This is an optimization exercise on Yosys and OpenROAD, whose aim is small area, not a production implementation. Function was checked by simulation only, so behaviour that the tests miss may differ from the original. Not every run is shown, and edits may drop behaviour that the tests do not exercise. Power is estimated from default activity; no workload was simulated.

**flow/config.mk**
```make
export PLATFORM = sky130hd
export DESIGN_NAME = MainModule
export DESIGN_NICKNAME = MainModule
export VERILOG_FILES = /design/flow/design.v
export SDC_FILE = /design/flow/constraint.sdc
export NUM_CORES = 4
export LEC_CHECK = 0
export ABC_AREA = 1
export CAP_MARGIN = 40
export CORE_MARGIN = 2
export CORE_UTILIZATION = 45
export PLACE_DENSITY = 0.55
export SLEW_MARGIN = 20
```
**flow/constraint.sdc**
```tcl
create_clock -name core_clock -period 10.0 [get_ports {clk}]
set_input_delay 2.0000 -clock core_clock [delete_from_list [all_inputs] [get_ports {clk}]]
set_output_delay 2.0000 -clock core_clock [all_outputs]
set_load 0.01 [all_outputs]
```
**flow/design.v**
```verilog
module MainModule(clk,rst,start,si_1,si_0,b1,b2,b3,b4,st,clk_on,data_compp,read_dataaa, Db1, Db2, Db3,
Db4, Tb1, Tb2, Tb3, Tb4, Rb1, Rb2, Rb3, Rb4, readPacket, o_hsync, o_vsync, o_vga_blank, o_vga_sync, o_vga_clk,
o_red, o_blue, o_green);
input clk,rst,start,si_1,si_0;
localparam READ_DIV = 95;
localparam SHOW_PHASE = 100000;
wire [17:0] buff1,buff2,buff3,buff4;
wire [2:0] state, read_dataa;
wire data_comp, clk_enn, hsync, vsync, vga_clk;
wire [3:0] dataa;
wire [4:0] packet_read;
wire red, blue, green;
wire Dbuffer_1, Dbuffer_2, Dbuffer_3, Dbuffer_4, Rbuffer_1, Rbuffer_2, Rbuffer_3, Rbuffer_4, Tbuffer_1, Tbuffer_2, Tbuffer_3, Tbuffer_4;
output reg [17:0] b1,b2,b3,b4;
output reg [2:0] st, read_dataaa;
output reg clk_on, data_compp, o_hsync, o_vsync, o_vga_clk;
output o_vga_blank, o_vga_sync;
output reg Db1, Db2, Db3, Db4, Tb1, Tb2, Tb3, Tb4, Rb1, Rb2, Rb3, Rb4;
output reg [4:0] readPacket;
output [7:0] o_red, o_blue, o_green;
reg rst_d;
reg o_r, o_g, o_b;
assign o_vga_blank = 1'b1;
assign o_vga_sync = 1'b0;
assign o_red = {8{o_r}};
assign o_green = {8{o_g}};
assign o_blue = {8{o_b}};
collect_input u1(.clk (clk), .rst (rst),.start (start), .si_1 (si_1), .si_0 (si_0), .data_output (dataa), .data_completed (data_comp));
buffer_dist3 u2(.rst_d (rst_d), .data (dataa), .data_completed (data_compp), .read_data (read_dataaa),
 .b1 (b1), .b2 (b2), .b3 (b3), .b4 (b4), .rp (readPacket),
 .Db ({Db4, Db3, Db2, Db1}), .Rb ({Rb4, Rb3, Rb2, Rb1}), .Tb ({Tb4, Tb3, Tb2, Tb1}),
 .buffer1 (buff1), .buffer2 (buff2), .buffer3 (buff3), .buffer4 (buff4), .packet_read(packet_read),
 .Dbuffer ({Dbuffer_4, Dbuffer_3, Dbuffer_2, Dbuffer_1}), .Rbuffer ({Rbuffer_4, Rbuffer_3, Rbuffer_2, Rbuffer_1}),
 .Tbuffer ({Tbuffer_4, Tbuffer_3, Tbuffer_2, Tbuffer_1}));
read_data_m #(.READ_DIV(READ_DIV)) u3(.clk (clk), .rst_d (rst_d), .b1 (b1), .b2 (b2), .b3 (b3), .b4 (b4),
 .st (st), .clk_on (clk_on), .rd (read_dataaa), .read_data (read_dataa), .current_state (state), .clk_en (clk_enn));
VGA_P #(.SHOW_PHASE(SHOW_PHASE)) u4( .clk(clk), .rst(rst), .rst_d(rst_d), .vclk_q(o_vga_clk), .o_hsync(hsync), .o_vsync(vsync), .vga_clk(vga_clk),
.o_red(red), .o_blue(blue), .o_green(green), .b1(buff1), .b2(buff2), .b3(buff3), .b4(buff4), .bq1(b1), .bq2(b2), .bq3(b3), .bq4(b4), .out(packet_read),
.TPulse1(Tbuffer_1), .TPulse2(Tbuffer_2), .TPulse3(Tbuffer_3), .TPulse4(Tbuffer_4), .RPulse1(Rbuffer_1), .RPulse2(Rbuffer_2),
 .RPulse3(Rbuffer_3), .RPulse4(Rbuffer_4), .DPulse1(Dbuffer_1), .DPulse2(Dbuffer_2), .DPulse3(Dbuffer_3), .DPulse4(Dbuffer_4) );
always @(posedge clk)
begin
	rst_d <= rst;
	b1 <= buff1;
	b2 <= buff2;
	b3 <= buff3;
	b4 <= buff4;
	st <= state;
	clk_on <= clk_enn;
	data_compp <= data_comp;
	read_dataaa <= read_dataa;
	Db1 <= Dbuffer_1;
	Db2 <= Dbuffer_2;
	Db3 <= Dbuffer_3;
	Db4 <= Dbuffer_4;
	Tb1 <= Tbuffer_1;
	Tb2 <= Tbuffer_2;
	Tb3 <= Tbuffer_3;
	Tb4 <= Tbuffer_4;
	Rb1 <= Rbuffer_1;
	Rb2 <= Rbuffer_2;
	Rb3 <= Rbuffer_3;
	Rb4 <= Rbuffer_4;
	readPacket <= packet_read;
	o_b <= blue;
	o_r <= red;
	o_g <= green;
	o_hsync <= hsync;
	o_vsync <= vsync;
	o_vga_clk <= vga_clk;
end
endmodule
module collect_input(clk,rst,start,si_1,si_0,data_output,data_completed);
input clk,rst,start,si_1,si_0;
output reg [3:0] data_output;
output data_completed;
reg [1:0] start_counter, si_1_counter, si_0_counter;
reg [2:0] counter;
assign data_completed = (counter == 3'd5);
wire p1 = (si_1_counter == 2'd2);
wire p0 = (si_0_counter == 2'd2);
wire active = (counter == 3'd1) || (counter == 3'd2) || (counter == 3'd3) || (counter == 3'd4);
always @(posedge clk) begin
	if (rst) begin
		start_counter <= 2'd0;
		si_1_counter <= 2'd0;
		si_0_counter <= 2'd0;
	end else begin
		if (start == 1'b0 && start_counter != 2'd3) start_counter <= start_counter + 2'd1;
		else if (start == 1'b1) start_counter <= 2'd0;
		if (si_1 == 1'b0 && si_1_counter != 2'd3) si_1_counter <= si_1_counter + 2'd1;
		else if (si_1 == 1'b1) si_1_counter <= 2'd0;
		if (si_0 == 1'b0 && si_0_counter != 2'd3) si_0_counter <= si_0_counter + 2'd1;
		else if (si_0 == 1'b1) si_0_counter <= 2'd0;
	end
end
reg [3:0] d_tmp;
always @(posedge clk) begin
	if (rst) begin
		counter <= 3'd0;
		data_output <= 4'd0;
	end else begin
		d_tmp = data_output;
		if (active && p1) d_tmp = {d_tmp[2:0], 1'b1};
		if (active && p0) d_tmp = {d_tmp[2:0], 1'b0};
		data_output <= d_tmp;
		if (active && (p1 || p0)) counter <= counter + 3'd1;
		else if (start_counter == 2'd2) counter <= 3'd1;
		else if (counter == 3'd5) counter <= 3'd0;
	end
end
endmodule
module buffer_dist3(rst_d, data, data_completed, read_data, b1, b2, b3, b4, rp, Db, Rb, Tb,
	buffer1, buffer2, buffer3, buffer4, packet_read, Dbuffer, Rbuffer, Tbuffer);
input rst_d, data_completed;
input [3:0] data;
input [2:0] read_data;
input [17:0] b1, b2, b3, b4;
input [4:0] rp;
input [3:0] Db, Rb, Tb;
output [17:0] buffer1, buffer2, buffer3, buffer4;
output reg [4:0] packet_read;
output reg [3:0] Dbuffer, Rbuffer, Tbuffer;
wire wr = data_completed;
wire rd = !data_completed && read_data[2];
wire [3:0] wsel = 4'b0001 << data[3:2];
wire [3:0] rsel = 4'b0001 << read_data[1:0];
function [17:0] nxt;
	input [17:0] b;
	input w, r;
	input [1:0] d;
	begin
		nxt = b;
		if (w) begin
			if (!b[2]) nxt[2:0] = {1'b1, d};
			else if (!b[5]) nxt[5:3] = {1'b1, d};
			else if (!b[8]) nxt[8:6] = {1'b1, d};
			else if (!b[11]) nxt[11:9] = {1'b1, d};
			else if (!b[14]) nxt[14:12] = {1'b1, d};
			else if (!b[17]) nxt[17:15] = {1'b1, d};
			else nxt = {1'b1, d, b[17:3]};
		end else if (r) nxt = {3'b000, b[17:3]};
	end
endfunction
wire [17:0] n1 = nxt(b1, wr && wsel[0], rd && rsel[0], data[1:0]);
wire [17:0] n2 = nxt(b2, wr && wsel[1], rd && rsel[1], data[1:0]);
wire [17:0] n3 = nxt(b3, wr && wsel[2], rd && rsel[2], data[1:0]);
wire [17:0] n4 = nxt(b4, wr && wsel[3], rd && rsel[3], data[1:0]);
assign buffer1 = rst_d ? 18'd0 : n1;
assign buffer2 = rst_d ? 18'd0 : n2;
assign buffer3 = rst_d ? 18'd0 : n3;
assign buffer4 = rst_d ? 18'd0 : n4;
wire [3:0] full = {b4[17] & b4[14] & b4[11] & b4[8] & b4[5] & b4[2],
                   b3[17] & b3[14] & b3[11] & b3[8] & b3[5] & b3[2],
                   b2[17] & b2[14] & b2[11] & b2[8] & b2[5] & b2[2],
                   b1[17] & b1[14] & b1[11] & b1[8] & b1[5] & b1[2]};
reg [1:0] head;
always @(*) begin
	case (read_data[1:0])
		2'd0: head = b1[1:0];
		2'd1: head = b2[1:0];
		2'd2: head = b3[1:0];
		default: head = b4[1:0];
	endcase
	if (rst_d) begin
		Dbuffer = 4'd0; Rbuffer = 4'd0; Tbuffer = 4'd0; packet_read = 5'd0;
	end else if (wr) begin
		Dbuffer = Db | (wsel & full);
		Rbuffer = Rb | wsel;
		Tbuffer = 4'd0;
		packet_read = rp;
	end else if (rd) begin
		Dbuffer = 4'd0;
		Rbuffer = 4'd0;
		Tbuffer = Tb | rsel;
		packet_read = {1'b1, read_data[1:0], head};
	end else begin
		Dbuffer = 4'd0; Rbuffer = 4'd0; Tbuffer = 4'd0; packet_read = rp;
	end
end
endmodule
module read_data_m #(parameter READ_DIV = 149999999) (clk, rst_d, b1, b2, b3, b4, st, clk_on, rd, read_data, current_state, clk_en);
input clk, rst_d;
input [17:0] b1, b2, b3, b4;
input [2:0] st, rd;
input clk_on;
output reg [2:0] read_data;
output reg [2:0] current_state;
output clk_en;
reg [6:0] q;
wire [6:0] counter = (rst_d || st == 3'd0 || q == READ_DIV) ? 7'd0 : q + 7'd1;
assign clk_en = !rst_d && st != 3'd0 && q == READ_DIV;
always @(posedge clk) q <= counter;
always @(*) begin
	if (rst_d) current_state = 3'd0;
	else if (b1[2] == 1'b0 && b2[2] == 1'b0 && b3[2] == 1'b0 && b4[2] == 1'b0) current_state = 3'd0;
	else if (b1[2] != 1'b0 && b2[17] != 1'b1 && b3[17] != 1'b1 && b4[17] != 1'b1) current_state = 3'd1;
	else if ((b2[17] == 1'b1 && b3[17] != 1'b1 && b4[17] != 1'b1) || (b1[2] == 1'b0 && b2[2] != 1'b0 && b3[17] != 1'b1 && b4[17] != 1'b1)) current_state = 3'd2;
	else if ((b3[17] == 1'b1 && b4[17] != 1'b1) || (b1[2] == 1'b0 && b2[2] == 1'b0 && b3[2] != 1'b0 && b4[17] != 1'b1)) current_state = 3'd3;
	else if ((b4[17] == 1'b1) || (b1[2] == 1'b0 && b2[2] == 1'b0 && b3[2] == 1'b0 && b4[2] != 1'b0)) current_state = 3'd4;
	else current_state = st;
	if (rst_d) read_data = 3'd0;
	else if (!clk_on) read_data = {1'b0, rd[1:0]};
	else case (st)
		3'd0: read_data = {1'b0, rd[1:0]};
		3'd1: read_data = 3'b100;
		3'd2: read_data = 3'b101;
		3'd3: read_data = 3'b110;
		3'd4: read_data = 3'b111;
		default: read_data = rd;
	endcase
end
endmodule
module cnt1000(input clk, input rst, input inc, output reg [9:0] v);
always @(posedge clk) begin
	if (rst) v <= 10'd0;
	else if (inc) v <= (v == 10'd999) ? 10'd0 : v + 10'd1;
end
endmodule
module VGA_P #(parameter SHOW_PHASE = 50000000) (
	input clk, input rst, input rst_d, input vclk_q, output o_hsync, output o_vsync, output vga_clk,
	output o_red, output o_blue, output o_green, input [17:0] b1, input [17:0] b2, input [17:0] b3,
	input [17:0] b4, input [17:0] bq1, input [17:0] bq2, input [17:0] bq3, input [17:0] bq4,
	input [4:0] out, input DPulse1, input DPulse2, input DPulse3, input DPulse4,
	input RPulse1, input RPulse2, input RPulse3, input RPulse4, input TPulse1, input TPulse2,
	input TPulse3, input TPulse4
);
	reg [9:0] x;   
	reg [9:0] y;   
	reg r_red, r_green, r_blue;
	wire clk25 = !rst_d && !vclk_q;
	assign vga_clk = clk25;
	always @(posedge clk) begin
		if (rst) x <= 10'd0;
		else if (!clk25) x <= (x == 10'd799) ? 10'd0 : x + 10'd1;
	end
	always @(posedge clk) begin
		if (rst) y <= 10'd0;
		else if (!clk25 && x == 10'd799) y <= (y == 10'd525) ? 10'd0 : y + 10'd1;
	end
	assign o_hsync = (x < 10'd96);
	assign o_vsync = (y < 10'd2);
	wire [9:0] R1, R2, R3, R4, Rt, T1, T2, T3, T4, Tt;
	cnt1000 cR1(.clk(clk), .rst(rst), .inc(RPulse1), .v(R1));
	cnt1000 cR2(.clk(clk), .rst(rst), .inc(RPulse2), .v(R2));
	cnt1000 cR3(.clk(clk), .rst(rst), .inc(RPulse3), .v(R3));
	cnt1000 cR4(.clk(clk), .rst(rst), .inc(RPulse4), .v(R4));
	cnt1000 cRt(.clk(clk), .rst(rst), .inc(RPulse1 | RPulse2 | RPulse3 | RPulse4), .v(Rt));
	cnt1000 cT1(.clk(clk), .rst(rst), .inc(TPulse1), .v(T1));
	cnt1000 cT2(.clk(clk), .rst(rst), .inc(TPulse2), .v(T2));
	cnt1000 cT3(.clk(clk), .rst(rst), .inc(TPulse3), .v(T3));
	cnt1000 cT4(.clk(clk), .rst(rst), .inc(TPulse4), .v(T4));
	cnt1000 cTt(.clk(clk), .rst(rst), .inc(TPulse1 | TPulse2 | TPulse3 | TPulse4), .v(Tt));
	function [2:0] occ;
		input [17:0] b;
		occ = {2'b00, b[2]} + {2'b00, b[5]} + {2'b00, b[8]} + {2'b00, b[11]} + {2'b00, b[14]} + {2'b00, b[17]};
	endfunction
	wire [2:0] o1 = occ(bq1), o2 = occ(bq2), o3 = occ(bq3), o4 = occ(bq4);
	wire [4:0] ot = {2'b00, o1} + {2'b00, o2} + {2'b00, o3} + {2'b00, o4};
	wire yk1 = (y >= 10'd248), yk2 = (y >= 10'd353);
	wire [6:0] ty = y[6:0] - (yk2 ? 7'd97 : yk1 ? 7'd120 : 7'd15);    
	wire ry_ok = (y >= 10'd143) && (y <= 10'd407);
	wire xg1 = (x >= 10'd519), xg2 = (x >= 10'd570), xg3 = (x >= 10'd621), xg4 = (x >= 10'd672);
	wire [2:0] g = xg4 ? 3'd4 : xg3 ? 3'd3 : xg2 ? 3'd2 : xg1 ? 3'd1 : 3'd0;
	wire [5:0] lg = x[5:0] - (xg4 ? 6'd32 : xg3 ? 6'd45 : xg2 ? 6'd58 : xg1 ? 6'd7 : 6'd21);   
	wire rx_ok = (x >= 10'd469) && (x <= 10'd721);
	wire dig_row = ry_ok && rx_ok && ty >= 7'd45 && ty <= 7'd54;
	wire [3:0] dly = ty[3:0] - 4'd13;
	reg [1:0] dpos; reg dcol;
	always @(*) begin
		dcol = 1'b1;
		if (lg <= 6'd7) dpos = 2'd2;
		else if (lg >= 6'd10 && lg <= 6'd17) dpos = 2'd1;
		else if (lg >= 6'd20 && lg <= 6'd27) dpos = 2'd0;
		else begin dpos = 2'd0; dcol = 1'b0; end
	end
	wire [2:0] dlx = lg[2:0] - (dpos == 2'd2 ? 3'd0 : dpos == 2'd1 ? 3'd2 : 3'd4);
	wire dig_in = dig_row && dcol;
	reg [9:0] Rg, Tg; reg [4:0] og;
	always @(*) begin
		case (g)
			3'd0: begin Rg = R1; Tg = T1; og = {2'b00, o1}; end
			3'd1: begin Rg = R2; Tg = T2; og = {2'b00, o2}; end
			3'd2: begin Rg = R3; Tg = T3; og = {2'b00, o3}; end
			3'd3: begin Rg = R4; Tg = T4; og = {2'b00, o4}; end
			default: begin Rg = Rt; Tg = Tt; og = ot; end
		endcase
	end
	wire [10:0] dd0 = {1'b0, Rg} - {1'b0, Tg} - {6'd0, og};
	wire [10:0] dd1 = dd0 + 11'd1000;
	wire [10:0] dd2 = dd0 + 11'd2000;
	wire [9:0] dval = !dd0[10] ? dd0[9:0] : !dd1[10] ? dd1[9:0] : dd2[9:0];
	wire [9:0] val = yk2 ? dval : yk1 ? Tg : Rg;
	function [11:0] bcd;
		input [9:0] v;
		integer i;
		reg [21:0] s;
		begin
			s = {12'd0, v};
			for (i = 0; i < 10; i = i + 1) begin
				if (s[13:10] >= 4'd5) s[13:10] = s[13:10] + 4'd3;
				if (s[17:14] >= 4'd5) s[17:14] = s[17:14] + 4'd3;
				if (s[21:18] >= 4'd5) s[21:18] = s[21:18] + 4'd3;
				s = s << 1;
			end
			bcd = s[21:10];
		end
	endfunction
	wire [11:0] vb = bcd(val);
	wire [3:0] dv = dpos == 2'd2 ? vb[11:8] : dpos == 2'd1 ? vb[7:4] : vb[3:0];
	wire dexc = (yk2 && g == 3'd4 && (dpos == 2'd2) && dv == 4'd8 && ((dlx == 3'd2 && dly == 4'd1) || (dlx == 3'd3 && dly == 4'd1) || (dlx == 3'd4 && dly == 4'd1) || (dlx == 3'd5 && dly == 4'd1))) ||
		(yk1 && !yk2 && g == 3'd2 && (dpos == 2'd2) && dv == 4'd9 && ((dlx == 3'd2 && dly == 4'd0) || (dlx == 3'd2 && dly == 4'd1) || (dlx == 3'd3 && dly == 4'd0) || (dlx == 3'd3 && dly == 4'd1) || (dlx == 3'd4 && dly == 4'd0) || (dlx == 3'd4 && dly == 4'd1) || (dlx == 3'd5 && dly == 4'd0) || (dlx == 3'd5 && dly == 4'd1))) ||
		(yk2 && g == 3'd1 && (dpos == 2'd0 || dpos == 2'd1 || dpos == 2'd2) && dv == 4'd4 && ((dlx == 3'd7 && dly == 4'd6) || (dlx == 3'd7 && dly == 4'd7))) ||
		(yk2 && g == 3'd1 && (dpos == 2'd0 || dpos == 2'd1 || dpos == 2'd2) && dv == 4'd7 && ((dlx == 3'd6 && dly == 4'd2) || (dlx == 3'd6 && dly == 4'd3) || (dlx == 3'd6 && dly == 4'd4) || (dlx == 3'd6 && dly == 4'd5))) ||
		(yk2 && g == 3'd0 && (dpos == 2'd1 || dpos == 2'd2) && dv == 4'd4 && ((dlx == 3'd2 && dly == 4'd2) || (dlx == 3'd2 && dly == 4'd3)));
	wire xc1 = (x >= 10'd238), xc2 = (x >= 10'd299), xc3 = (x >= 10'd360);
	wire [1:0] c = xc3 ? 2'd3 : xc2 ? 2'd2 : xc1 ? 2'd1 : 2'd0;
	wire [5:0] xb = x[5:0] - (xc3 ? 6'd40 : xc2 ? 6'd43 : xc1 ? 6'd46 : 6'd49);   
	wire lx_ok = (x >= 10'd177) && (x <= 10'd395) && (xb <= 6'd35);
	wire ym1 = (y >= 10'd150), ym2 = (y >= 10'd184), ym3 = (y >= 10'd218), ym4 = (y >= 10'd252), ym5 = (y >= 10'd286), ym6 = (y >= 10'd320);
	wire [2:0] m = ym6 ? 3'd6 : ym5 ? 3'd5 : ym4 ? 3'd4 : ym3 ? 3'd3 : ym2 ? 3'd2 : ym1 ? 3'd1 : 3'd0;
	wire [5:0] yb = y[5:0] - (ym6 ? 6'd0 : ym5 ? 6'd30 : ym4 ? 6'd60 : ym3 ? 6'd26 : ym2 ? 6'd56 : ym1 ? 6'd22 : 6'd52);  
	wire ly_ok = (y >= 10'd116) && (y <= 10'd321);
	wire grid = lx_ok && ly_ok && (xb <= 6'd1 || xb >= 6'd34 || yb <= 6'd1);
	wire box_in = lx_ok && ly_ok && !grid;
	reg [17:0] bc;
	always @(*) begin
		case (c)
			2'd0: bc = b1;
			2'd1: bc = b2;
			2'd2: bc = b3;
			default: bc = b4;
		endcase
	end
	reg [2:0] slot;
	always @(*) begin
		case (m)
			3'd0: slot = bc[17:15];
			3'd1: slot = bc[14:12];
			3'd2: slot = bc[11:9];
			3'd3: slot = bc[8:6];
			3'd4: slot = bc[5:3];
			default: slot = bc[2:0];
		endcase
	end
	wire bwin = xb >= 6'd14 && xb <= 6'd21 && yb >= 6'd13 && yb <= 6'd22;
	wire [2:0] blx = xb[2:0] + 3'd2;
	wire [3:0] bly = yb[3:0] + 4'd3;
	wire out_row = (y >= 10'd427) && (y <= 10'd436);
	wire [3:0] oly = y[3:0] - 4'd11;
	reg out_in; reg ov;
	always @(*) begin
		out_in = out[4] && out_row; ov = 1'b0;
		if (x >= 10'd259 && x <= 10'd266) ov = out[3];
		else if (x >= 10'd275 && x <= 10'd282) ov = out[2];
		else if (x >= 10'd291 && x <= 10'd298) ov = out[1];
		else if (x >= 10'd307 && x <= 10'd314) ov = out[0];
		else out_in = 1'b0;
	end
	wire [2:0] olx = x[2:0] - 3'd3;
	function glyph;
		input [3:0] v;
		input [2:0] lx;
		input [3:0] ly;
		reg [7:0] row;
		begin
			case ({v, ly[3:1]})
				7'd0: row = 8'b00111100;
				7'd1: row = 8'b11000011;
				7'd2: row = 8'b11000011;
				7'd3: row = 8'b11000011;
				7'd4: row = 8'b00111100;
				7'd8: row = 8'b00011000;
				7'd9: row = 8'b01111000;
				7'd10: row = 8'b00011000;
				7'd11: row = 8'b00011000;
				7'd12: row = 8'b01111110;
				7'd16: row = 8'b00111100;
				7'd17: row = 8'b11000011;
				7'd18: row = 8'b00001100;
				7'd19: row = 8'b00110000;
				7'd20: row = 8'b11111111;
				7'd24: row = 8'b00111100;
				7'd25: row = 8'b11000011;
				7'd26: row = 8'b00001100;
				7'd27: row = 8'b11000011;
				7'd28: row = 8'b00111100;
				7'd32: row = 8'b00001100;
				7'd33: row = 8'b00111100;
				7'd34: row = 8'b11001100;
				7'd35: row = 8'b11111111;
				7'd36: row = 8'b00001100;
				7'd40: row = 8'b11111111;
				7'd41: row = 8'b11000000;
				7'd42: row = 8'b11111100;
				7'd43: row = 8'b00000011;
				7'd44: row = 8'b11111100;
				7'd48: row = 8'b00111100;
				7'd49: row = 8'b11000000;
				7'd50: row = 8'b11111100;
				7'd51: row = 8'b11000011;
				7'd52: row = 8'b00111100;
				7'd56: row = 8'b11111100;
				7'd57: row = 8'b00000011;
				7'd58: row = 8'b00000011;
				7'd59: row = 8'b00001100;
				7'd60: row = 8'b00001100;
				7'd64: row = 8'b00111100;
				7'd65: row = 8'b11000011;
				7'd66: row = 8'b00111100;
				7'd67: row = 8'b11000011;
				7'd68: row = 8'b00111100;
				7'd72: row = 8'b00111100;
				7'd73: row = 8'b11000011;
				7'd74: row = 8'b00111111;
				7'd75: row = 8'b00000011;
				7'd76: row = 8'b00001100;
				default: row = 8'b0;
			endcase
			glyph = row[3'd7 - lx];
		end
	endfunction
	function label;
		input [2:0] n;
		input [2:0] r;
		input [5:0] lx;
		reg [35:0] row;
		begin
			case ({n, r})
				6'd0: row = 36'b001000001110111101111011110100100111;
				6'd1: row = 36'b001100010010000100001000010100101001;
				6'd2: row = 36'b001000001110011100111001110100100111;
				6'd3: row = 36'b001000001010000100001000010100101001;
				6'd4: row = 36'b011100010010111100001000010111100111;
				6'd8: row = 36'b011000001110111101111011110100100111;
				6'd9: row = 36'b100100010010000100001000010100101001;
				6'd10: row = 36'b010000001110011100111001110100100111;
				6'd11: row = 36'b001000001010000100001000010100101001;
				6'd12: row = 36'b111100010010111100001000010111100111;
				6'd16: row = 36'b011000001110111101111011110100100111;
				6'd17: row = 36'b100100010010000100001000010100101001;
				6'd18: row = 36'b010000001110011100111001110100100111;
				6'd19: row = 36'b100100001010000100001000010100101001;
				6'd20: row = 36'b011000010010111100001000010111100111;
				6'd24: row = 36'b010000001110111101111011110100100111;
				6'd25: row = 36'b011000010010000100001000010100101001;
				6'd26: row = 36'b010100001110011100111001110100100111;
				6'd27: row = 36'b111100001010000100001000010100101001;
				6'd28: row = 36'b010000010010111100001000010111100111;
				6'd32: row = 36'b000000000000010011001111100110011111;
				6'd33: row = 36'b000000000000010100100010001001000100;
				6'd34: row = 36'b000000000000010111100010001001000100;
				6'd35: row = 36'b000000000000010100100010001001000100;
				6'd36: row = 36'b000000000011110100100010000110000100;
				default: row = 36'b0;
			endcase
			label = (lx <= 6'd35) ? row[lx] : 1'b0;
		end
	endfunction
	wire t_frame = x >= 10'd238 && x <= 10'd334 && y >= 10'd414 && y <= 10'd449 && (x <= 10'd239 || x >= 10'd333 || y <= 10'd415 || y >= 10'd448);
	wire t_top = (y >= 10'd108) && (y <= 10'd112) && lx_ok && label({1'b0, c}, y[2:0] - 3'd4, xb);
	wire lab_row = ry_ok && rx_ok && ty >= 7'd30 && ty <= 7'd34;
	wire [2:0] lr = ty[2:0] - 3'd6;
	wire t_lab = lab_row && (label(g, lr, lg) || (g == 3'd2 && lr == 3'd2 && lg == 6'd23) || (g == 3'd3 && lr == 3'd2 && lg == 6'd23));
	reg t_big;
	always @(*) begin
		t_big = 1'b0;
		if (ry_ok && ty <= 7'd9) case ({yk2, yk1, ty[3:0]})
			{2'b00, 4'd0}: t_big = (x >= 10'd469 && x <= 10'd470) || (x >= 10'd475 && x <= 10'd476) || (x >= 10'd479 && x <= 10'd480) || (x >= 10'd485 && x <= 10'd486) || (x >= 10'd489 && x <= 10'd490) || (x >= 10'd497 && x <= 10'd498) || (x >= 10'd501 && x <= 10'd506) || (x >= 10'd511 && x <= 10'd518) || (x >= 10'd521 && x <= 10'd526) || (x >= 10'd537 && x <= 10'd540) || (x >= 10'd545 && x <= 10'd552) || (x >= 10'd559 && x <= 10'd564) || (x >= 10'd569 && x <= 10'd576) || (x >= 10'd581 && x <= 10'd584) || (x >= 10'd589 && x <= 10'd596) || (x >= 10'd599 && x <= 10'd604) || (x >= 10'd607 && x <= 10'd608) || (x >= 10'd615 && x <= 10'd616) || (x >= 10'd619 && x <= 10'd626) || (x >= 10'd629 && x <= 10'd634) || (x >= 10'd643 && x <= 10'd648) || (x >= 10'd655 && x <= 10'd658) || (x >= 10'd665 && x <= 10'd668) || (x >= 10'd673 && x <= 10'd674) || (x >= 10'd679 && x <= 10'd680) || (x >= 10'd683 && x <= 10'd690) || (x >= 10'd693 && x <= 10'd702) || (x >= 10'd707 && x <= 10'd712);
			{2'b00, 4'd1}: t_big = (x >= 10'd469 && x <= 10'd470) || (x >= 10'd475 && x <= 10'd476) || (x >= 10'd479 && x <= 10'd480) || (x >= 10'd485 && x <= 10'd486) || (x >= 10'd489 && x <= 10'd490) || (x >= 10'd497 && x <= 10'd498) || (x >= 10'd501 && x <= 10'd506) || (x >= 10'd511 && x <= 10'd518) || (x >= 10'd521 && x <= 10'd526) || (x >= 10'd537 && x <= 10'd540) || (x >= 10'd545 && x <= 10'd552) || (x >= 10'd559 && x <= 10'd564) || (x >= 10'd569 && x <= 10'd576) || (x >= 10'd581 && x <= 10'd584) || (x >= 10'd589 && x <= 10'd596) || (x >= 10'd599 && x <= 10'd604) || (x >= 10'd607 && x <= 10'd608) || (x >= 10'd615 && x <= 10'd616) || (x >= 10'd619 && x <= 10'd626) || (x >= 10'd629 && x <= 10'd634) || (x >= 10'd643 && x <= 10'd648) || (x >= 10'd655 && x <= 10'd658) || (x >= 10'd665 && x <= 10'd668) || (x >= 10'd673 && x <= 10'd674) || (x >= 10'd679 && x <= 10'd680) || (x >= 10'd683 && x <= 10'd690) || (x >= 10'd693 && x <= 10'd702) || (x >= 10'd707 && x <= 10'd712);
			{2'b00, 4'd2}: t_big = (x >= 10'd469 && x <= 10'd472) || (x >= 10'd475 && x <= 10'd476) || (x >= 10'd479 && x <= 10'd480) || (x >= 10'd485 && x <= 10'd486) || (x >= 10'd489 && x <= 10'd492) || (x >= 10'd495 && x <= 10'd498) || (x >= 10'd501 && x <= 10'd502) || (x >= 10'd507 && x <= 10'd508) || (x >= 10'd511 && x <= 10'd512) || (x >= 10'd521 && x <= 10'd522) || (x >= 10'd527 && x <= 10'd528) || (x >= 10'd535 && x <= 10'd536) || (x >= 10'd541 && x <= 10'd542) || (x >= 10'd545 && x <= 10'd546) || (x >= 10'd559 && x <= 10'd560) || (x >= 10'd565 && x <= 10'd566) || (x >= 10'd569 && x <= 10'd570) || (x >= 10'd579 && x <= 10'd580) || (x >= 10'd585 && x <= 10'd586) || (x >= 10'd589 && x <= 10'd590) || (x >= 10'd601 && x <= 10'd602) || (x >= 10'd607 && x <= 10'd608) || (x >= 10'd615 && x <= 10'd616) || (x >= 10'd619 && x <= 10'd620) || (x >= 10'd629 && x <= 10'd630) || (x >= 10'd635 && x <= 10'd636) || (x >= 10'd643 && x <= 10'd644) || (x >= 10'd649 && x <= 10'd650) || (x >= 10'd653 && x <= 10'd654) || (x >= 10'd659 && x <= 10'd660) || (x >= 10'd663 && x <= 10'd664) || (x >= 10'd669 && x <= 10'd670) || (x >= 10'd673 && x <= 10'd674) || (x >= 10'd677 && x <= 10'd678) || (x >= 10'd683 && x <= 10'd684) || (x >= 10'd697 && x <= 10'd698) || (x >= 10'd705 && x <= 10'd706);
			{2'b00, 4'd3}: t_big = (x >= 10'd469 && x <= 10'd472) || (x >= 10'd475 && x <= 10'd476) || (x >= 10'd479 && x <= 10'd480) || (x >= 10'd485 && x <= 10'd486) || (x >= 10'd489 && x <= 10'd492) || (x >= 10'd495 && x <= 10'd498) || (x >= 10'd501 && x <= 10'd502) || (x >= 10'd507 && x <= 10'd508) || (x >= 10'd511 && x <= 10'd512) || (x >= 10'd521 && x <= 10'd522) || (x >= 10'd527 && x <= 10'd528) || (x >= 10'd535 && x <= 10'd536) || (x >= 10'd541 && x <= 10'd542) || (x >= 10'd545 && x <= 10'd546) || (x >= 10'd559 && x <= 10'd560) || (x >= 10'd565 && x <= 10'd566) || (x >= 10'd569 && x <= 10'd570) || (x >= 10'd579 && x <= 10'd580) || (x >= 10'd585 && x <= 10'd586) || (x >= 10'd589 && x <= 10'd590) || (x >= 10'd601 && x <= 10'd602) || (x >= 10'd607 && x <= 10'd608) || (x >= 10'd615 && x <= 10'd616) || (x >= 10'd619 && x <= 10'd620) || (x >= 10'd629 && x <= 10'd630) || (x >= 10'd635 && x <= 10'd636) || (x >= 10'd643 && x <= 10'd644) || (x >= 10'd649 && x <= 10'd650) || (x >= 10'd653 && x <= 10'd654) || (x >= 10'd659 && x <= 10'd660) || (x >= 10'd663 && x <= 10'd664) || (x >= 10'd669 && x <= 10'd670) || (x >= 10'd673 && x <= 10'd674) || (x >= 10'd677 && x <= 10'd678) || (x >= 10'd683 && x <= 10'd684) || (x >= 10'd697 && x <= 10'd698) || (x >= 10'd705 && x <= 10'd706);
			{2'b00, 4'd4}: t_big = (x >= 10'd469 && x <= 10'd470) || (x >= 10'd473 && x <= 10'd476) || (x >= 10'd479 && x <= 10'd480) || (x >= 10'd485 && x <= 10'd486) || (x >= 10'd489 && x <= 10'd490) || (x >= 10'd493 && x <= 10'd494) || (x >= 10'd497 && x <= 10'd498) || (x >= 10'd501 && x <= 10'd506) || (x >= 10'd511 && x <= 10'd516) || (x >= 10'd521 && x <= 10'd526) || (x >= 10'd535 && x <= 10'd536) || (x >= 10'd541 && x <= 10'd542) || (x >= 10'd545 && x <= 10'd550) || (x >= 10'd559 && x <= 10'd564) || (x >= 10'd569 && x <= 10'd574) || (x >= 10'd579 && x <= 10'd580) || (x >= 10'd589 && x <= 10'd594) || (x >= 10'd601 && x <= 10'd602) || (x >= 10'd609 && x <= 10'd610) || (x >= 10'd613 && x <= 10'd614) || (x >= 10'd619 && x <= 10'd624) || (x >= 10'd629 && x <= 10'd630) || (x >= 10'd635 && x <= 10'd636) || (x >= 10'd643 && x <= 10'd648) || (x >= 10'd653 && x <= 10'd660) || (x >= 10'd663 && x <= 10'd664) || (x >= 10'd673 && x <= 10'd676) || (x >= 10'd683 && x <= 10'd688) || (x >= 10'd697 && x <= 10'd698) || (x >= 10'd707 && x <= 10'd710);
			{2'b00, 4'd5}: t_big = (x >= 10'd469 && x <= 10'd470) || (x >= 10'd473 && x <= 10'd476) || (x >= 10'd479 && x <= 10'd480) || (x >= 10'd485 && x <= 10'd486) || (x >= 10'd489 && x <= 10'd490) || (x >= 10'd493 && x <= 10'd494) || (x >= 10'd497 && x <= 10'd498) || (x >= 10'd501 && x <= 10'd506) || (x >= 10'd511 && x <= 10'd516) || (x >= 10'd521 && x <= 10'd526) || (x >= 10'd535 && x <= 10'd536) || (x >= 10'd541 && x <= 10'd542) || (x >= 10'd545 && x <= 10'd550) || (x >= 10'd559 && x <= 10'd564) || (x >= 10'd569 && x <= 10'd574) || (x >= 10'd579 && x <= 10'd580) || (x >= 10'd589 && x <= 10'd594) || (x >= 10'd601 && x <= 10'd602) || (x >= 10'd609 && x <= 10'd610) || (x >= 10'd613 && x <= 10'd614) || (x >= 10'd619 && x <= 10'd624) || (x >= 10'd629 && x <= 10'd630) || (x >= 10'd635 && x <= 10'd636) || (x >= 10'd643 && x <= 10'd648) || (x >= 10'd653 && x <= 10'd660) || (x >= 10'd663 && x <= 10'd664) || (x >= 10'd673 && x <= 10'd676) || (x >= 10'd683 && x <= 10'd688) || (x >= 10'd697 && x <= 10'd698) || (x >= 10'd707 && x <= 10'd710);
			{2'b00, 4'd6}: t_big = (x >= 10'd469 && x <= 10'd470) || (x >= 10'd475 && x <= 10'd476) || (x >= 10'd479 && x <= 10'd480) || (x >= 10'd485 && x <= 10'd486) || (x >= 10'd489 && x <= 10'd490) || (x >= 10'd497 && x <= 10'd498) || (x >= 10'd501 && x <= 10'd502) || (x >= 10'd507 && x <= 10'd508) || (x >= 10'd511 && x <= 10'd512) || (x >= 10'd521 && x <= 10'd522) || (x >= 10'd525 && x <= 10'd526) || (x >= 10'd535 && x <= 10'd536) || (x >= 10'd541 && x <= 10'd542) || (x >= 10'd545 && x <= 10'd546) || (x >= 10'd559 && x <= 10'd560) || (x >= 10'd563 && x <= 10'd564) || (x >= 10'd569 && x <= 10'd570) || (x >= 10'd579 && x <= 10'd580) || (x >= 10'd585 && x <= 10'd586) || (x >= 10'd589 && x <= 10'd590) || (x >= 10'd601 && x <= 10'd602) || (x >= 10'd609 && x <= 10'd610) || (x >= 10'd613 && x <= 10'd614) || (x >= 10'd619 && x <= 10'd620) || (x >= 10'd629 && x <= 10'd630) || (x >= 10'd635 && x <= 10'd636) || (x >= 10'd643 && x <= 10'd644) || (x >= 10'd653 && x <= 10'd654) || (x >= 10'd659 && x <= 10'd660) || (x >= 10'd663 && x <= 10'd664) || (x >= 10'd669 && x <= 10'd670) || (x >= 10'd673 && x <= 10'd674) || (x >= 10'd677 && x <= 10'd678) || (x >= 10'd683 && x <= 10'd684) || (x >= 10'd697 && x <= 10'd698) || (x >= 10'd711 && x <= 10'd712);
			{2'b00, 4'd7}: t_big = (x >= 10'd469 && x <= 10'd470) || (x >= 10'd475 && x <= 10'd476) || (x >= 10'd479 && x <= 10'd480) || (x >= 10'd485 && x <= 10'd486) || (x >= 10'd489 && x <= 10'd490) || (x >= 10'd497 && x <= 10'd498) || (x >= 10'd501 && x <= 10'd502) || (x >= 10'd507 && x <= 10'd508) || (x >= 10'd511 && x <= 10'd512) || (x >= 10'd521 && x <= 10'd522) || (x >= 10'd525 && x <= 10'd526) || (x >= 10'd535 && x <= 10'd536) || (x >= 10'd541 && x <= 10'd542) || (x >= 10'd545 && x <= 10'd546) || (x >= 10'd559 && x <= 10'd560) || (x >= 10'd563 && x <= 10'd564) || (x >= 10'd569 && x <= 10'd570) || (x >= 10'd579 && x <= 10'd580) || (x >= 10'd585 && x <= 10'd586) || (x >= 10'd589 && x <= 10'd590) || (x >= 10'd601 && x <= 10'd602) || (x >= 10'd609 && x <= 10'd610) || (x >= 10'd613 && x <= 10'd614) || (x >= 10'd619 && x <= 10'd620) || (x >= 10'd629 && x <= 10'd630) || (x >= 10'd635 && x <= 10'd636) || (x >= 10'd643 && x <= 10'd644) || (x >= 10'd653 && x <= 10'd654) || (x >= 10'd659 && x <= 10'd660) || (x >= 10'd663 && x <= 10'd664) || (x >= 10'd669 && x <= 10'd670) || (x >= 10'd673 && x <= 10'd674) || (x >= 10'd677 && x <= 10'd678) || (x >= 10'd683 && x <= 10'd684) || (x >= 10'd697 && x <= 10'd698) || (x >= 10'd711 && x <= 10'd712);
			{2'b00, 4'd8}: t_big = (x >= 10'd469 && x <= 10'd470) || (x >= 10'd475 && x <= 10'd476) || (x >= 10'd479 && x <= 10'd486) || (x >= 10'd489 && x <= 10'd490) || (x >= 10'd497 && x <= 10'd498) || (x >= 10'd501 && x <= 10'd506) || (x >= 10'd511 && x <= 10'd518) || (x >= 10'd521 && x <= 10'd522) || (x >= 10'd527 && x <= 10'd528) || (x >= 10'd537 && x <= 10'd540) || (x >= 10'd545 && x <= 10'd546) || (x >= 10'd559 && x <= 10'd560) || (x >= 10'd565 && x <= 10'd566) || (x >= 10'd569 && x <= 10'd576) || (x >= 10'd581 && x <= 10'd584) || (x >= 10'd589 && x <= 10'd596) || (x >= 10'd599 && x <= 10'd604) || (x >= 10'd611 && x <= 10'd612) || (x >= 10'd619 && x <= 10'd626) || (x >= 10'd629 && x <= 10'd634) || (x >= 10'd643 && x <= 10'd644) || (x >= 10'd653 && x <= 10'd654) || (x >= 10'd659 && x <= 10'd660) || (x >= 10'd665 && x <= 10'd668) || (x >= 10'd673 && x <= 10'd674) || (x >= 10'd679 && x <= 10'd680) || (x >= 10'd683 && x <= 10'd690) || (x >= 10'd697 && x <= 10'd698) || (x >= 10'd705 && x <= 10'd710);
			{2'b00, 4'd9}: t_big = (x >= 10'd469 && x <= 10'd470) || (x >= 10'd475 && x <= 10'd476) || (x >= 10'd479 && x <= 10'd486) || (x >= 10'd489 && x <= 10'd490) || (x >= 10'd497 && x <= 10'd498) || (x >= 10'd501 && x <= 10'd506) || (x >= 10'd511 && x <= 10'd518) || (x >= 10'd521 && x <= 10'd522) || (x >= 10'd527 && x <= 10'd528) || (x >= 10'd537 && x <= 10'd540) || (x >= 10'd545 && x <= 10'd546) || (x >= 10'd559 && x <= 10'd560) || (x >= 10'd565 && x <= 10'd566) || (x >= 10'd569 && x <= 10'd576) || (x >= 10'd581 && x <= 10'd584) || (x >= 10'd589 && x <= 10'd596) || (x >= 10'd599 && x <= 10'd604) || (x >= 10'd611 && x <= 10'd612) || (x >= 10'd619 && x <= 10'd626) || (x >= 10'd629 && x <= 10'd634) || (x >= 10'd643 && x <= 10'd644) || (x >= 10'd653 && x <= 10'd654) || (x >= 10'd659 && x <= 10'd660) || (x >= 10'd665 && x <= 10'd668) || (x >= 10'd673 && x <= 10'd674) || (x >= 10'd679 && x <= 10'd680) || (x >= 10'd683 && x <= 10'd690) || (x >= 10'd697 && x <= 10'd698) || (x >= 10'd705 && x <= 10'd710);
			{2'b01, 4'd0}: t_big = (x >= 10'd469 && x <= 10'd470) || (x >= 10'd475 && x <= 10'd476) || (x >= 10'd479 && x <= 10'd480) || (x >= 10'd485 && x <= 10'd486) || (x >= 10'd489 && x <= 10'd490) || (x >= 10'd497 && x <= 10'd498) || (x >= 10'd501 && x <= 10'd506) || (x >= 10'd511 && x <= 10'd518) || (x >= 10'd521 && x <= 10'd526) || (x >= 10'd537 && x <= 10'd540) || (x >= 10'd545 && x <= 10'd552) || (x >= 10'd559 && x <= 10'd568) || (x >= 10'd571 && x <= 10'd576) || (x >= 10'd583 && x <= 10'd586) || (x >= 10'd591 && x <= 10'd592) || (x >= 10'd597 && x <= 10'd598) || (x >= 10'd603 && x <= 10'd608) || (x >= 10'd611 && x <= 10'd612) || (x >= 10'd619 && x <= 10'd620) || (x >= 10'd623 && x <= 10'd628) || (x >= 10'd631 && x <= 10'd640) || (x >= 10'd643 && x <= 10'd652) || (x >= 10'd655 && x <= 10'd662) || (x >= 10'd665 && x <= 10'd670) || (x >= 10'd679 && x <= 10'd684) || (x >= 10'd691 && x <= 10'd694) || (x >= 10'd701 && x <= 10'd704) || (x >= 10'd709 && x <= 10'd710) || (x >= 10'd715 && x <= 10'd716) || (x >= 10'd719 && x <= 10'd726) || (x >= 10'd729 && x <= 10'd738) || (x >= 10'd743 && x <= 10'd748);
			{2'b01, 4'd1}: t_big = (x >= 10'd469 && x <= 10'd470) || (x >= 10'd475 && x <= 10'd476) || (x >= 10'd479 && x <= 10'd480) || (x >= 10'd485 && x <= 10'd486) || (x >= 10'd489 && x <= 10'd490) || (x >= 10'd497 && x <= 10'd498) || (x >= 10'd501 && x <= 10'd506) || (x >= 10'd511 && x <= 10'd518) || (x >= 10'd521 && x <= 10'd526) || (x >= 10'd537 && x <= 10'd540) || (x >= 10'd545 && x <= 10'd552) || (x >= 10'd559 && x <= 10'd568) || (x >= 10'd571 && x <= 10'd576) || (x >= 10'd583 && x <= 10'd586) || (x >= 10'd591 && x <= 10'd592) || (x >= 10'd597 && x <= 10'd598) || (x >= 10'd603 && x <= 10'd608) || (x >= 10'd611 && x <= 10'd612) || (x >= 10'd619 && x <= 10'd620) || (x >= 10'd623 && x <= 10'd628) || (x >= 10'd631 && x <= 10'd640) || (x >= 10'd643 && x <= 10'd652) || (x >= 10'd655 && x <= 10'd662) || (x >= 10'd665 && x <= 10'd670) || (x >= 10'd679 && x <= 10'd684) || (x >= 10'd691 && x <= 10'd694) || (x >= 10'd701 && x <= 10'd704) || (x >= 10'd709 && x <= 10'd710) || (x >= 10'd715 && x <= 10'd716) || (x >= 10'd719 && x <= 10'd726) || (x >= 10'd729 && x <= 10'd738) || (x >= 10'd743 && x <= 10'd748);
			{2'b01, 4'd2}: t_big = (x >= 10'd469 && x <= 10'd472) || (x >= 10'd475 && x <= 10'd476) || (x >= 10'd479 && x <= 10'd480) || (x >= 10'd485 && x <= 10'd486) || (x >= 10'd489 && x <= 10'd492) || (x >= 10'd495 && x <= 10'd498) || (x >= 10'd501 && x <= 10'd502) || (x >= 10'd507 && x <= 10'd508) || (x >= 10'd511 && x <= 10'd512) || (x >= 10'd521 && x <= 10'd522) || (x >= 10'd527 && x <= 10'd528) || (x >= 10'd535 && x <= 10'd536) || (x >= 10'd541 && x <= 10'd542) || (x >= 10'd545 && x <= 10'd546) || (x >= 10'd563 && x <= 10'd564) || (x >= 10'd571 && x <= 10'd572) || (x >= 10'd577 && x <= 10'd578) || (x >= 10'd581 && x <= 10'd582) || (x >= 10'd587 && x <= 10'd588) || (x >= 10'd591 && x <= 10'd594) || (x >= 10'd597 && x <= 10'd598) || (x >= 10'd601 && x <= 10'd602) || (x >= 10'd611 && x <= 10'd614) || (x >= 10'd617 && x <= 10'd620) || (x >= 10'd625 && x <= 10'd626) || (x >= 10'd635 && x <= 10'd636) || (x >= 10'd647 && x <= 10'd648) || (x >= 10'd655 && x <= 10'd656) || (x >= 10'd665 && x <= 10'd666) || (x >= 10'd671 && x <= 10'd672) || (x >= 10'd679 && x <= 10'd680) || (x >= 10'd685 && x <= 10'd686) || (x >= 10'd689 && x <= 10'd690) || (x >= 10'd695 && x <= 10'd696) || (x >= 10'd699 && x <= 10'd700) || (x >= 10'd705 && x <= 10'd706) || (x >= 10'd709 && x <= 10'd710) || (x >= 10'd713 && x <= 10'd714) || (x >= 10'd719 && x <= 10'd720) || (x >= 10'd733 && x <= 10'd734) || (x >= 10'd741 && x <= 10'd742);
			{2'b01, 4'd3}: t_big = (x >= 10'd469 && x <= 10'd472) || (x >= 10'd475 && x <= 10'd476) || (x >= 10'd479 && x <= 10'd480) || (x >= 10'd485 && x <= 10'd486) || (x >= 10'd489 && x <= 10'd492) || (x >= 10'd495 && x <= 10'd498) || (x >= 10'd501 && x <= 10'd502) || (x >= 10'd507 && x <= 10'd508) || (x >= 10'd511 && x <= 10'd512) || (x >= 10'd521 && x <= 10'd522) || (x >= 10'd527 && x <= 10'd528) || (x >= 10'd535 && x <= 10'd536) || (x >= 10'd541 && x <= 10'd542) || (x >= 10'd545 && x <= 10'd546) || (x >= 10'd563 && x <= 10'd564) || (x >= 10'd571 && x <= 10'd572) || (x >= 10'd577 && x <= 10'd578) || (x >= 10'd581 && x <= 10'd582) || (x >= 10'd587 && x <= 10'd588) || (x >= 10'd591 && x <= 10'd594) || (x >= 10'd597 && x <= 10'd598) || (x >= 10'd601 && x <= 10'd602) || (x >= 10'd611 && x <= 10'd614) || (x >= 10'd617 && x <= 10'd620) || (x >= 10'd625 && x <= 10'd626) || (x >= 10'd635 && x <= 10'd636) || (x >= 10'd647 && x <= 10'd648) || (x >= 10'd655 && x <= 10'd656) || (x >= 10'd665 && x <= 10'd666) || (x >= 10'd671 && x <= 10'd672) || (x >= 10'd679 && x <= 10'd680) || (x >= 10'd685 && x <= 10'd686) || (x >= 10'd689 && x <= 10'd690) || (x >= 10'd695 && x <= 10'd696) || (x >= 10'd699 && x <= 10'd700) || (x >= 10'd705 && x <= 10'd706) || (x >= 10'd709 && x <= 10'd710) || (x >= 10'd713 && x <= 10'd714) || (x >= 10'd719 && x <= 10'd720) || (x >= 10'd733 && x <= 10'd734) || (x >= 10'd741 && x <= 10'd742);
			{2'b01, 4'd4}: t_big = (x >= 10'd469 && x <= 10'd470) || (x >= 10'd473 && x <= 10'd476) || (x >= 10'd479 && x <= 10'd480) || (x >= 10'd485 && x <= 10'd486) || (x >= 10'd489 && x <= 10'd490) || (x >= 10'd493 && x <= 10'd494) || (x >= 10'd497 && x <= 10'd498) || (x >= 10'd501 && x <= 10'd506) || (x >= 10'd511 && x <= 10'd516) || (x >= 10'd521 && x <= 10'd526) || (x >= 10'd535 && x <= 10'd536) || (x >= 10'd541 && x <= 10'd542) || (x >= 10'd545 && x <= 10'd550) || (x >= 10'd563 && x <= 10'd564) || (x >= 10'd571 && x <= 10'd576) || (x >= 10'd581 && x <= 10'd588) || (x >= 10'd591 && x <= 10'd592) || (x >= 10'd595 && x <= 10'd598) || (x >= 10'd603 && x <= 10'd606) || (x >= 10'd611 && x <= 10'd612) || (x >= 10'd615 && x <= 10'd616) || (x >= 10'd619 && x <= 10'd620) || (x >= 10'd625 && x <= 10'd626) || (x >= 10'd635 && x <= 10'd636) || (x >= 10'd647 && x <= 10'd648) || (x >= 10'd655 && x <= 10'd660) || (x >= 10'd665 && x <= 10'd666) || (x >= 10'd671 && x <= 10'd672) || (x >= 10'd679 && x <= 10'd684) || (x >= 10'd689 && x <= 10'd696) || (x >= 10'd699 && x <= 10'd700) || (x >= 10'd709 && x <= 10'd712) || (x >= 10'd719 && x <= 10'd724) || (x >= 10'd733 && x <= 10'd734) || (x >= 10'd743 && x <= 10'd746);
			{2'b01, 4'd5}: t_big = (x >= 10'd469 && x <= 10'd470) || (x >= 10'd473 && x <= 10'd476) || (x >= 10'd479 && x <= 10'd480) || (x >= 10'd485 && x <= 10'd486) || (x >= 10'd489 && x <= 10'd490) || (x >= 10'd493 && x <= 10'd494) || (x >= 10'd497 && x <= 10'd498) || (x >= 10'd501 && x <= 10'd506) || (x >= 10'd511 && x <= 10'd516) || (x >= 10'd521 && x <= 10'd526) || (x >= 10'd535 && x <= 10'd536) || (x >= 10'd541 && x <= 10'd542) || (x >= 10'd545 && x <= 10'd550) || (x >= 10'd563 && x <= 10'd564) || (x >= 10'd571 && x <= 10'd576) || (x >= 10'd581 && x <= 10'd588) || (x >= 10'd591 && x <= 10'd592) || (x >= 10'd595 && x <= 10'd598) || (x >= 10'd603 && x <= 10'd606) || (x >= 10'd611 && x <= 10'd612) || (x >= 10'd615 && x <= 10'd616) || (x >= 10'd619 && x <= 10'd620) || (x >= 10'd625 && x <= 10'd626) || (x >= 10'd635 && x <= 10'd636) || (x >= 10'd647 && x <= 10'd648) || (x >= 10'd655 && x <= 10'd660) || (x >= 10'd665 && x <= 10'd666) || (x >= 10'd671 && x <= 10'd672) || (x >= 10'd679 && x <= 10'd684) || (x >= 10'd689 && x <= 10'd696) || (x >= 10'd699 && x <= 10'd700) || (x >= 10'd709 && x <= 10'd712) || (x >= 10'd719 && x <= 10'd724) || (x >= 10'd733 && x <= 10'd734) || (x >= 10'd743 && x <= 10'd746);
			{2'b01, 4'd6}: t_big = (x >= 10'd469 && x <= 10'd470) || (x >= 10'd475 && x <= 10'd476) || (x >= 10'd479 && x <= 10'd480) || (x >= 10'd485 && x <= 10'd486) || (x >= 10'd489 && x <= 10'd490) || (x >= 10'd497 && x <= 10'd498) || (x >= 10'd501 && x <= 10'd502) || (x >= 10'd507 && x <= 10'd508) || (x >= 10'd511 && x <= 10'd512) || (x >= 10'd521 && x <= 10'd522) || (x >= 10'd525 && x <= 10'd526) || (x >= 10'd535 && x <= 10'd536) || (x >= 10'd541 && x <= 10'd542) || (x >= 10'd545 && x <= 10'd546) || (x >= 10'd563 && x <= 10'd564) || (x >= 10'd571 && x <= 10'd572) || (x >= 10'd575 && x <= 10'd576) || (x >= 10'd581 && x <= 10'd582) || (x >= 10'd587 && x <= 10'd588) || (x >= 10'd591 && x <= 10'd592) || (x >= 10'd597 && x <= 10'd598) || (x >= 10'd607 && x <= 10'd608) || (x >= 10'd611 && x <= 10'd612) || (x >= 10'd619 && x <= 10'd620) || (x >= 10'd625 && x <= 10'd626) || (x >= 10'd635 && x <= 10'd636) || (x >= 10'd647 && x <= 10'd648) || (x >= 10'd655 && x <= 10'd656) || (x >= 10'd665 && x <= 10'd666) || (x >= 10'd671 && x <= 10'd672) || (x >= 10'd679 && x <= 10'd680) || (x >= 10'd689 && x <= 10'd690) || (x >= 10'd695 && x <= 10'd696) || (x >= 10'd699 && x <= 10'd700) || (x >= 10'd705 && x <= 10'd706) || (x >= 10'd709 && x <= 10'd710) || (x >= 10'd713 && x <= 10'd714) || (x >= 10'd719 && x <= 10'd720) || (x >= 10'd733 && x <= 10'd734) || (x >= 10'd747 && x <= 10'd748);
			{2'b01, 4'd7}: t_big = (x >= 10'd469 && x <= 10'd470) || (x >= 10'd475 && x <= 10'd476) || (x >= 10'd479 && x <= 10'd480) || (x >= 10'd485 && x <= 10'd486) || (x >= 10'd489 && x <= 10'd490) || (x >= 10'd497 && x <= 10'd498) || (x >= 10'd501 && x <= 10'd502) || (x >= 10'd507 && x <= 10'd508) || (x >= 10'd511 && x <= 10'd512) || (x >= 10'd521 && x <= 10'd522) || (x >= 10'd525 && x <= 10'd526) || (x >= 10'd535 && x <= 10'd536) || (x >= 10'd541 && x <= 10'd542) || (x >= 10'd545 && x <= 10'd546) || (x >= 10'd563 && x <= 10'd564) || (x >= 10'd571 && x <= 10'd572) || (x >= 10'd575 && x <= 10'd576) || (x >= 10'd581 && x <= 10'd582) || (x >= 10'd587 && x <= 10'd588) || (x >= 10'd591 && x <= 10'd592) || (x >= 10'd597 && x <= 10'd598) || (x >= 10'd607 && x <= 10'd608) || (x >= 10'd611 && x <= 10'd612) || (x >= 10'd619 && x <= 10'd620) || (x >= 10'd625 && x <= 10'd626) || (x >= 10'd635 && x <= 10'd636) || (x >= 10'd647 && x <= 10'd648) || (x >= 10'd655 && x <= 10'd656) || (x >= 10'd665 && x <= 10'd666) || (x >= 10'd671 && x <= 10'd672) || (x >= 10'd679 && x <= 10'd680) || (x >= 10'd689 && x <= 10'd690) || (x >= 10'd695 && x <= 10'd696) || (x >= 10'd699 && x <= 10'd700) || (x >= 10'd705 && x <= 10'd706) || (x >= 10'd709 && x <= 10'd710) || (x >= 10'd713 && x <= 10'd714) || (x >= 10'd719 && x <= 10'd720) || (x >= 10'd733 && x <= 10'd734) || (x >= 10'd747 && x <= 10'd748);
			{2'b01, 4'd8}: t_big = (x >= 10'd469 && x <= 10'd470) || (x >= 10'd475 && x <= 10'd476) || (x >= 10'd479 && x <= 10'd486) || (x >= 10'd489 && x <= 10'd490) || (x >= 10'd497 && x <= 10'd498) || (x >= 10'd501 && x <= 10'd506) || (x >= 10'd511 && x <= 10'd518) || (x >= 10'd521 && x <= 10'd522) || (x >= 10'd527 && x <= 10'd528) || (x >= 10'd537 && x <= 10'd540) || (x >= 10'd545 && x <= 10'd546) || (x >= 10'd563 && x <= 10'd564) || (x >= 10'd571 && x <= 10'd572) || (x >= 10'd577 && x <= 10'd578) || (x >= 10'd581 && x <= 10'd582) || (x >= 10'd587 && x <= 10'd588) || (x >= 10'd591 && x <= 10'd592) || (x >= 10'd597 && x <= 10'd598) || (x >= 10'd601 && x <= 10'd606) || (x >= 10'd611 && x <= 10'd612) || (x >= 10'd619 && x <= 10'd620) || (x >= 10'd623 && x <= 10'd628) || (x >= 10'd635 && x <= 10'd636) || (x >= 10'd647 && x <= 10'd648) || (x >= 10'd655 && x <= 10'd662) || (x >= 10'd665 && x <= 10'd670) || (x >= 10'd679 && x <= 10'd680) || (x >= 10'd689 && x <= 10'd690) || (x >= 10'd695 && x <= 10'd696) || (x >= 10'd701 && x <= 10'd704) || (x >= 10'd709 && x <= 10'd710) || (x >= 10'd715 && x <= 10'd716) || (x >= 10'd719 && x <= 10'd726) || (x >= 10'd733 && x <= 10'd734) || (x >= 10'd741 && x <= 10'd746);
			{2'b01, 4'd9}: t_big = (x >= 10'd469 && x <= 10'd470) || (x >= 10'd475 && x <= 10'd476) || (x >= 10'd479 && x <= 10'd486) || (x >= 10'd489 && x <= 10'd490) || (x >= 10'd497 && x <= 10'd498) || (x >= 10'd501 && x <= 10'd506) || (x >= 10'd511 && x <= 10'd518) || (x >= 10'd521 && x <= 10'd522) || (x >= 10'd527 && x <= 10'd528) || (x >= 10'd537 && x <= 10'd540) || (x >= 10'd545 && x <= 10'd546) || (x >= 10'd563 && x <= 10'd564) || (x >= 10'd571 && x <= 10'd572) || (x >= 10'd577 && x <= 10'd578) || (x >= 10'd581 && x <= 10'd582) || (x >= 10'd587 && x <= 10'd588) || (x >= 10'd591 && x <= 10'd592) || (x >= 10'd597 && x <= 10'd598) || (x >= 10'd601 && x <= 10'd606) || (x >= 10'd611 && x <= 10'd612) || (x >= 10'd619 && x <= 10'd620) || (x >= 10'd623 && x <= 10'd628) || (x >= 10'd635 && x <= 10'd636) || (x >= 10'd647 && x <= 10'd648) || (x >= 10'd655 && x <= 10'd662) || (x >= 10'd665 && x <= 10'd670) || (x >= 10'd679 && x <= 10'd680) || (x >= 10'd689 && x <= 10'd690) || (x >= 10'd695 && x <= 10'd696) || (x >= 10'd701 && x <= 10'd704) || (x >= 10'd709 && x <= 10'd710) || (x >= 10'd715 && x <= 10'd716) || (x >= 10'd719 && x <= 10'd726) || (x >= 10'd733 && x <= 10'd734) || (x >= 10'd741 && x <= 10'd746);
			{2'b11, 4'd0}: t_big = (x >= 10'd469 && x <= 10'd470) || (x >= 10'd475 && x <= 10'd476) || (x >= 10'd479 && x <= 10'd480) || (x >= 10'd485 && x <= 10'd486) || (x >= 10'd489 && x <= 10'd490) || (x >= 10'd497 && x <= 10'd498) || (x >= 10'd501 && x <= 10'd506) || (x >= 10'd511 && x <= 10'd518) || (x >= 10'd521 && x <= 10'd526) || (x >= 10'd537 && x <= 10'd540) || (x >= 10'd545 && x <= 10'd552) || (x >= 10'd559 && x <= 10'd564) || (x >= 10'd569 && x <= 10'd574) || (x >= 10'd581 && x <= 10'd584) || (x >= 10'd589 && x <= 10'd594) || (x >= 10'd599 && x <= 10'd604) || (x >= 10'd609 && x <= 10'd616) || (x >= 10'd619 && x <= 10'd624) || (x >= 10'd633 && x <= 10'd638) || (x >= 10'd645 && x <= 10'd648) || (x >= 10'd655 && x <= 10'd658) || (x >= 10'd663 && x <= 10'd664) || (x >= 10'd669 && x <= 10'd670) || (x >= 10'd673 && x <= 10'd680) || (x >= 10'd683 && x <= 10'd692) || (x >= 10'd697 && x <= 10'd702);
			{2'b11, 4'd1}: t_big = (x >= 10'd469 && x <= 10'd470) || (x >= 10'd475 && x <= 10'd476) || (x >= 10'd479 && x <= 10'd480) || (x >= 10'd485 && x <= 10'd486) || (x >= 10'd489 && x <= 10'd490) || (x >= 10'd497 && x <= 10'd498) || (x >= 10'd501 && x <= 10'd506) || (x >= 10'd511 && x <= 10'd518) || (x >= 10'd521 && x <= 10'd526) || (x >= 10'd537 && x <= 10'd540) || (x >= 10'd545 && x <= 10'd552) || (x >= 10'd559 && x <= 10'd564) || (x >= 10'd569 && x <= 10'd574) || (x >= 10'd581 && x <= 10'd584) || (x >= 10'd589 && x <= 10'd594) || (x >= 10'd599 && x <= 10'd604) || (x >= 10'd609 && x <= 10'd616) || (x >= 10'd619 && x <= 10'd624) || (x >= 10'd633 && x <= 10'd638) || (x >= 10'd645 && x <= 10'd648) || (x >= 10'd655 && x <= 10'd658) || (x >= 10'd663 && x <= 10'd664) || (x >= 10'd669 && x <= 10'd670) || (x >= 10'd673 && x <= 10'd680) || (x >= 10'd683 && x <= 10'd692) || (x >= 10'd697 && x <= 10'd702);
			{2'b11, 4'd2}: t_big = (x >= 10'd469 && x <= 10'd472) || (x >= 10'd475 && x <= 10'd476) || (x >= 10'd479 && x <= 10'd480) || (x >= 10'd485 && x <= 10'd486) || (x >= 10'd489 && x <= 10'd492) || (x >= 10'd495 && x <= 10'd498) || (x >= 10'd501 && x <= 10'd502) || (x >= 10'd507 && x <= 10'd508) || (x >= 10'd511 && x <= 10'd512) || (x >= 10'd521 && x <= 10'd522) || (x >= 10'd527 && x <= 10'd528) || (x >= 10'd535 && x <= 10'd536) || (x >= 10'd541 && x <= 10'd542) || (x >= 10'd545 && x <= 10'd546) || (x >= 10'd559 && x <= 10'd560) || (x >= 10'd565 && x <= 10'd566) || (x >= 10'd569 && x <= 10'd570) || (x >= 10'd575 && x <= 10'd576) || (x >= 10'd579 && x <= 10'd580) || (x >= 10'd585 && x <= 10'd586) || (x >= 10'd589 && x <= 10'd590) || (x >= 10'd595 && x <= 10'd596) || (x >= 10'd599 && x <= 10'd600) || (x >= 10'd605 && x <= 10'd606) || (x >= 10'd609 && x <= 10'd610) || (x >= 10'd619 && x <= 10'd620) || (x >= 10'd625 && x <= 10'd626) || (x >= 10'd633 && x <= 10'd634) || (x >= 10'd639 && x <= 10'd640) || (x >= 10'd643 && x <= 10'd644) || (x >= 10'd649 && x <= 10'd650) || (x >= 10'd653 && x <= 10'd654) || (x >= 10'd659 && x <= 10'd660) || (x >= 10'd663 && x <= 10'd664) || (x >= 10'd667 && x <= 10'd668) || (x >= 10'd673 && x <= 10'd674) || (x >= 10'd687 && x <= 10'd688) || (x >= 10'd695 && x <= 10'd696);
			{2'b11, 4'd3}: t_big = (x >= 10'd469 && x <= 10'd472) || (x >= 10'd475 && x <= 10'd476) || (x >= 10'd479 && x <= 10'd480) || (x >= 10'd485 && x <= 10'd486) || (x >= 10'd489 && x <= 10'd492) || (x >= 10'd495 && x <= 10'd498) || (x >= 10'd501 && x <= 10'd502) || (x >= 10'd507 && x <= 10'd508) || (x >= 10'd511 && x <= 10'd512) || (x >= 10'd521 && x <= 10'd522) || (x >= 10'd527 && x <= 10'd528) || (x >= 10'd535 && x <= 10'd536) || (x >= 10'd541 && x <= 10'd542) || (x >= 10'd545 && x <= 10'd546) || (x >= 10'd559 && x <= 10'd560) || (x >= 10'd565 && x <= 10'd566) || (x >= 10'd569 && x <= 10'd570) || (x >= 10'd575 && x <= 10'd576) || (x >= 10'd579 && x <= 10'd580) || (x >= 10'd585 && x <= 10'd586) || (x >= 10'd589 && x <= 10'd590) || (x >= 10'd595 && x <= 10'd596) || (x >= 10'd599 && x <= 10'd600) || (x >= 10'd605 && x <= 10'd606) || (x >= 10'd609 && x <= 10'd610) || (x >= 10'd619 && x <= 10'd620) || (x >= 10'd625 && x <= 10'd626) || (x >= 10'd633 && x <= 10'd634) || (x >= 10'd639 && x <= 10'd640) || (x >= 10'd643 && x <= 10'd644) || (x >= 10'd649 && x <= 10'd650) || (x >= 10'd653 && x <= 10'd654) || (x >= 10'd659 && x <= 10'd660) || (x >= 10'd663 && x <= 10'd664) || (x >= 10'd667 && x <= 10'd668) || (x >= 10'd673 && x <= 10'd674) || (x >= 10'd687 && x <= 10'd688) || (x >= 10'd695 && x <= 10'd696);
			{2'b11, 4'd4}: t_big = (x >= 10'd469 && x <= 10'd470) || (x >= 10'd473 && x <= 10'd476) || (x >= 10'd479 && x <= 10'd480) || (x >= 10'd485 && x <= 10'd486) || (x >= 10'd489 && x <= 10'd490) || (x >= 10'd493 && x <= 10'd494) || (x >= 10'd497 && x <= 10'd498) || (x >= 10'd501 && x <= 10'd506) || (x >= 10'd511 && x <= 10'd516) || (x >= 10'd521 && x <= 10'd526) || (x >= 10'd535 && x <= 10'd536) || (x >= 10'd541 && x <= 10'd542) || (x >= 10'd545 && x <= 10'd550) || (x >= 10'd559 && x <= 10'd560) || (x >= 10'd565 && x <= 10'd566) || (x >= 10'd569 && x <= 10'd574) || (x >= 10'd579 && x <= 10'd580) || (x >= 10'd585 && x <= 10'd586) || (x >= 10'd589 && x <= 10'd594) || (x >= 10'd599 && x <= 10'd604) || (x >= 10'd609 && x <= 10'd614) || (x >= 10'd619 && x <= 10'd620) || (x >= 10'd625 && x <= 10'd626) || (x >= 10'd633 && x <= 10'd638) || (x >= 10'd643 && x <= 10'd650) || (x >= 10'd653 && x <= 10'd654) || (x >= 10'd663 && x <= 10'd666) || (x >= 10'd673 && x <= 10'd678) || (x >= 10'd687 && x <= 10'd688) || (x >= 10'd697 && x <= 10'd700);
			{2'b11, 4'd5}: t_big = (x >= 10'd469 && x <= 10'd470) || (x >= 10'd473 && x <= 10'd476) || (x >= 10'd479 && x <= 10'd480) || (x >= 10'd485 && x <= 10'd486) || (x >= 10'd489 && x <= 10'd490) || (x >= 10'd493 && x <= 10'd494) || (x >= 10'd497 && x <= 10'd498) || (x >= 10'd501 && x <= 10'd506) || (x >= 10'd511 && x <= 10'd516) || (x >= 10'd521 && x <= 10'd526) || (x >= 10'd535 && x <= 10'd536) || (x >= 10'd541 && x <= 10'd542) || (x >= 10'd545 && x <= 10'd550) || (x >= 10'd559 && x <= 10'd560) || (x >= 10'd565 && x <= 10'd566) || (x >= 10'd569 && x <= 10'd574) || (x >= 10'd579 && x <= 10'd580) || (x >= 10'd585 && x <= 10'd586) || (x >= 10'd589 && x <= 10'd594) || (x >= 10'd599 && x <= 10'd604) || (x >= 10'd609 && x <= 10'd614) || (x >= 10'd619 && x <= 10'd620) || (x >= 10'd625 && x <= 10'd626) || (x >= 10'd633 && x <= 10'd638) || (x >= 10'd643 && x <= 10'd650) || (x >= 10'd653 && x <= 10'd654) || (x >= 10'd663 && x <= 10'd666) || (x >= 10'd673 && x <= 10'd678) || (x >= 10'd687 && x <= 10'd688) || (x >= 10'd697 && x <= 10'd700);
			{2'b11, 4'd6}: t_big = (x >= 10'd469 && x <= 10'd470) || (x >= 10'd475 && x <= 10'd476) || (x >= 10'd479 && x <= 10'd480) || (x >= 10'd485 && x <= 10'd486) || (x >= 10'd489 && x <= 10'd490) || (x >= 10'd497 && x <= 10'd498) || (x >= 10'd501 && x <= 10'd502) || (x >= 10'd507 && x <= 10'd508) || (x >= 10'd511 && x <= 10'd512) || (x >= 10'd521 && x <= 10'd522) || (x >= 10'd525 && x <= 10'd526) || (x >= 10'd535 && x <= 10'd536) || (x >= 10'd541 && x <= 10'd542) || (x >= 10'd545 && x <= 10'd546) || (x >= 10'd559 && x <= 10'd560) || (x >= 10'd565 && x <= 10'd566) || (x >= 10'd569 && x <= 10'd570) || (x >= 10'd573 && x <= 10'd574) || (x >= 10'd579 && x <= 10'd580) || (x >= 10'd585 && x <= 10'd586) || (x >= 10'd589 && x <= 10'd590) || (x >= 10'd599 && x <= 10'd600) || (x >= 10'd609 && x <= 10'd610) || (x >= 10'd619 && x <= 10'd620) || (x >= 10'd625 && x <= 10'd626) || (x >= 10'd633 && x <= 10'd634) || (x >= 10'd643 && x <= 10'd644) || (x >= 10'd649 && x <= 10'd650) || (x >= 10'd653 && x <= 10'd654) || (x >= 10'd659 && x <= 10'd660) || (x >= 10'd663 && x <= 10'd664) || (x >= 10'd667 && x <= 10'd668) || (x >= 10'd673 && x <= 10'd674) || (x >= 10'd687 && x <= 10'd688) || (x >= 10'd701 && x <= 10'd702);
			{2'b11, 4'd7}: t_big = (x >= 10'd469 && x <= 10'd470) || (x >= 10'd475 && x <= 10'd476) || (x >= 10'd479 && x <= 10'd480) || (x >= 10'd485 && x <= 10'd486) || (x >= 10'd489 && x <= 10'd490) || (x >= 10'd497 && x <= 10'd498) || (x >= 10'd501 && x <= 10'd502) || (x >= 10'd507 && x <= 10'd508) || (x >= 10'd511 && x <= 10'd512) || (x >= 10'd521 && x <= 10'd522) || (x >= 10'd525 && x <= 10'd526) || (x >= 10'd535 && x <= 10'd536) || (x >= 10'd541 && x <= 10'd542) || (x >= 10'd545 && x <= 10'd546) || (x >= 10'd559 && x <= 10'd560) || (x >= 10'd565 && x <= 10'd566) || (x >= 10'd569 && x <= 10'd570) || (x >= 10'd573 && x <= 10'd574) || (x >= 10'd579 && x <= 10'd580) || (x >= 10'd585 && x <= 10'd586) || (x >= 10'd589 && x <= 10'd590) || (x >= 10'd599 && x <= 10'd600) || (x >= 10'd609 && x <= 10'd610) || (x >= 10'd619 && x <= 10'd620) || (x >= 10'd625 && x <= 10'd626) || (x >= 10'd633 && x <= 10'd634) || (x >= 10'd643 && x <= 10'd644) || (x >= 10'd649 && x <= 10'd650) || (x >= 10'd653 && x <= 10'd654) || (x >= 10'd659 && x <= 10'd660) || (x >= 10'd663 && x <= 10'd664) || (x >= 10'd667 && x <= 10'd668) || (x >= 10'd673 && x <= 10'd674) || (x >= 10'd687 && x <= 10'd688) || (x >= 10'd701 && x <= 10'd702);
			{2'b11, 4'd8}: t_big = (x >= 10'd469 && x <= 10'd470) || (x >= 10'd475 && x <= 10'd476) || (x >= 10'd479 && x <= 10'd486) || (x >= 10'd489 && x <= 10'd490) || (x >= 10'd497 && x <= 10'd498) || (x >= 10'd501 && x <= 10'd506) || (x >= 10'd511 && x <= 10'd518) || (x >= 10'd521 && x <= 10'd522) || (x >= 10'd527 && x <= 10'd528) || (x >= 10'd537 && x <= 10'd540) || (x >= 10'd545 && x <= 10'd546) || (x >= 10'd559 && x <= 10'd564) || (x >= 10'd569 && x <= 10'd570) || (x >= 10'd575 && x <= 10'd576) || (x >= 10'd581 && x <= 10'd584) || (x >= 10'd589 && x <= 10'd590) || (x >= 10'd599 && x <= 10'd600) || (x >= 10'd609 && x <= 10'd616) || (x >= 10'd619 && x <= 10'd624) || (x >= 10'd633 && x <= 10'd634) || (x >= 10'd643 && x <= 10'd644) || (x >= 10'd649 && x <= 10'd650) || (x >= 10'd655 && x <= 10'd658) || (x >= 10'd663 && x <= 10'd664) || (x >= 10'd669 && x <= 10'd670) || (x >= 10'd673 && x <= 10'd680) || (x >= 10'd687 && x <= 10'd688) || (x >= 10'd695 && x <= 10'd700);
			{2'b11, 4'd9}: t_big = (x >= 10'd469 && x <= 10'd470) || (x >= 10'd475 && x <= 10'd476) || (x >= 10'd479 && x <= 10'd484) || (x >= 10'd489 && x <= 10'd490) || (x >= 10'd497 && x <= 10'd498) || (x >= 10'd501 && x <= 10'd506) || (x >= 10'd511 && x <= 10'd518) || (x >= 10'd521 && x <= 10'd522) || (x >= 10'd527 && x <= 10'd528) || (x >= 10'd537 && x <= 10'd540) || (x >= 10'd545 && x <= 10'd546) || (x >= 10'd559 && x <= 10'd564) || (x >= 10'd569 && x <= 10'd570) || (x >= 10'd575 && x <= 10'd576) || (x >= 10'd581 && x <= 10'd584) || (x >= 10'd589 && x <= 10'd590) || (x >= 10'd599 && x <= 10'd600) || (x >= 10'd609 && x <= 10'd616) || (x >= 10'd619 && x <= 10'd624) || (x >= 10'd633 && x <= 10'd634) || (x >= 10'd643 && x <= 10'd644) || (x >= 10'd649 && x <= 10'd650) || (x >= 10'd655 && x <= 10'd658) || (x >= 10'd663 && x <= 10'd664) || (x >= 10'd669 && x <= 10'd670) || (x >= 10'd673 && x <= 10'd680) || (x >= 10'd687 && x <= 10'd688) || (x >= 10'd695 && x <= 10'd700);
			default: t_big = 1'b0;
		endcase
	end
	wire t_on = grid || t_frame || t_top || t_lab || t_big;
	wire use_box = box_in && bwin && slot[2];
	wire [3:0] gv = use_box ? {2'b00, slot[1:0]} : out_in ? {3'b000, ov} : dv;
	wire [2:0] glx = use_box ? blx : out_in ? olx : dlx;
	wire [3:0] gly = use_box ? bly : out_in ? oly : dly;
	wire black = (use_box || out_in || (dig_in && !dexc)) && glyph(gv, glx, gly);
	reg [2:0] box_rgb;
	always @(*) begin
		case (c)
			2'd0: box_rgb = 3'b100;
			2'd1: box_rgb = 3'b001;
			2'd2: box_rgb = 3'b110;
			default: box_rgb = 3'b010;
		endcase
	end
	reg [1:0] phase;
	reg [16:0] cnt;    
	wire cnt_last = (cnt == 17'd64700);
	wire [16:0] cnt_next = {cnt[15:0], cnt[16] ^ cnt[13]};
	wire bg = !t_on && !box_in && !out_in && !dig_in;
	always @(posedge clk) begin
		if (rst) begin
			phase <= 2'd0; cnt <= 17'd1;
		end else if (t_on && phase == 2'd3) begin
			phase <= 2'd0; cnt <= 17'd1;
		end else if ((t_on || bg) && phase != 2'd3) begin
			if (cnt_last) begin cnt <= 17'd1; phase <= phase + 2'd1; end
			else cnt <= cnt_next;
		end
	end
	always @(posedge clk) begin
		if (rst) begin
			r_red <= 1'b0; r_green <= 1'b0; r_blue <= 1'b0;
		end else if (t_on) begin
			if (phase != 2'd3) begin
				r_red <= (phase == 2'd0);
				r_green <= (phase == 2'd1);
				r_blue <= (phase != 2'd2);
			end
		end else if (box_in && slot[2]) begin
			r_red <= box_rgb[2] && !black;
			r_green <= box_rgb[1] && !black;
			r_blue <= box_rgb[0] && !black;
		end else begin
			r_red <= !black; r_green <= !black; r_blue <= !black;
		end
	end
	wire vis = (x > 10'd144 && x <= 10'd783 && y > 10'd35 && y <= 10'd514);
	assign o_red = vis && r_red;
	assign o_green = vis && r_green;
	assign o_blue = vis && r_blue;
endmodule
```
**flow/run.sh**
```bash
#!/bin/bash
# synth_recipe.tcl (not shown) runs the flow's synth.tcl, then flattens the netlist and writes it again
# the make line also repeats each setting of config.mk as NAME=value (left out here)
make -C /OpenROAD-flow-scripts/flow DESIGN_CONFIG=/design/flow/config.mk WORK_HOME=/design/flow/orfs CLKGATE_MAP_FILE= SYNTH_SCRIPT=/design/flow/synth_recipe.tcl finish
```
==> results.toml, run 1 <==
[layout]
bufAreaShareNonClock = 0.130
design.seq.count = 266
drive_gt1_frac = 0.150
multi_input_gates = 3167
clkCellAreaFrac = 0.0341
seq_area_frac = 0.164
diodes = 3
dominant_cells = "multi-input gates"
area_growth_pct = 24.7
fin_nets = 4854
n_all_inverters = 721
multi_input_area_um2 = 18100
mostFrequentLayoutCells = "nand2_1 (763), inv_1 (664), nor2_1 (493)"
buffers_excl_clock = 510
clkbuf_count = 38
fill_cells = 5770
regArea_um2 = 5330

[global_routing]
grt_antenna_before_repair = 3
grt_max_degree = 48
met1_usage = 0.566
grt_pass1_wl_um = 186000
top_usage_layer = "met2"
use_met3 = 0.0892
gr-total-overflow = 0
grt_pass1_vias = 30200
use_met2 = 0.607

[clock_network]
cts_buffers = 31
cts_tree = "done"
clockBufferDepth = 3
root_buffer = "clkbuf_16"
clk_pin_slew_ns = 0.06
htreeDepth = 1
ctsResizeCount = 62
clock-sinks = 266
post_cts.repair.setup_buffers = 26
clk_latency_ns = 0.61
hold_buffers = 0

[placed_design]
routabilityCongestion = 1.05
place_area_um2 = 30500
dp_slack_ns = -2.06
placed_cells = 5386
place_hpwl_um = 99900
port_buffers = 128

[synth]
async_flop_share = 0
ys_ff_latch = 266
synthAdderAreaFrac = 0.0805
synth_xor_xnor_area_share = 0.0165
synth.mux.area_fraction = 0.000384
synth_top_family_by_area = "simple AND/OR/NAND/NOR gates"
yosys.area_share.simple = 0.314
ys.flop_type = "dfxtp_1"
synthDistinctLibCells = 75
netlist_area_um2 = 26100
synth_compound_area_frac = 0.255
syn_nets = 4443
yosysSeqAreaShare = 0.204
synthCells = 4286
synth.most_common_cell = "nand2_1"
synth.area.top_cells = "dfxtp_1 (20%), nand2_1 (12%), inv_1 (9.9%), nor2_1 (7.2%), o21ai_0 (7.2%)"
syn_avg_cell_area_um2 = 6.08
ys_top_cells_by_count = "nand2_1 (801), inv_1 (684), nor2_1 (499), o21ai_0 (374), a21oi_1 (322)"
yosys_warnings = 6
synth-edff-count = 0
synth_top_area_share = 0.204
yosys.area.top_type = "dfxtp_1"

[die]
start_util = 0.453
well_tap_count = 765
die_w_um = 245
fp.dieH_um = 245
core_um2 = 57500

[min_path]
worstHoldEndpoint = "o_g"
timing.hold.worst_path_depth = 2
hp-class = "reg -> reg"
hp-start = "u4.r_green"

[critical_path]
cp_max_fo = 6
slowest_stage = "fa_1"
cp.depth = 84
r2r_cells = 84
cpLargestDelayFamily = "adder cells"
cp_data_arrival_time_ns = 12.31
rrSetupSlack_ns = -1.82
setup.worst_path.start = "b2[5]"
path_common_cell = "nand2_4"
crit_path_end = "u4.r_green"
cp-end-kind = "flop"
critPathRequiredTime_ns = 10.49
path_class = "reg -> reg"
reg2reg_from = "b2[5]"
r2r_end = "u4.r_green"
crit_buf_inv = 16
crit_path_max_incr_delay_ns = 0.60
start_kind = "flop"

[power_and_ir_drop]
p_sw_w = 0.000677
ir_drop_mv = 0.174
p_leak_nw = 14.4
combPwrFrac = 0.088
comb_power_w = 0.000223
p_seq_w = 0.00107
p_per_area_nw_per_um2 = 78.1
switching_share = 0.267
p_clk_frac = 0.492
pg_clk_w = 0.00125
p_int_w = 0.00186
power.group.top = "clock"
finalPower_w = 0.00254
pwr-share-seq = 0.421

[status]
violations = "setup timing"
status = "failed layout checks"

[job]
max_cap_viol_count = 0

[drt]
routed-wl-met2_um = 51900
via_per_inst = 6.03
wl_met1_um = 52800
routed.top_layer = "met4"
drtIter0Drc = 3692
drtPass1Iterations = 8
dr_wl_met3_um = 15300
ant_nets = 0
drc = 0

[timing]
fin_crit_ns = 11.82
finalClockSkew_ns = 0.0435
maxSlewHeadroom = 0.234
holdWs_ns = 0.429
fin_ws_ns = -1.82
drv_slew = 0
rsz0062_at_grt = "true"
finalCritPeriodShare = 1.18
finalHoldViolations = 0
setup_viol = 3
setup-tns-final_ns = -5.46
tightestPinTransition_ns = 1.12
fmax_ghz = 0.0846
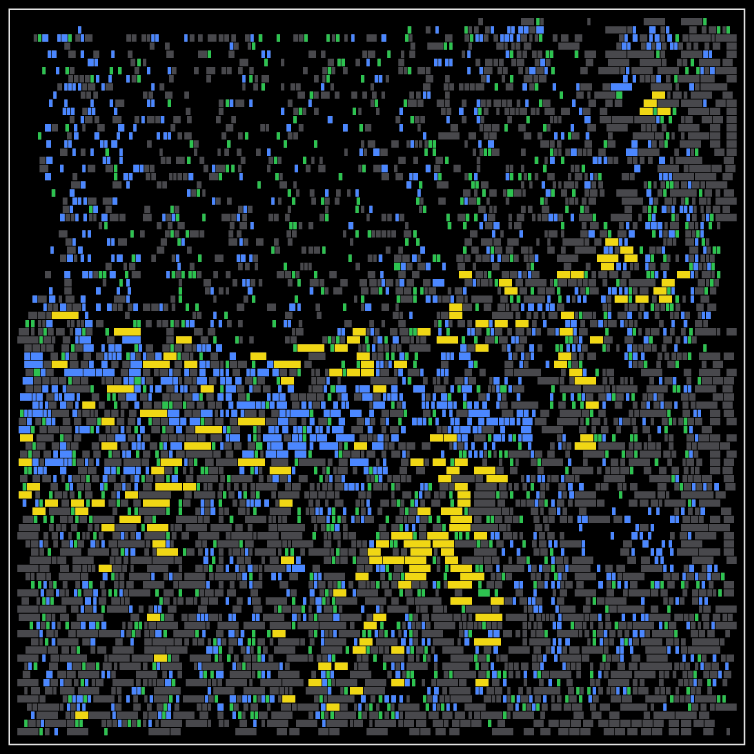
*Gate-type map, run 1*
(3 px per µm)
| family | colour | cells | most used |
|---|---|---|---|
| nand cells | blue | 1,161 | nand2_1 |
| inv cells | green | 721 | inv_1 |
| fa/ha/maj cells | yellow | 152 | ha_1 |
most common cell after layout, fill and taps aside: nand2_1
fraction of area in multi-input gates: 0.558
Post-Layout Cell Count: 5,490

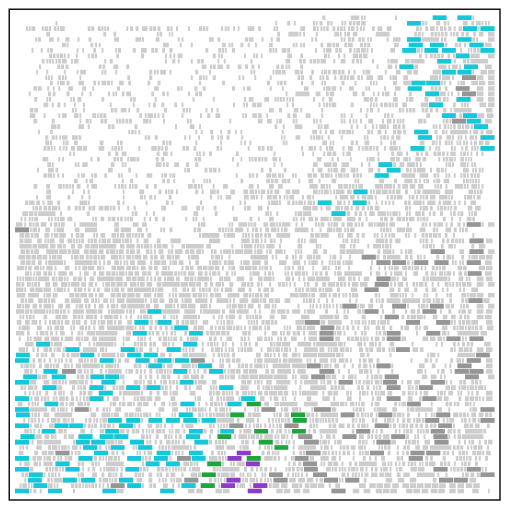
*Flops by top-level scope, run 1*
(2 px per µm)
| scope | colour | placed flops | where |
|---|---|---|---|
| `u3` | purple | 7 | south |
| `u4` | cyan | 142 | widely spread |
| `u1` | green | 13 | south |
not coloured: 104

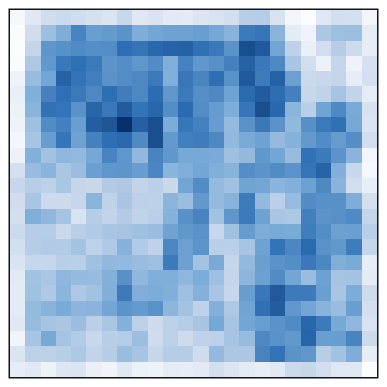
*Wire density map, run 1*
(1.5 px per µm) 24 x 24 tiles, from white (low) to dark blue (high), scaled to the fullest tile. Values are wire area over tile area, all layers added.
tiles over half the peak: 42%
nearly empty tiles: 0.30%
fullest tile: 0.82
mean over tiles: 0.36
DR WL/cell: 22.9 µm
Total GRT Usage: 0.405
vias: 33,100
routed wire length: 126,000 µm

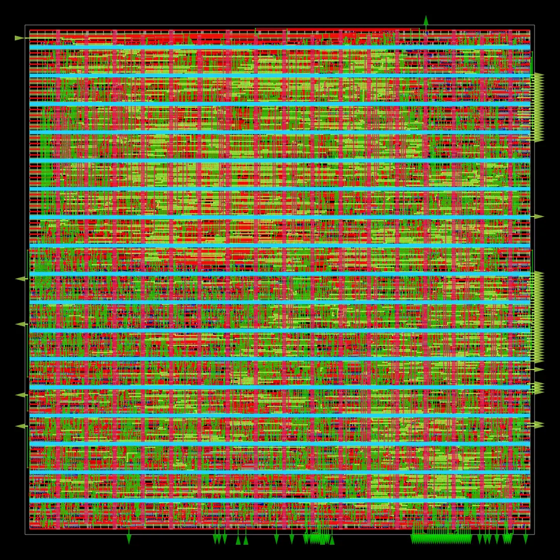
*The whole layout, all layers, run 1*
fin area: 32,500 µm²
# IOs: 131
Core Util, Final: 0.565
row cnt: 88
total die area: 59,800 µm²

### Layout detail, run 1

Region (173, 51) to (193, 71) µm. Cells in grey, sequential cells in the stronger grey; small squares are vias.
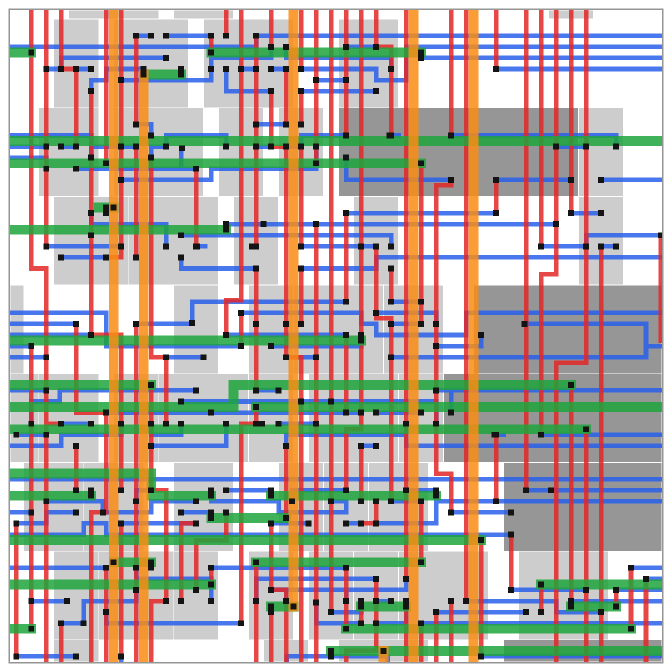

--- run 2: outline of the changes from run 1 ---
flow/design.v: 553 -> 790 lines; modules unchanged: 2
  MainModule: edited, 72 -> 71 lines
  buffer_dist3: edited, 69 -> 54 lines
  VGA_P: edited, 334 -> 230 lines
  vga_glyph: new, 59 lines
  vga_label: new, 34 lines
  vga_code: new, 78 lines
  vga_font: new, 192 lines
  removed: cnt1000
==> module vga_glyph as of run 2 <==
module vga_glyph(input [3:0] v, input [2:0] lx, input [3:0] ly, output g);
	reg [7:0] row;
	always @(*) begin
		case ({v, ly[3:1]})
			7'd0: row = 8'b00111100;
			7'd1: row = 8'b11000011;
			7'd2: row = 8'b11000011;
			7'd3: row = 8'b11000011;
			7'd4: row = 8'b00111100;
			7'd8: row = 8'b00011000;
			7'd9: row = 8'b01111000;
			7'd10: row = 8'b00011000;
			7'd11: row = 8'b00011000;
			7'd12: row = 8'b01111110;
			7'd16: row = 8'b00111100;
			7'd17: row = 8'b11000011;
			7'd18: row = 8'b00001100;
			7'd19: row = 8'b00110000;
			7'd20: row = 8'b11111111;
			7'd24: row = 8'b00111100;
			7'd25: row = 8'b11000011;
			7'd26: row = 8'b00001100;
			7'd27: row = 8'b11000011;
			7'd28: row = 8'b00111100;
			7'd32: row = 8'b00001100;
			7'd33: row = 8'b00111100;
			7'd34: row = 8'b11001100;
			7'd35: row = 8'b11111111;
			7'd36: row = 8'b00001100;
			7'd40: row = 8'b11111111;
			7'd41: row = 8'b11000000;
			7'd42: row = 8'b11111100;
			7'd43: row = 8'b00000011;
			7'd44: row = 8'b11111100;
			7'd48: row = 8'b00111100;
			7'd49: row = 8'b11000000;
			7'd50: row = 8'b11111100;
			7'd51: row = 8'b11000011;
			7'd52: row = 8'b00111100;
			7'd56: row = 8'b11111100;
			7'd57: row = 8'b00000011;
			7'd58: row = 8'b00000011;
			7'd59: row = 8'b00001100;
			7'd60: row = 8'b00001100;
			7'd64: row = 8'b00111100;
			7'd65: row = 8'b11000011;
			7'd66: row = 8'b00111100;
			7'd67: row = 8'b11000011;
			7'd68: row = 8'b00111100;
			7'd72: row = 8'b00111100;
			7'd73: row = 8'b11000011;
			7'd74: row = 8'b00111111;
			7'd75: row = 8'b00000011;
			7'd76: row = 8'b00001100;
			default: row = 8'b0;
		endcase
	end
	assign g = row[3'd7 - lx];
endmodule
==> module MainModule as of run 2 <==
module MainModule(clk,rst,start,si_1,si_0,b1,b2,b3,b4,st,clk_on,data_compp,read_dataaa, Db1, Db2, Db3,
Db4, Tb1, Tb2, Tb3, Tb4, Rb1, Rb2, Rb3, Rb4, readPacket, o_hsync, o_vsync, o_vga_blank, o_vga_sync, o_vga_clk,
o_red, o_blue, o_green);
input clk,rst,start,si_1,si_0;
localparam READ_DIV = 95;
localparam SHOW_PHASE = 100000;
wire [17:0] buff1,buff2,buff3,buff4;
wire [2:0] state, read_dataa;
wire data_comp, clk_enn, hsync, vsync, vga_clk;
wire [3:0] dataa;
wire [4:0] packet_read;
wire red, blue, green;
wire Dbuffer_1, Dbuffer_2, Dbuffer_3, Dbuffer_4, Rbuffer_1, Rbuffer_2, Rbuffer_3, Rbuffer_4, Tbuffer_1, Tbuffer_2, Tbuffer_3, Tbuffer_4;
output reg [17:0] b1,b2,b3,b4;
output reg [2:0] st, read_dataaa;
output reg clk_on, data_compp, o_hsync, o_vsync, o_vga_clk;
output o_vga_blank, o_vga_sync;
output reg Db1, Db2, Db3, Db4, Tb1, Tb2, Tb3, Tb4, Rb1, Rb2, Rb3, Rb4;
output reg [4:0] readPacket;
output [7:0] o_red, o_blue, o_green;
reg rst_d;
reg o_r, o_g, o_b;
assign o_vga_blank = 1'b1;
assign o_vga_sync = 1'b0;
assign o_red = {8{o_r}};
assign o_green = {8{o_g}};
assign o_blue = {8{o_b}};
collect_input u1(.clk (clk), .rst (rst),.start (start), .si_1 (si_1), .si_0 (si_0), .data_output (dataa), .data_completed (data_comp));
buffer_dist3 u2(.rst_d (rst_d), .data (dataa), .data_completed (data_compp), .read_data (read_dataaa),
 .b1 (b1), .b2 (b2), .b3 (b3), .b4 (b4), .rp (readPacket),
 .buffer1 (buff1), .buffer2 (buff2), .buffer3 (buff3), .buffer4 (buff4), .packet_read(packet_read),
 .Dbuffer ({Dbuffer_4, Dbuffer_3, Dbuffer_2, Dbuffer_1}), .Rbuffer ({Rbuffer_4, Rbuffer_3, Rbuffer_2, Rbuffer_1}),
 .Tbuffer ({Tbuffer_4, Tbuffer_3, Tbuffer_2, Tbuffer_1}));
read_data_m #(.READ_DIV(READ_DIV)) u3(.clk (clk), .rst_d (rst_d), .b1 (b1), .b2 (b2), .b3 (b3), .b4 (b4),
 .st (st), .clk_on (clk_on), .rd (read_dataaa), .read_data (read_dataa), .current_state (state), .clk_en (clk_enn));
VGA_P #(.SHOW_PHASE(SHOW_PHASE)) u4( .clk(clk), .rst(rst), .rst_d(rst_d), .vclk_q(o_vga_clk), .o_hsync(hsync), .o_vsync(vsync), .vga_clk(vga_clk),
.o_red(red), .o_blue(blue), .o_green(green), .b1(buff1), .b2(buff2), .b3(buff3), .b4(buff4), .out(packet_read),
.TPulse1(Tbuffer_1), .TPulse2(Tbuffer_2), .TPulse3(Tbuffer_3), .TPulse4(Tbuffer_4), .RPulse1(Rbuffer_1), .RPulse2(Rbuffer_2),
 .RPulse3(Rbuffer_3), .RPulse4(Rbuffer_4), .DPulse1(Dbuffer_1), .DPulse2(Dbuffer_2), .DPulse3(Dbuffer_3), .DPulse4(Dbuffer_4) );
always @(posedge clk)
begin
	rst_d <= rst;
	b1 <= buff1;
	b2 <= buff2;
	b3 <= buff3;
	b4 <= buff4;
	st <= state;
	clk_on <= clk_enn;
	data_compp <= data_comp;
	read_dataaa <= read_dataa;
	Db1 <= Dbuffer_1;
	Db2 <= Dbuffer_2;
	Db3 <= Dbuffer_3;
	Db4 <= Dbuffer_4;
	Tb1 <= Tbuffer_1;
	Tb2 <= Tbuffer_2;
	Tb3 <= Tbuffer_3;
	Tb4 <= Tbuffer_4;
	Rb1 <= Rbuffer_1;
	Rb2 <= Rbuffer_2;
	Rb3 <= Rbuffer_3;
	Rb4 <= Rbuffer_4;
	readPacket <= packet_read;
	o_b <= blue;
	o_r <= red;
	o_g <= green;
	o_hsync <= hsync;
	o_vsync <= vsync;
	o_vga_clk <= vga_clk;
end
endmodule
==> module vga_code as of run 2 <==
module vga_code(input [1:0] k, input [4:0] ci, output reg [4:0] gid, output reg [2:0] cw);
	always @(*) begin
		case ({k, ci})
			{2'b00, 5'd0}: begin gid = 5'd1; cw = 3'd4; end
			{2'b00, 5'd1}: begin gid = 5'd2; cw = 3'd4; end
			{2'b00, 5'd2}: begin gid = 5'd3; cw = 3'd5; end
			{2'b00, 5'd3}: begin gid = 5'd4; cw = 3'd4; end
			{2'b00, 5'd4}: begin gid = 5'd5; cw = 3'd4; end
			{2'b00, 5'd5}: begin gid = 5'd6; cw = 3'd6; end
			{2'b00, 5'd6}: begin gid = 5'd7; cw = 3'd4; end
			{2'b00, 5'd7}: begin gid = 5'd8; cw = 3'd6; end
			{2'b00, 5'd8}: begin gid = 5'd6; cw = 3'd4; end
			{2'b00, 5'd9}: begin gid = 5'd5; cw = 3'd4; end
			{2'b00, 5'd10}: begin gid = 5'd9; cw = 3'd4; end
			{2'b00, 5'd11}: begin gid = 5'd5; cw = 3'd4; end
			{2'b00, 5'd12}: begin gid = 5'd10; cw = 3'd3; end
			{2'b00, 5'd13}: begin gid = 5'd11; cw = 3'd5; end
			{2'b00, 5'd14}: begin gid = 5'd5; cw = 3'd4; end
			{2'b00, 5'd15}: begin gid = 5'd12; cw = 3'd6; end
			{2'b00, 5'd16}: begin gid = 5'd13; cw = 3'd4; end
			{2'b00, 5'd17}: begin gid = 5'd14; cw = 3'd4; end
			{2'b00, 5'd18}: begin gid = 5'd9; cw = 3'd4; end
			{2'b00, 5'd19}: begin gid = 5'd15; cw = 3'd4; end
			{2'b00, 5'd20}: begin gid = 5'd5; cw = 3'd4; end
			{2'b00, 5'd21}: begin gid = 5'd16; cw = 3'd5; end
			{2'b00, 5'd22}: begin gid = 5'd17; cw = 3'd6; end
			{2'b01, 5'd0}: begin gid = 5'd1; cw = 3'd4; end
			{2'b01, 5'd1}: begin gid = 5'd2; cw = 3'd4; end
			{2'b01, 5'd2}: begin gid = 5'd3; cw = 3'd5; end
			{2'b01, 5'd3}: begin gid = 5'd4; cw = 3'd4; end
			{2'b01, 5'd4}: begin gid = 5'd5; cw = 3'd4; end
			{2'b01, 5'd5}: begin gid = 5'd6; cw = 3'd6; end
			{2'b01, 5'd6}: begin gid = 5'd7; cw = 3'd4; end
			{2'b01, 5'd7}: begin gid = 5'd8; cw = 3'd6; end
			{2'b01, 5'd8}: begin gid = 5'd16; cw = 3'd5; end
			{2'b01, 5'd9}: begin gid = 5'd6; cw = 3'd4; end
			{2'b01, 5'd10}: begin gid = 5'd14; cw = 3'd4; end
			{2'b01, 5'd11}: begin gid = 5'd1; cw = 3'd4; end
			{2'b01, 5'd12}: begin gid = 5'd17; cw = 3'd4; end
			{2'b01, 5'd13}: begin gid = 5'd3; cw = 3'd5; end
			{2'b01, 5'd14}: begin gid = 5'd10; cw = 3'd3; end
			{2'b01, 5'd15}: begin gid = 5'd16; cw = 3'd5; end
			{2'b01, 5'd16}: begin gid = 5'd16; cw = 3'd5; end
			{2'b01, 5'd17}: begin gid = 5'd5; cw = 3'd4; end
			{2'b01, 5'd18}: begin gid = 5'd12; cw = 3'd6; end
			{2'b01, 5'd19}: begin gid = 5'd13; cw = 3'd4; end
			{2'b01, 5'd20}: begin gid = 5'd14; cw = 3'd4; end
			{2'b01, 5'd21}: begin gid = 5'd9; cw = 3'd4; end
			{2'b01, 5'd22}: begin gid = 5'd15; cw = 3'd4; end
			{2'b01, 5'd23}: begin gid = 5'd5; cw = 3'd4; end
			{2'b01, 5'd24}: begin gid = 5'd16; cw = 3'd5; end
			{2'b01, 5'd25}: begin gid = 5'd17; cw = 3'd6; end
			{2'b11, 5'd0}: begin gid = 5'd1; cw = 3'd4; end
			{2'b11, 5'd1}: begin gid = 5'd2; cw = 3'd4; end
			{2'b11, 5'd2}: begin gid = 5'd3; cw = 3'd5; end
			{2'b11, 5'd3}: begin gid = 5'd4; cw = 3'd4; end
			{2'b11, 5'd4}: begin gid = 5'd5; cw = 3'd4; end
			{2'b11, 5'd5}: begin gid = 5'd6; cw = 3'd6; end
			{2'b11, 5'd6}: begin gid = 5'd7; cw = 3'd4; end
			{2'b11, 5'd7}: begin gid = 5'd8; cw = 3'd6; end
			{2'b11, 5'd8}: begin gid = 5'd12; cw = 3'd4; end
			{2'b11, 5'd9}: begin gid = 5'd6; cw = 3'd4; end
			{2'b11, 5'd10}: begin gid = 5'd7; cw = 3'd4; end
			{2'b11, 5'd11}: begin gid = 5'd13; cw = 3'd4; end
			{2'b11, 5'd12}: begin gid = 5'd13; cw = 3'd4; end
			{2'b11, 5'd13}: begin gid = 5'd5; cw = 3'd4; end
			{2'b11, 5'd14}: begin gid = 5'd12; cw = 3'd6; end
			{2'b11, 5'd15}: begin gid = 5'd13; cw = 3'd4; end
			{2'b11, 5'd16}: begin gid = 5'd14; cw = 3'd4; end
			{2'b11, 5'd17}: begin gid = 5'd9; cw = 3'd4; end
			{2'b11, 5'd18}: begin gid = 5'd15; cw = 3'd4; end
			{2'b11, 5'd19}: begin gid = 5'd5; cw = 3'd4; end
			{2'b11, 5'd20}: begin gid = 5'd16; cw = 3'd5; end
			{2'b11, 5'd21}: begin gid = 5'd17; cw = 3'd6; end
			default: begin gid = 5'd0; cw = 3'd6; end
		endcase
	end
endmodule
--- a/flow/config.mk
+++ b/flow/config.mk
@@ -7,7 +7,7 @@
 export LEC_CHECK = 0
 export ABC_AREA = 1
-export CAP_MARGIN = 40
+export CAP_MARGIN = 30
 export CORE_MARGIN = 2
-export CORE_UTILIZATION = 45
-export PLACE_DENSITY = 0.55
+export CORE_UTILIZATION = 55
+export PLACE_DENSITY = 0.65
 export SLEW_MARGIN = 20
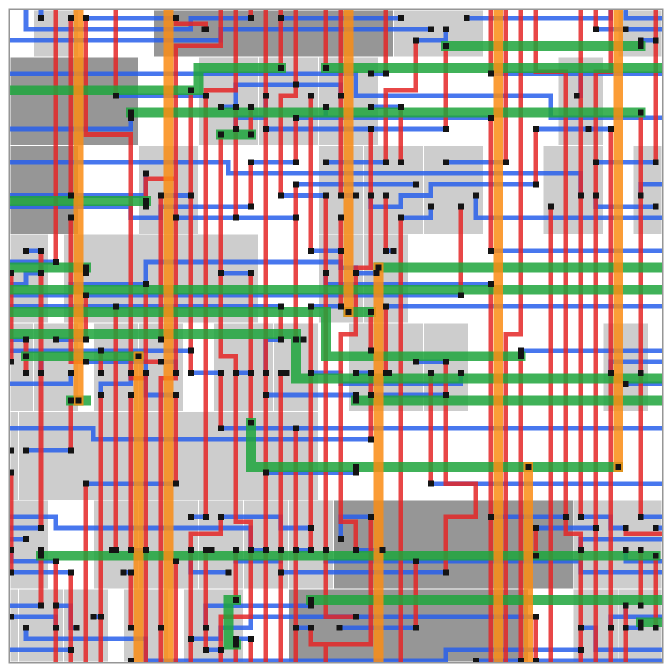
*Layout detail, run 2*
Region (152, 44) to (172, 64) µm. Cells in grey, sequential cells in the stronger grey; small squares are vias.
| layer | colour |
|---|---|
| M4 | orange |
| M2 | red |
| M1 | blue |
| M3 | green |
cells with their middle in the window: 44
sequential cells in the window: 4
netlist names of flops here include: `b3` (2)
most frequent: nand2_1 (12), inv_1 (6), nor2_1 (5)

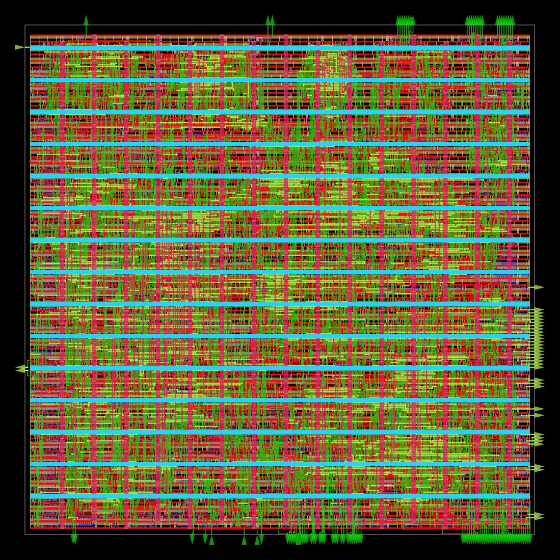
*The whole layout, all layers, run 2*
total die area: 46,900 µm²
routed wire length: 85,100 µm
die height: 217 µm
Die W: 217 µm
Post-Layout Cell Count: 4,213

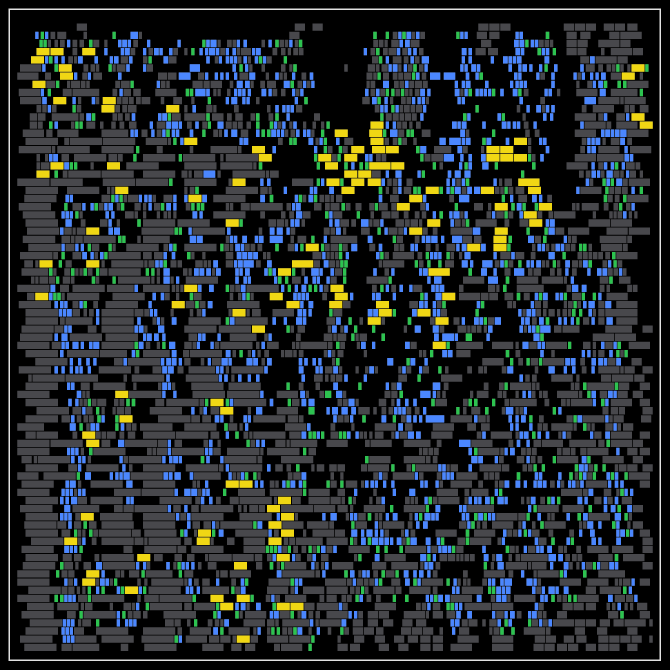
*Gate-type map, run 2*
(3 px per µm)
| family | colour | cells | most used | where |
|---|---|---|---|---|
| inv cells | green | 470 | inv_1 | widely spread |
| fa/ha/maj cells | yellow | 119 | ha_1 | widely spread |
| nand cells | blue | 1,209 | nand2_1 | widely spread |

==> results.toml, run 2 <==
[status]
status = "finished clean"

[die]
core_um2 = 44400
rows = 77
start_util = 0.559
ios = 131
well_tap_count = 592

[timing]
drv_slew = 0
maxSlewHeadroom = 0.238
rsz0062_at_grt = "false"
tightestPinTransition_ns = 1.13
setup_viol = 0
finalClockSkew_ns = 0.0270
finalHoldViolations = 0
fin_crit_ns = 6.36
fin_ws_ns = 3.64
holdWs_ns = 0.444
setup-tns-final_ns = 0
fmax_ghz = 0.157
finalCritPeriodShare = 0.636

[layout]
bufAreaShareNonClock = 0.0524
dominant_cells = "multi-input gates"
buffers_excl_clock = 151
n_all_inverters = 470
regArea_um2 = 8890
area_growth_pct = 11.8
mostFrequentLayoutCells = "nand2_1 (840), nor2_1 (451), inv_1 (420)"
fin_nets = 3714
multi_input_gates = 2572
fill_cells = 4052
drive_gt1_frac = 0.0674
clkCellAreaFrac = 0.0496
final_util = 0.625
clkbuf_count = 58
seq_area_frac = 0.320
multi_input_area_share = 0.487
final_area_um2 = 27800
multi_input_area_um2 = 13500
diodes = 0
final_common_cell = "nand2_1"
design.seq.count = 354

[synth]
yosys_warnings = 9
synth_compound_area_frac = 0.149
synth_xor_xnor_area_share = 0.0159
synthAdderAreaFrac = 0.0611
synth.most_common_cell = "nand2_1"
async_flop_share = 0
synth-edff-count = 180
synth_top_family_by_area = "simple AND/OR/NAND/NOR gates"
ys_ff_latch = 354
synth.mux.area_fraction = 0
syn_avg_cell_area_um2 = 7.07
netlist_area_um2 = 24800
synth.area.top_cells = "edfxtp_1 (22%), dfxtp_1 (14%), nand2_1 (13%), nor2_1 (6.8%), inv_1 (6.4%)"
ys_top_cells_by_count = "nand2_1 (840), nor2_1 (451), inv_1 (421), nand3_1 (241), o21ai_0 (187)"
yosys.area.top_type = "edfxtp_1"
synthDistinctLibCells = 72
yosys.area_share.simple = 0.317
yosysSeqAreaShare = 0.358
synth_top_area_share = 0.218
synthCells = 3512

[critical_path]
cp.depth = 35
critPathRequiredTime_ns = 10.50
slowest_stage = "dfxtp_1"
reg2reg_from = "u4.x[1]"
cp_max_fo = 16
cp-end-kind = "flop"
setup.worst_path.start = "u4.x[1]"
cp_data_arrival_time_ns = 6.86
r2r_cells = 35
crit_path_end = "u4.r_green"
cpLargestDelayFamily = "simple AND/OR/NAND/NOR gates"
r2r_end = "u4.r_green"
rrSetupSlack_ns = 3.64
start_kind = "flop"
crit_path_max_incr_delay_ns = 0.74
crit_buf_inv = 5
path_class = "reg -> reg"
path_common_cell = "nand2_1"

[clock_network]
cts_tree = "done"
post_cts.repair.setup_buffers = 0
clk_latency_ns = 0.59
hold_buffers = 0
clock-sinks = 354
ctsResizeCount = 0
clk_pin_slew_ns = 0.06
clockBufferDepth = 3
htreeDepth = 2
cts_buffers = 41
root_buffer = "clkbuf_16"

[placed_design]
routabilityCongestion = 1.00
place_area_um2 = 26400
placed_cells = 4137
dp_slack_ns = 3.58
port_buffers = 128
place_hpwl_um = 63200

[global_routing]
grt_usage = 0.355
grt_pass1_vias = 24000
top_usage_layer = "met2"
met1_usage = 0.462
use_met3 = 0.0662
gr-total-overflow = 0
grt_antenna_before_repair = 1
grt_max_degree = 53

[drt]
drc = 0
ant_nets = 0
drtPass1Iterations = 6
routed.top_layer = "met4"
wl_per_cell_um = 20.2
via_per_inst = 6.05
dr_wl_met3_um = 8720
wl_met1_um = 33800
routed-wl-met2_um = 38500
drtIter0Drc = 3080
dr_total_vias = 25500

[power_and_ir_drop]
ir_drop_mv = 0.156
p_per_area_nw_per_um2 = 120
pg_clk_w = 0.00156
combPwrFrac = 0.058
finalPower_w = 0.00334
pwr-share-seq = 0.476
comb_power_w = 0.000194
p_leak_nw = 12.3
p_sw_w = 0.000806
p_clk_frac = 0.466
power.group.top = "sequential cells"
p_seq_w = 0.00159
switching_share = 0.241

[min_path]
worstHoldEndpoint = "o_b"
timing.hold.worst_path_depth = 2
hp-start = "u4.r_blue"

[job]
max_cap_viol_count = 0

-- static timing again, ports no longer ideal --
The flow's constraints put no driver on any port. The routed layouts listed below were extracted and timed again, unchanged, in two steps. Step 1 (the two cells are an assumption about what drives the block):
set clk [get_ports {clk}]
set_driving_cell -lib_cell sky130_fd_sc_hd__clkbuf_16 $clk
set_driving_cell -lib_cell sky130_fd_sc_hd__buf_2 [delete_from_list [all_inputs] $clk]
Step 2 times the ports against the registers' clock, not the clock port: input delays grow and output delays shrink by t, the midpoint of the rising clock arrivals with the driver on. Three values: ideal ports, drivers, drivers and shift; two values: the first two.
run | t (ns) | setup slack, ns | worst hold slack (ns) | worst setup path at the end | clock arrival spread, ns
run 1 | 0.653 | -1.824 / -1.824 / -1.824 | 0.429 / 0.429 / 0.429 | register to register | 0.047 / 0.048
run 2 | 0.636 | 3.637 / 3.637 / 3.637 | 0.444 / 0.444 / 0.444 | register to register | 0.028 / 0.028
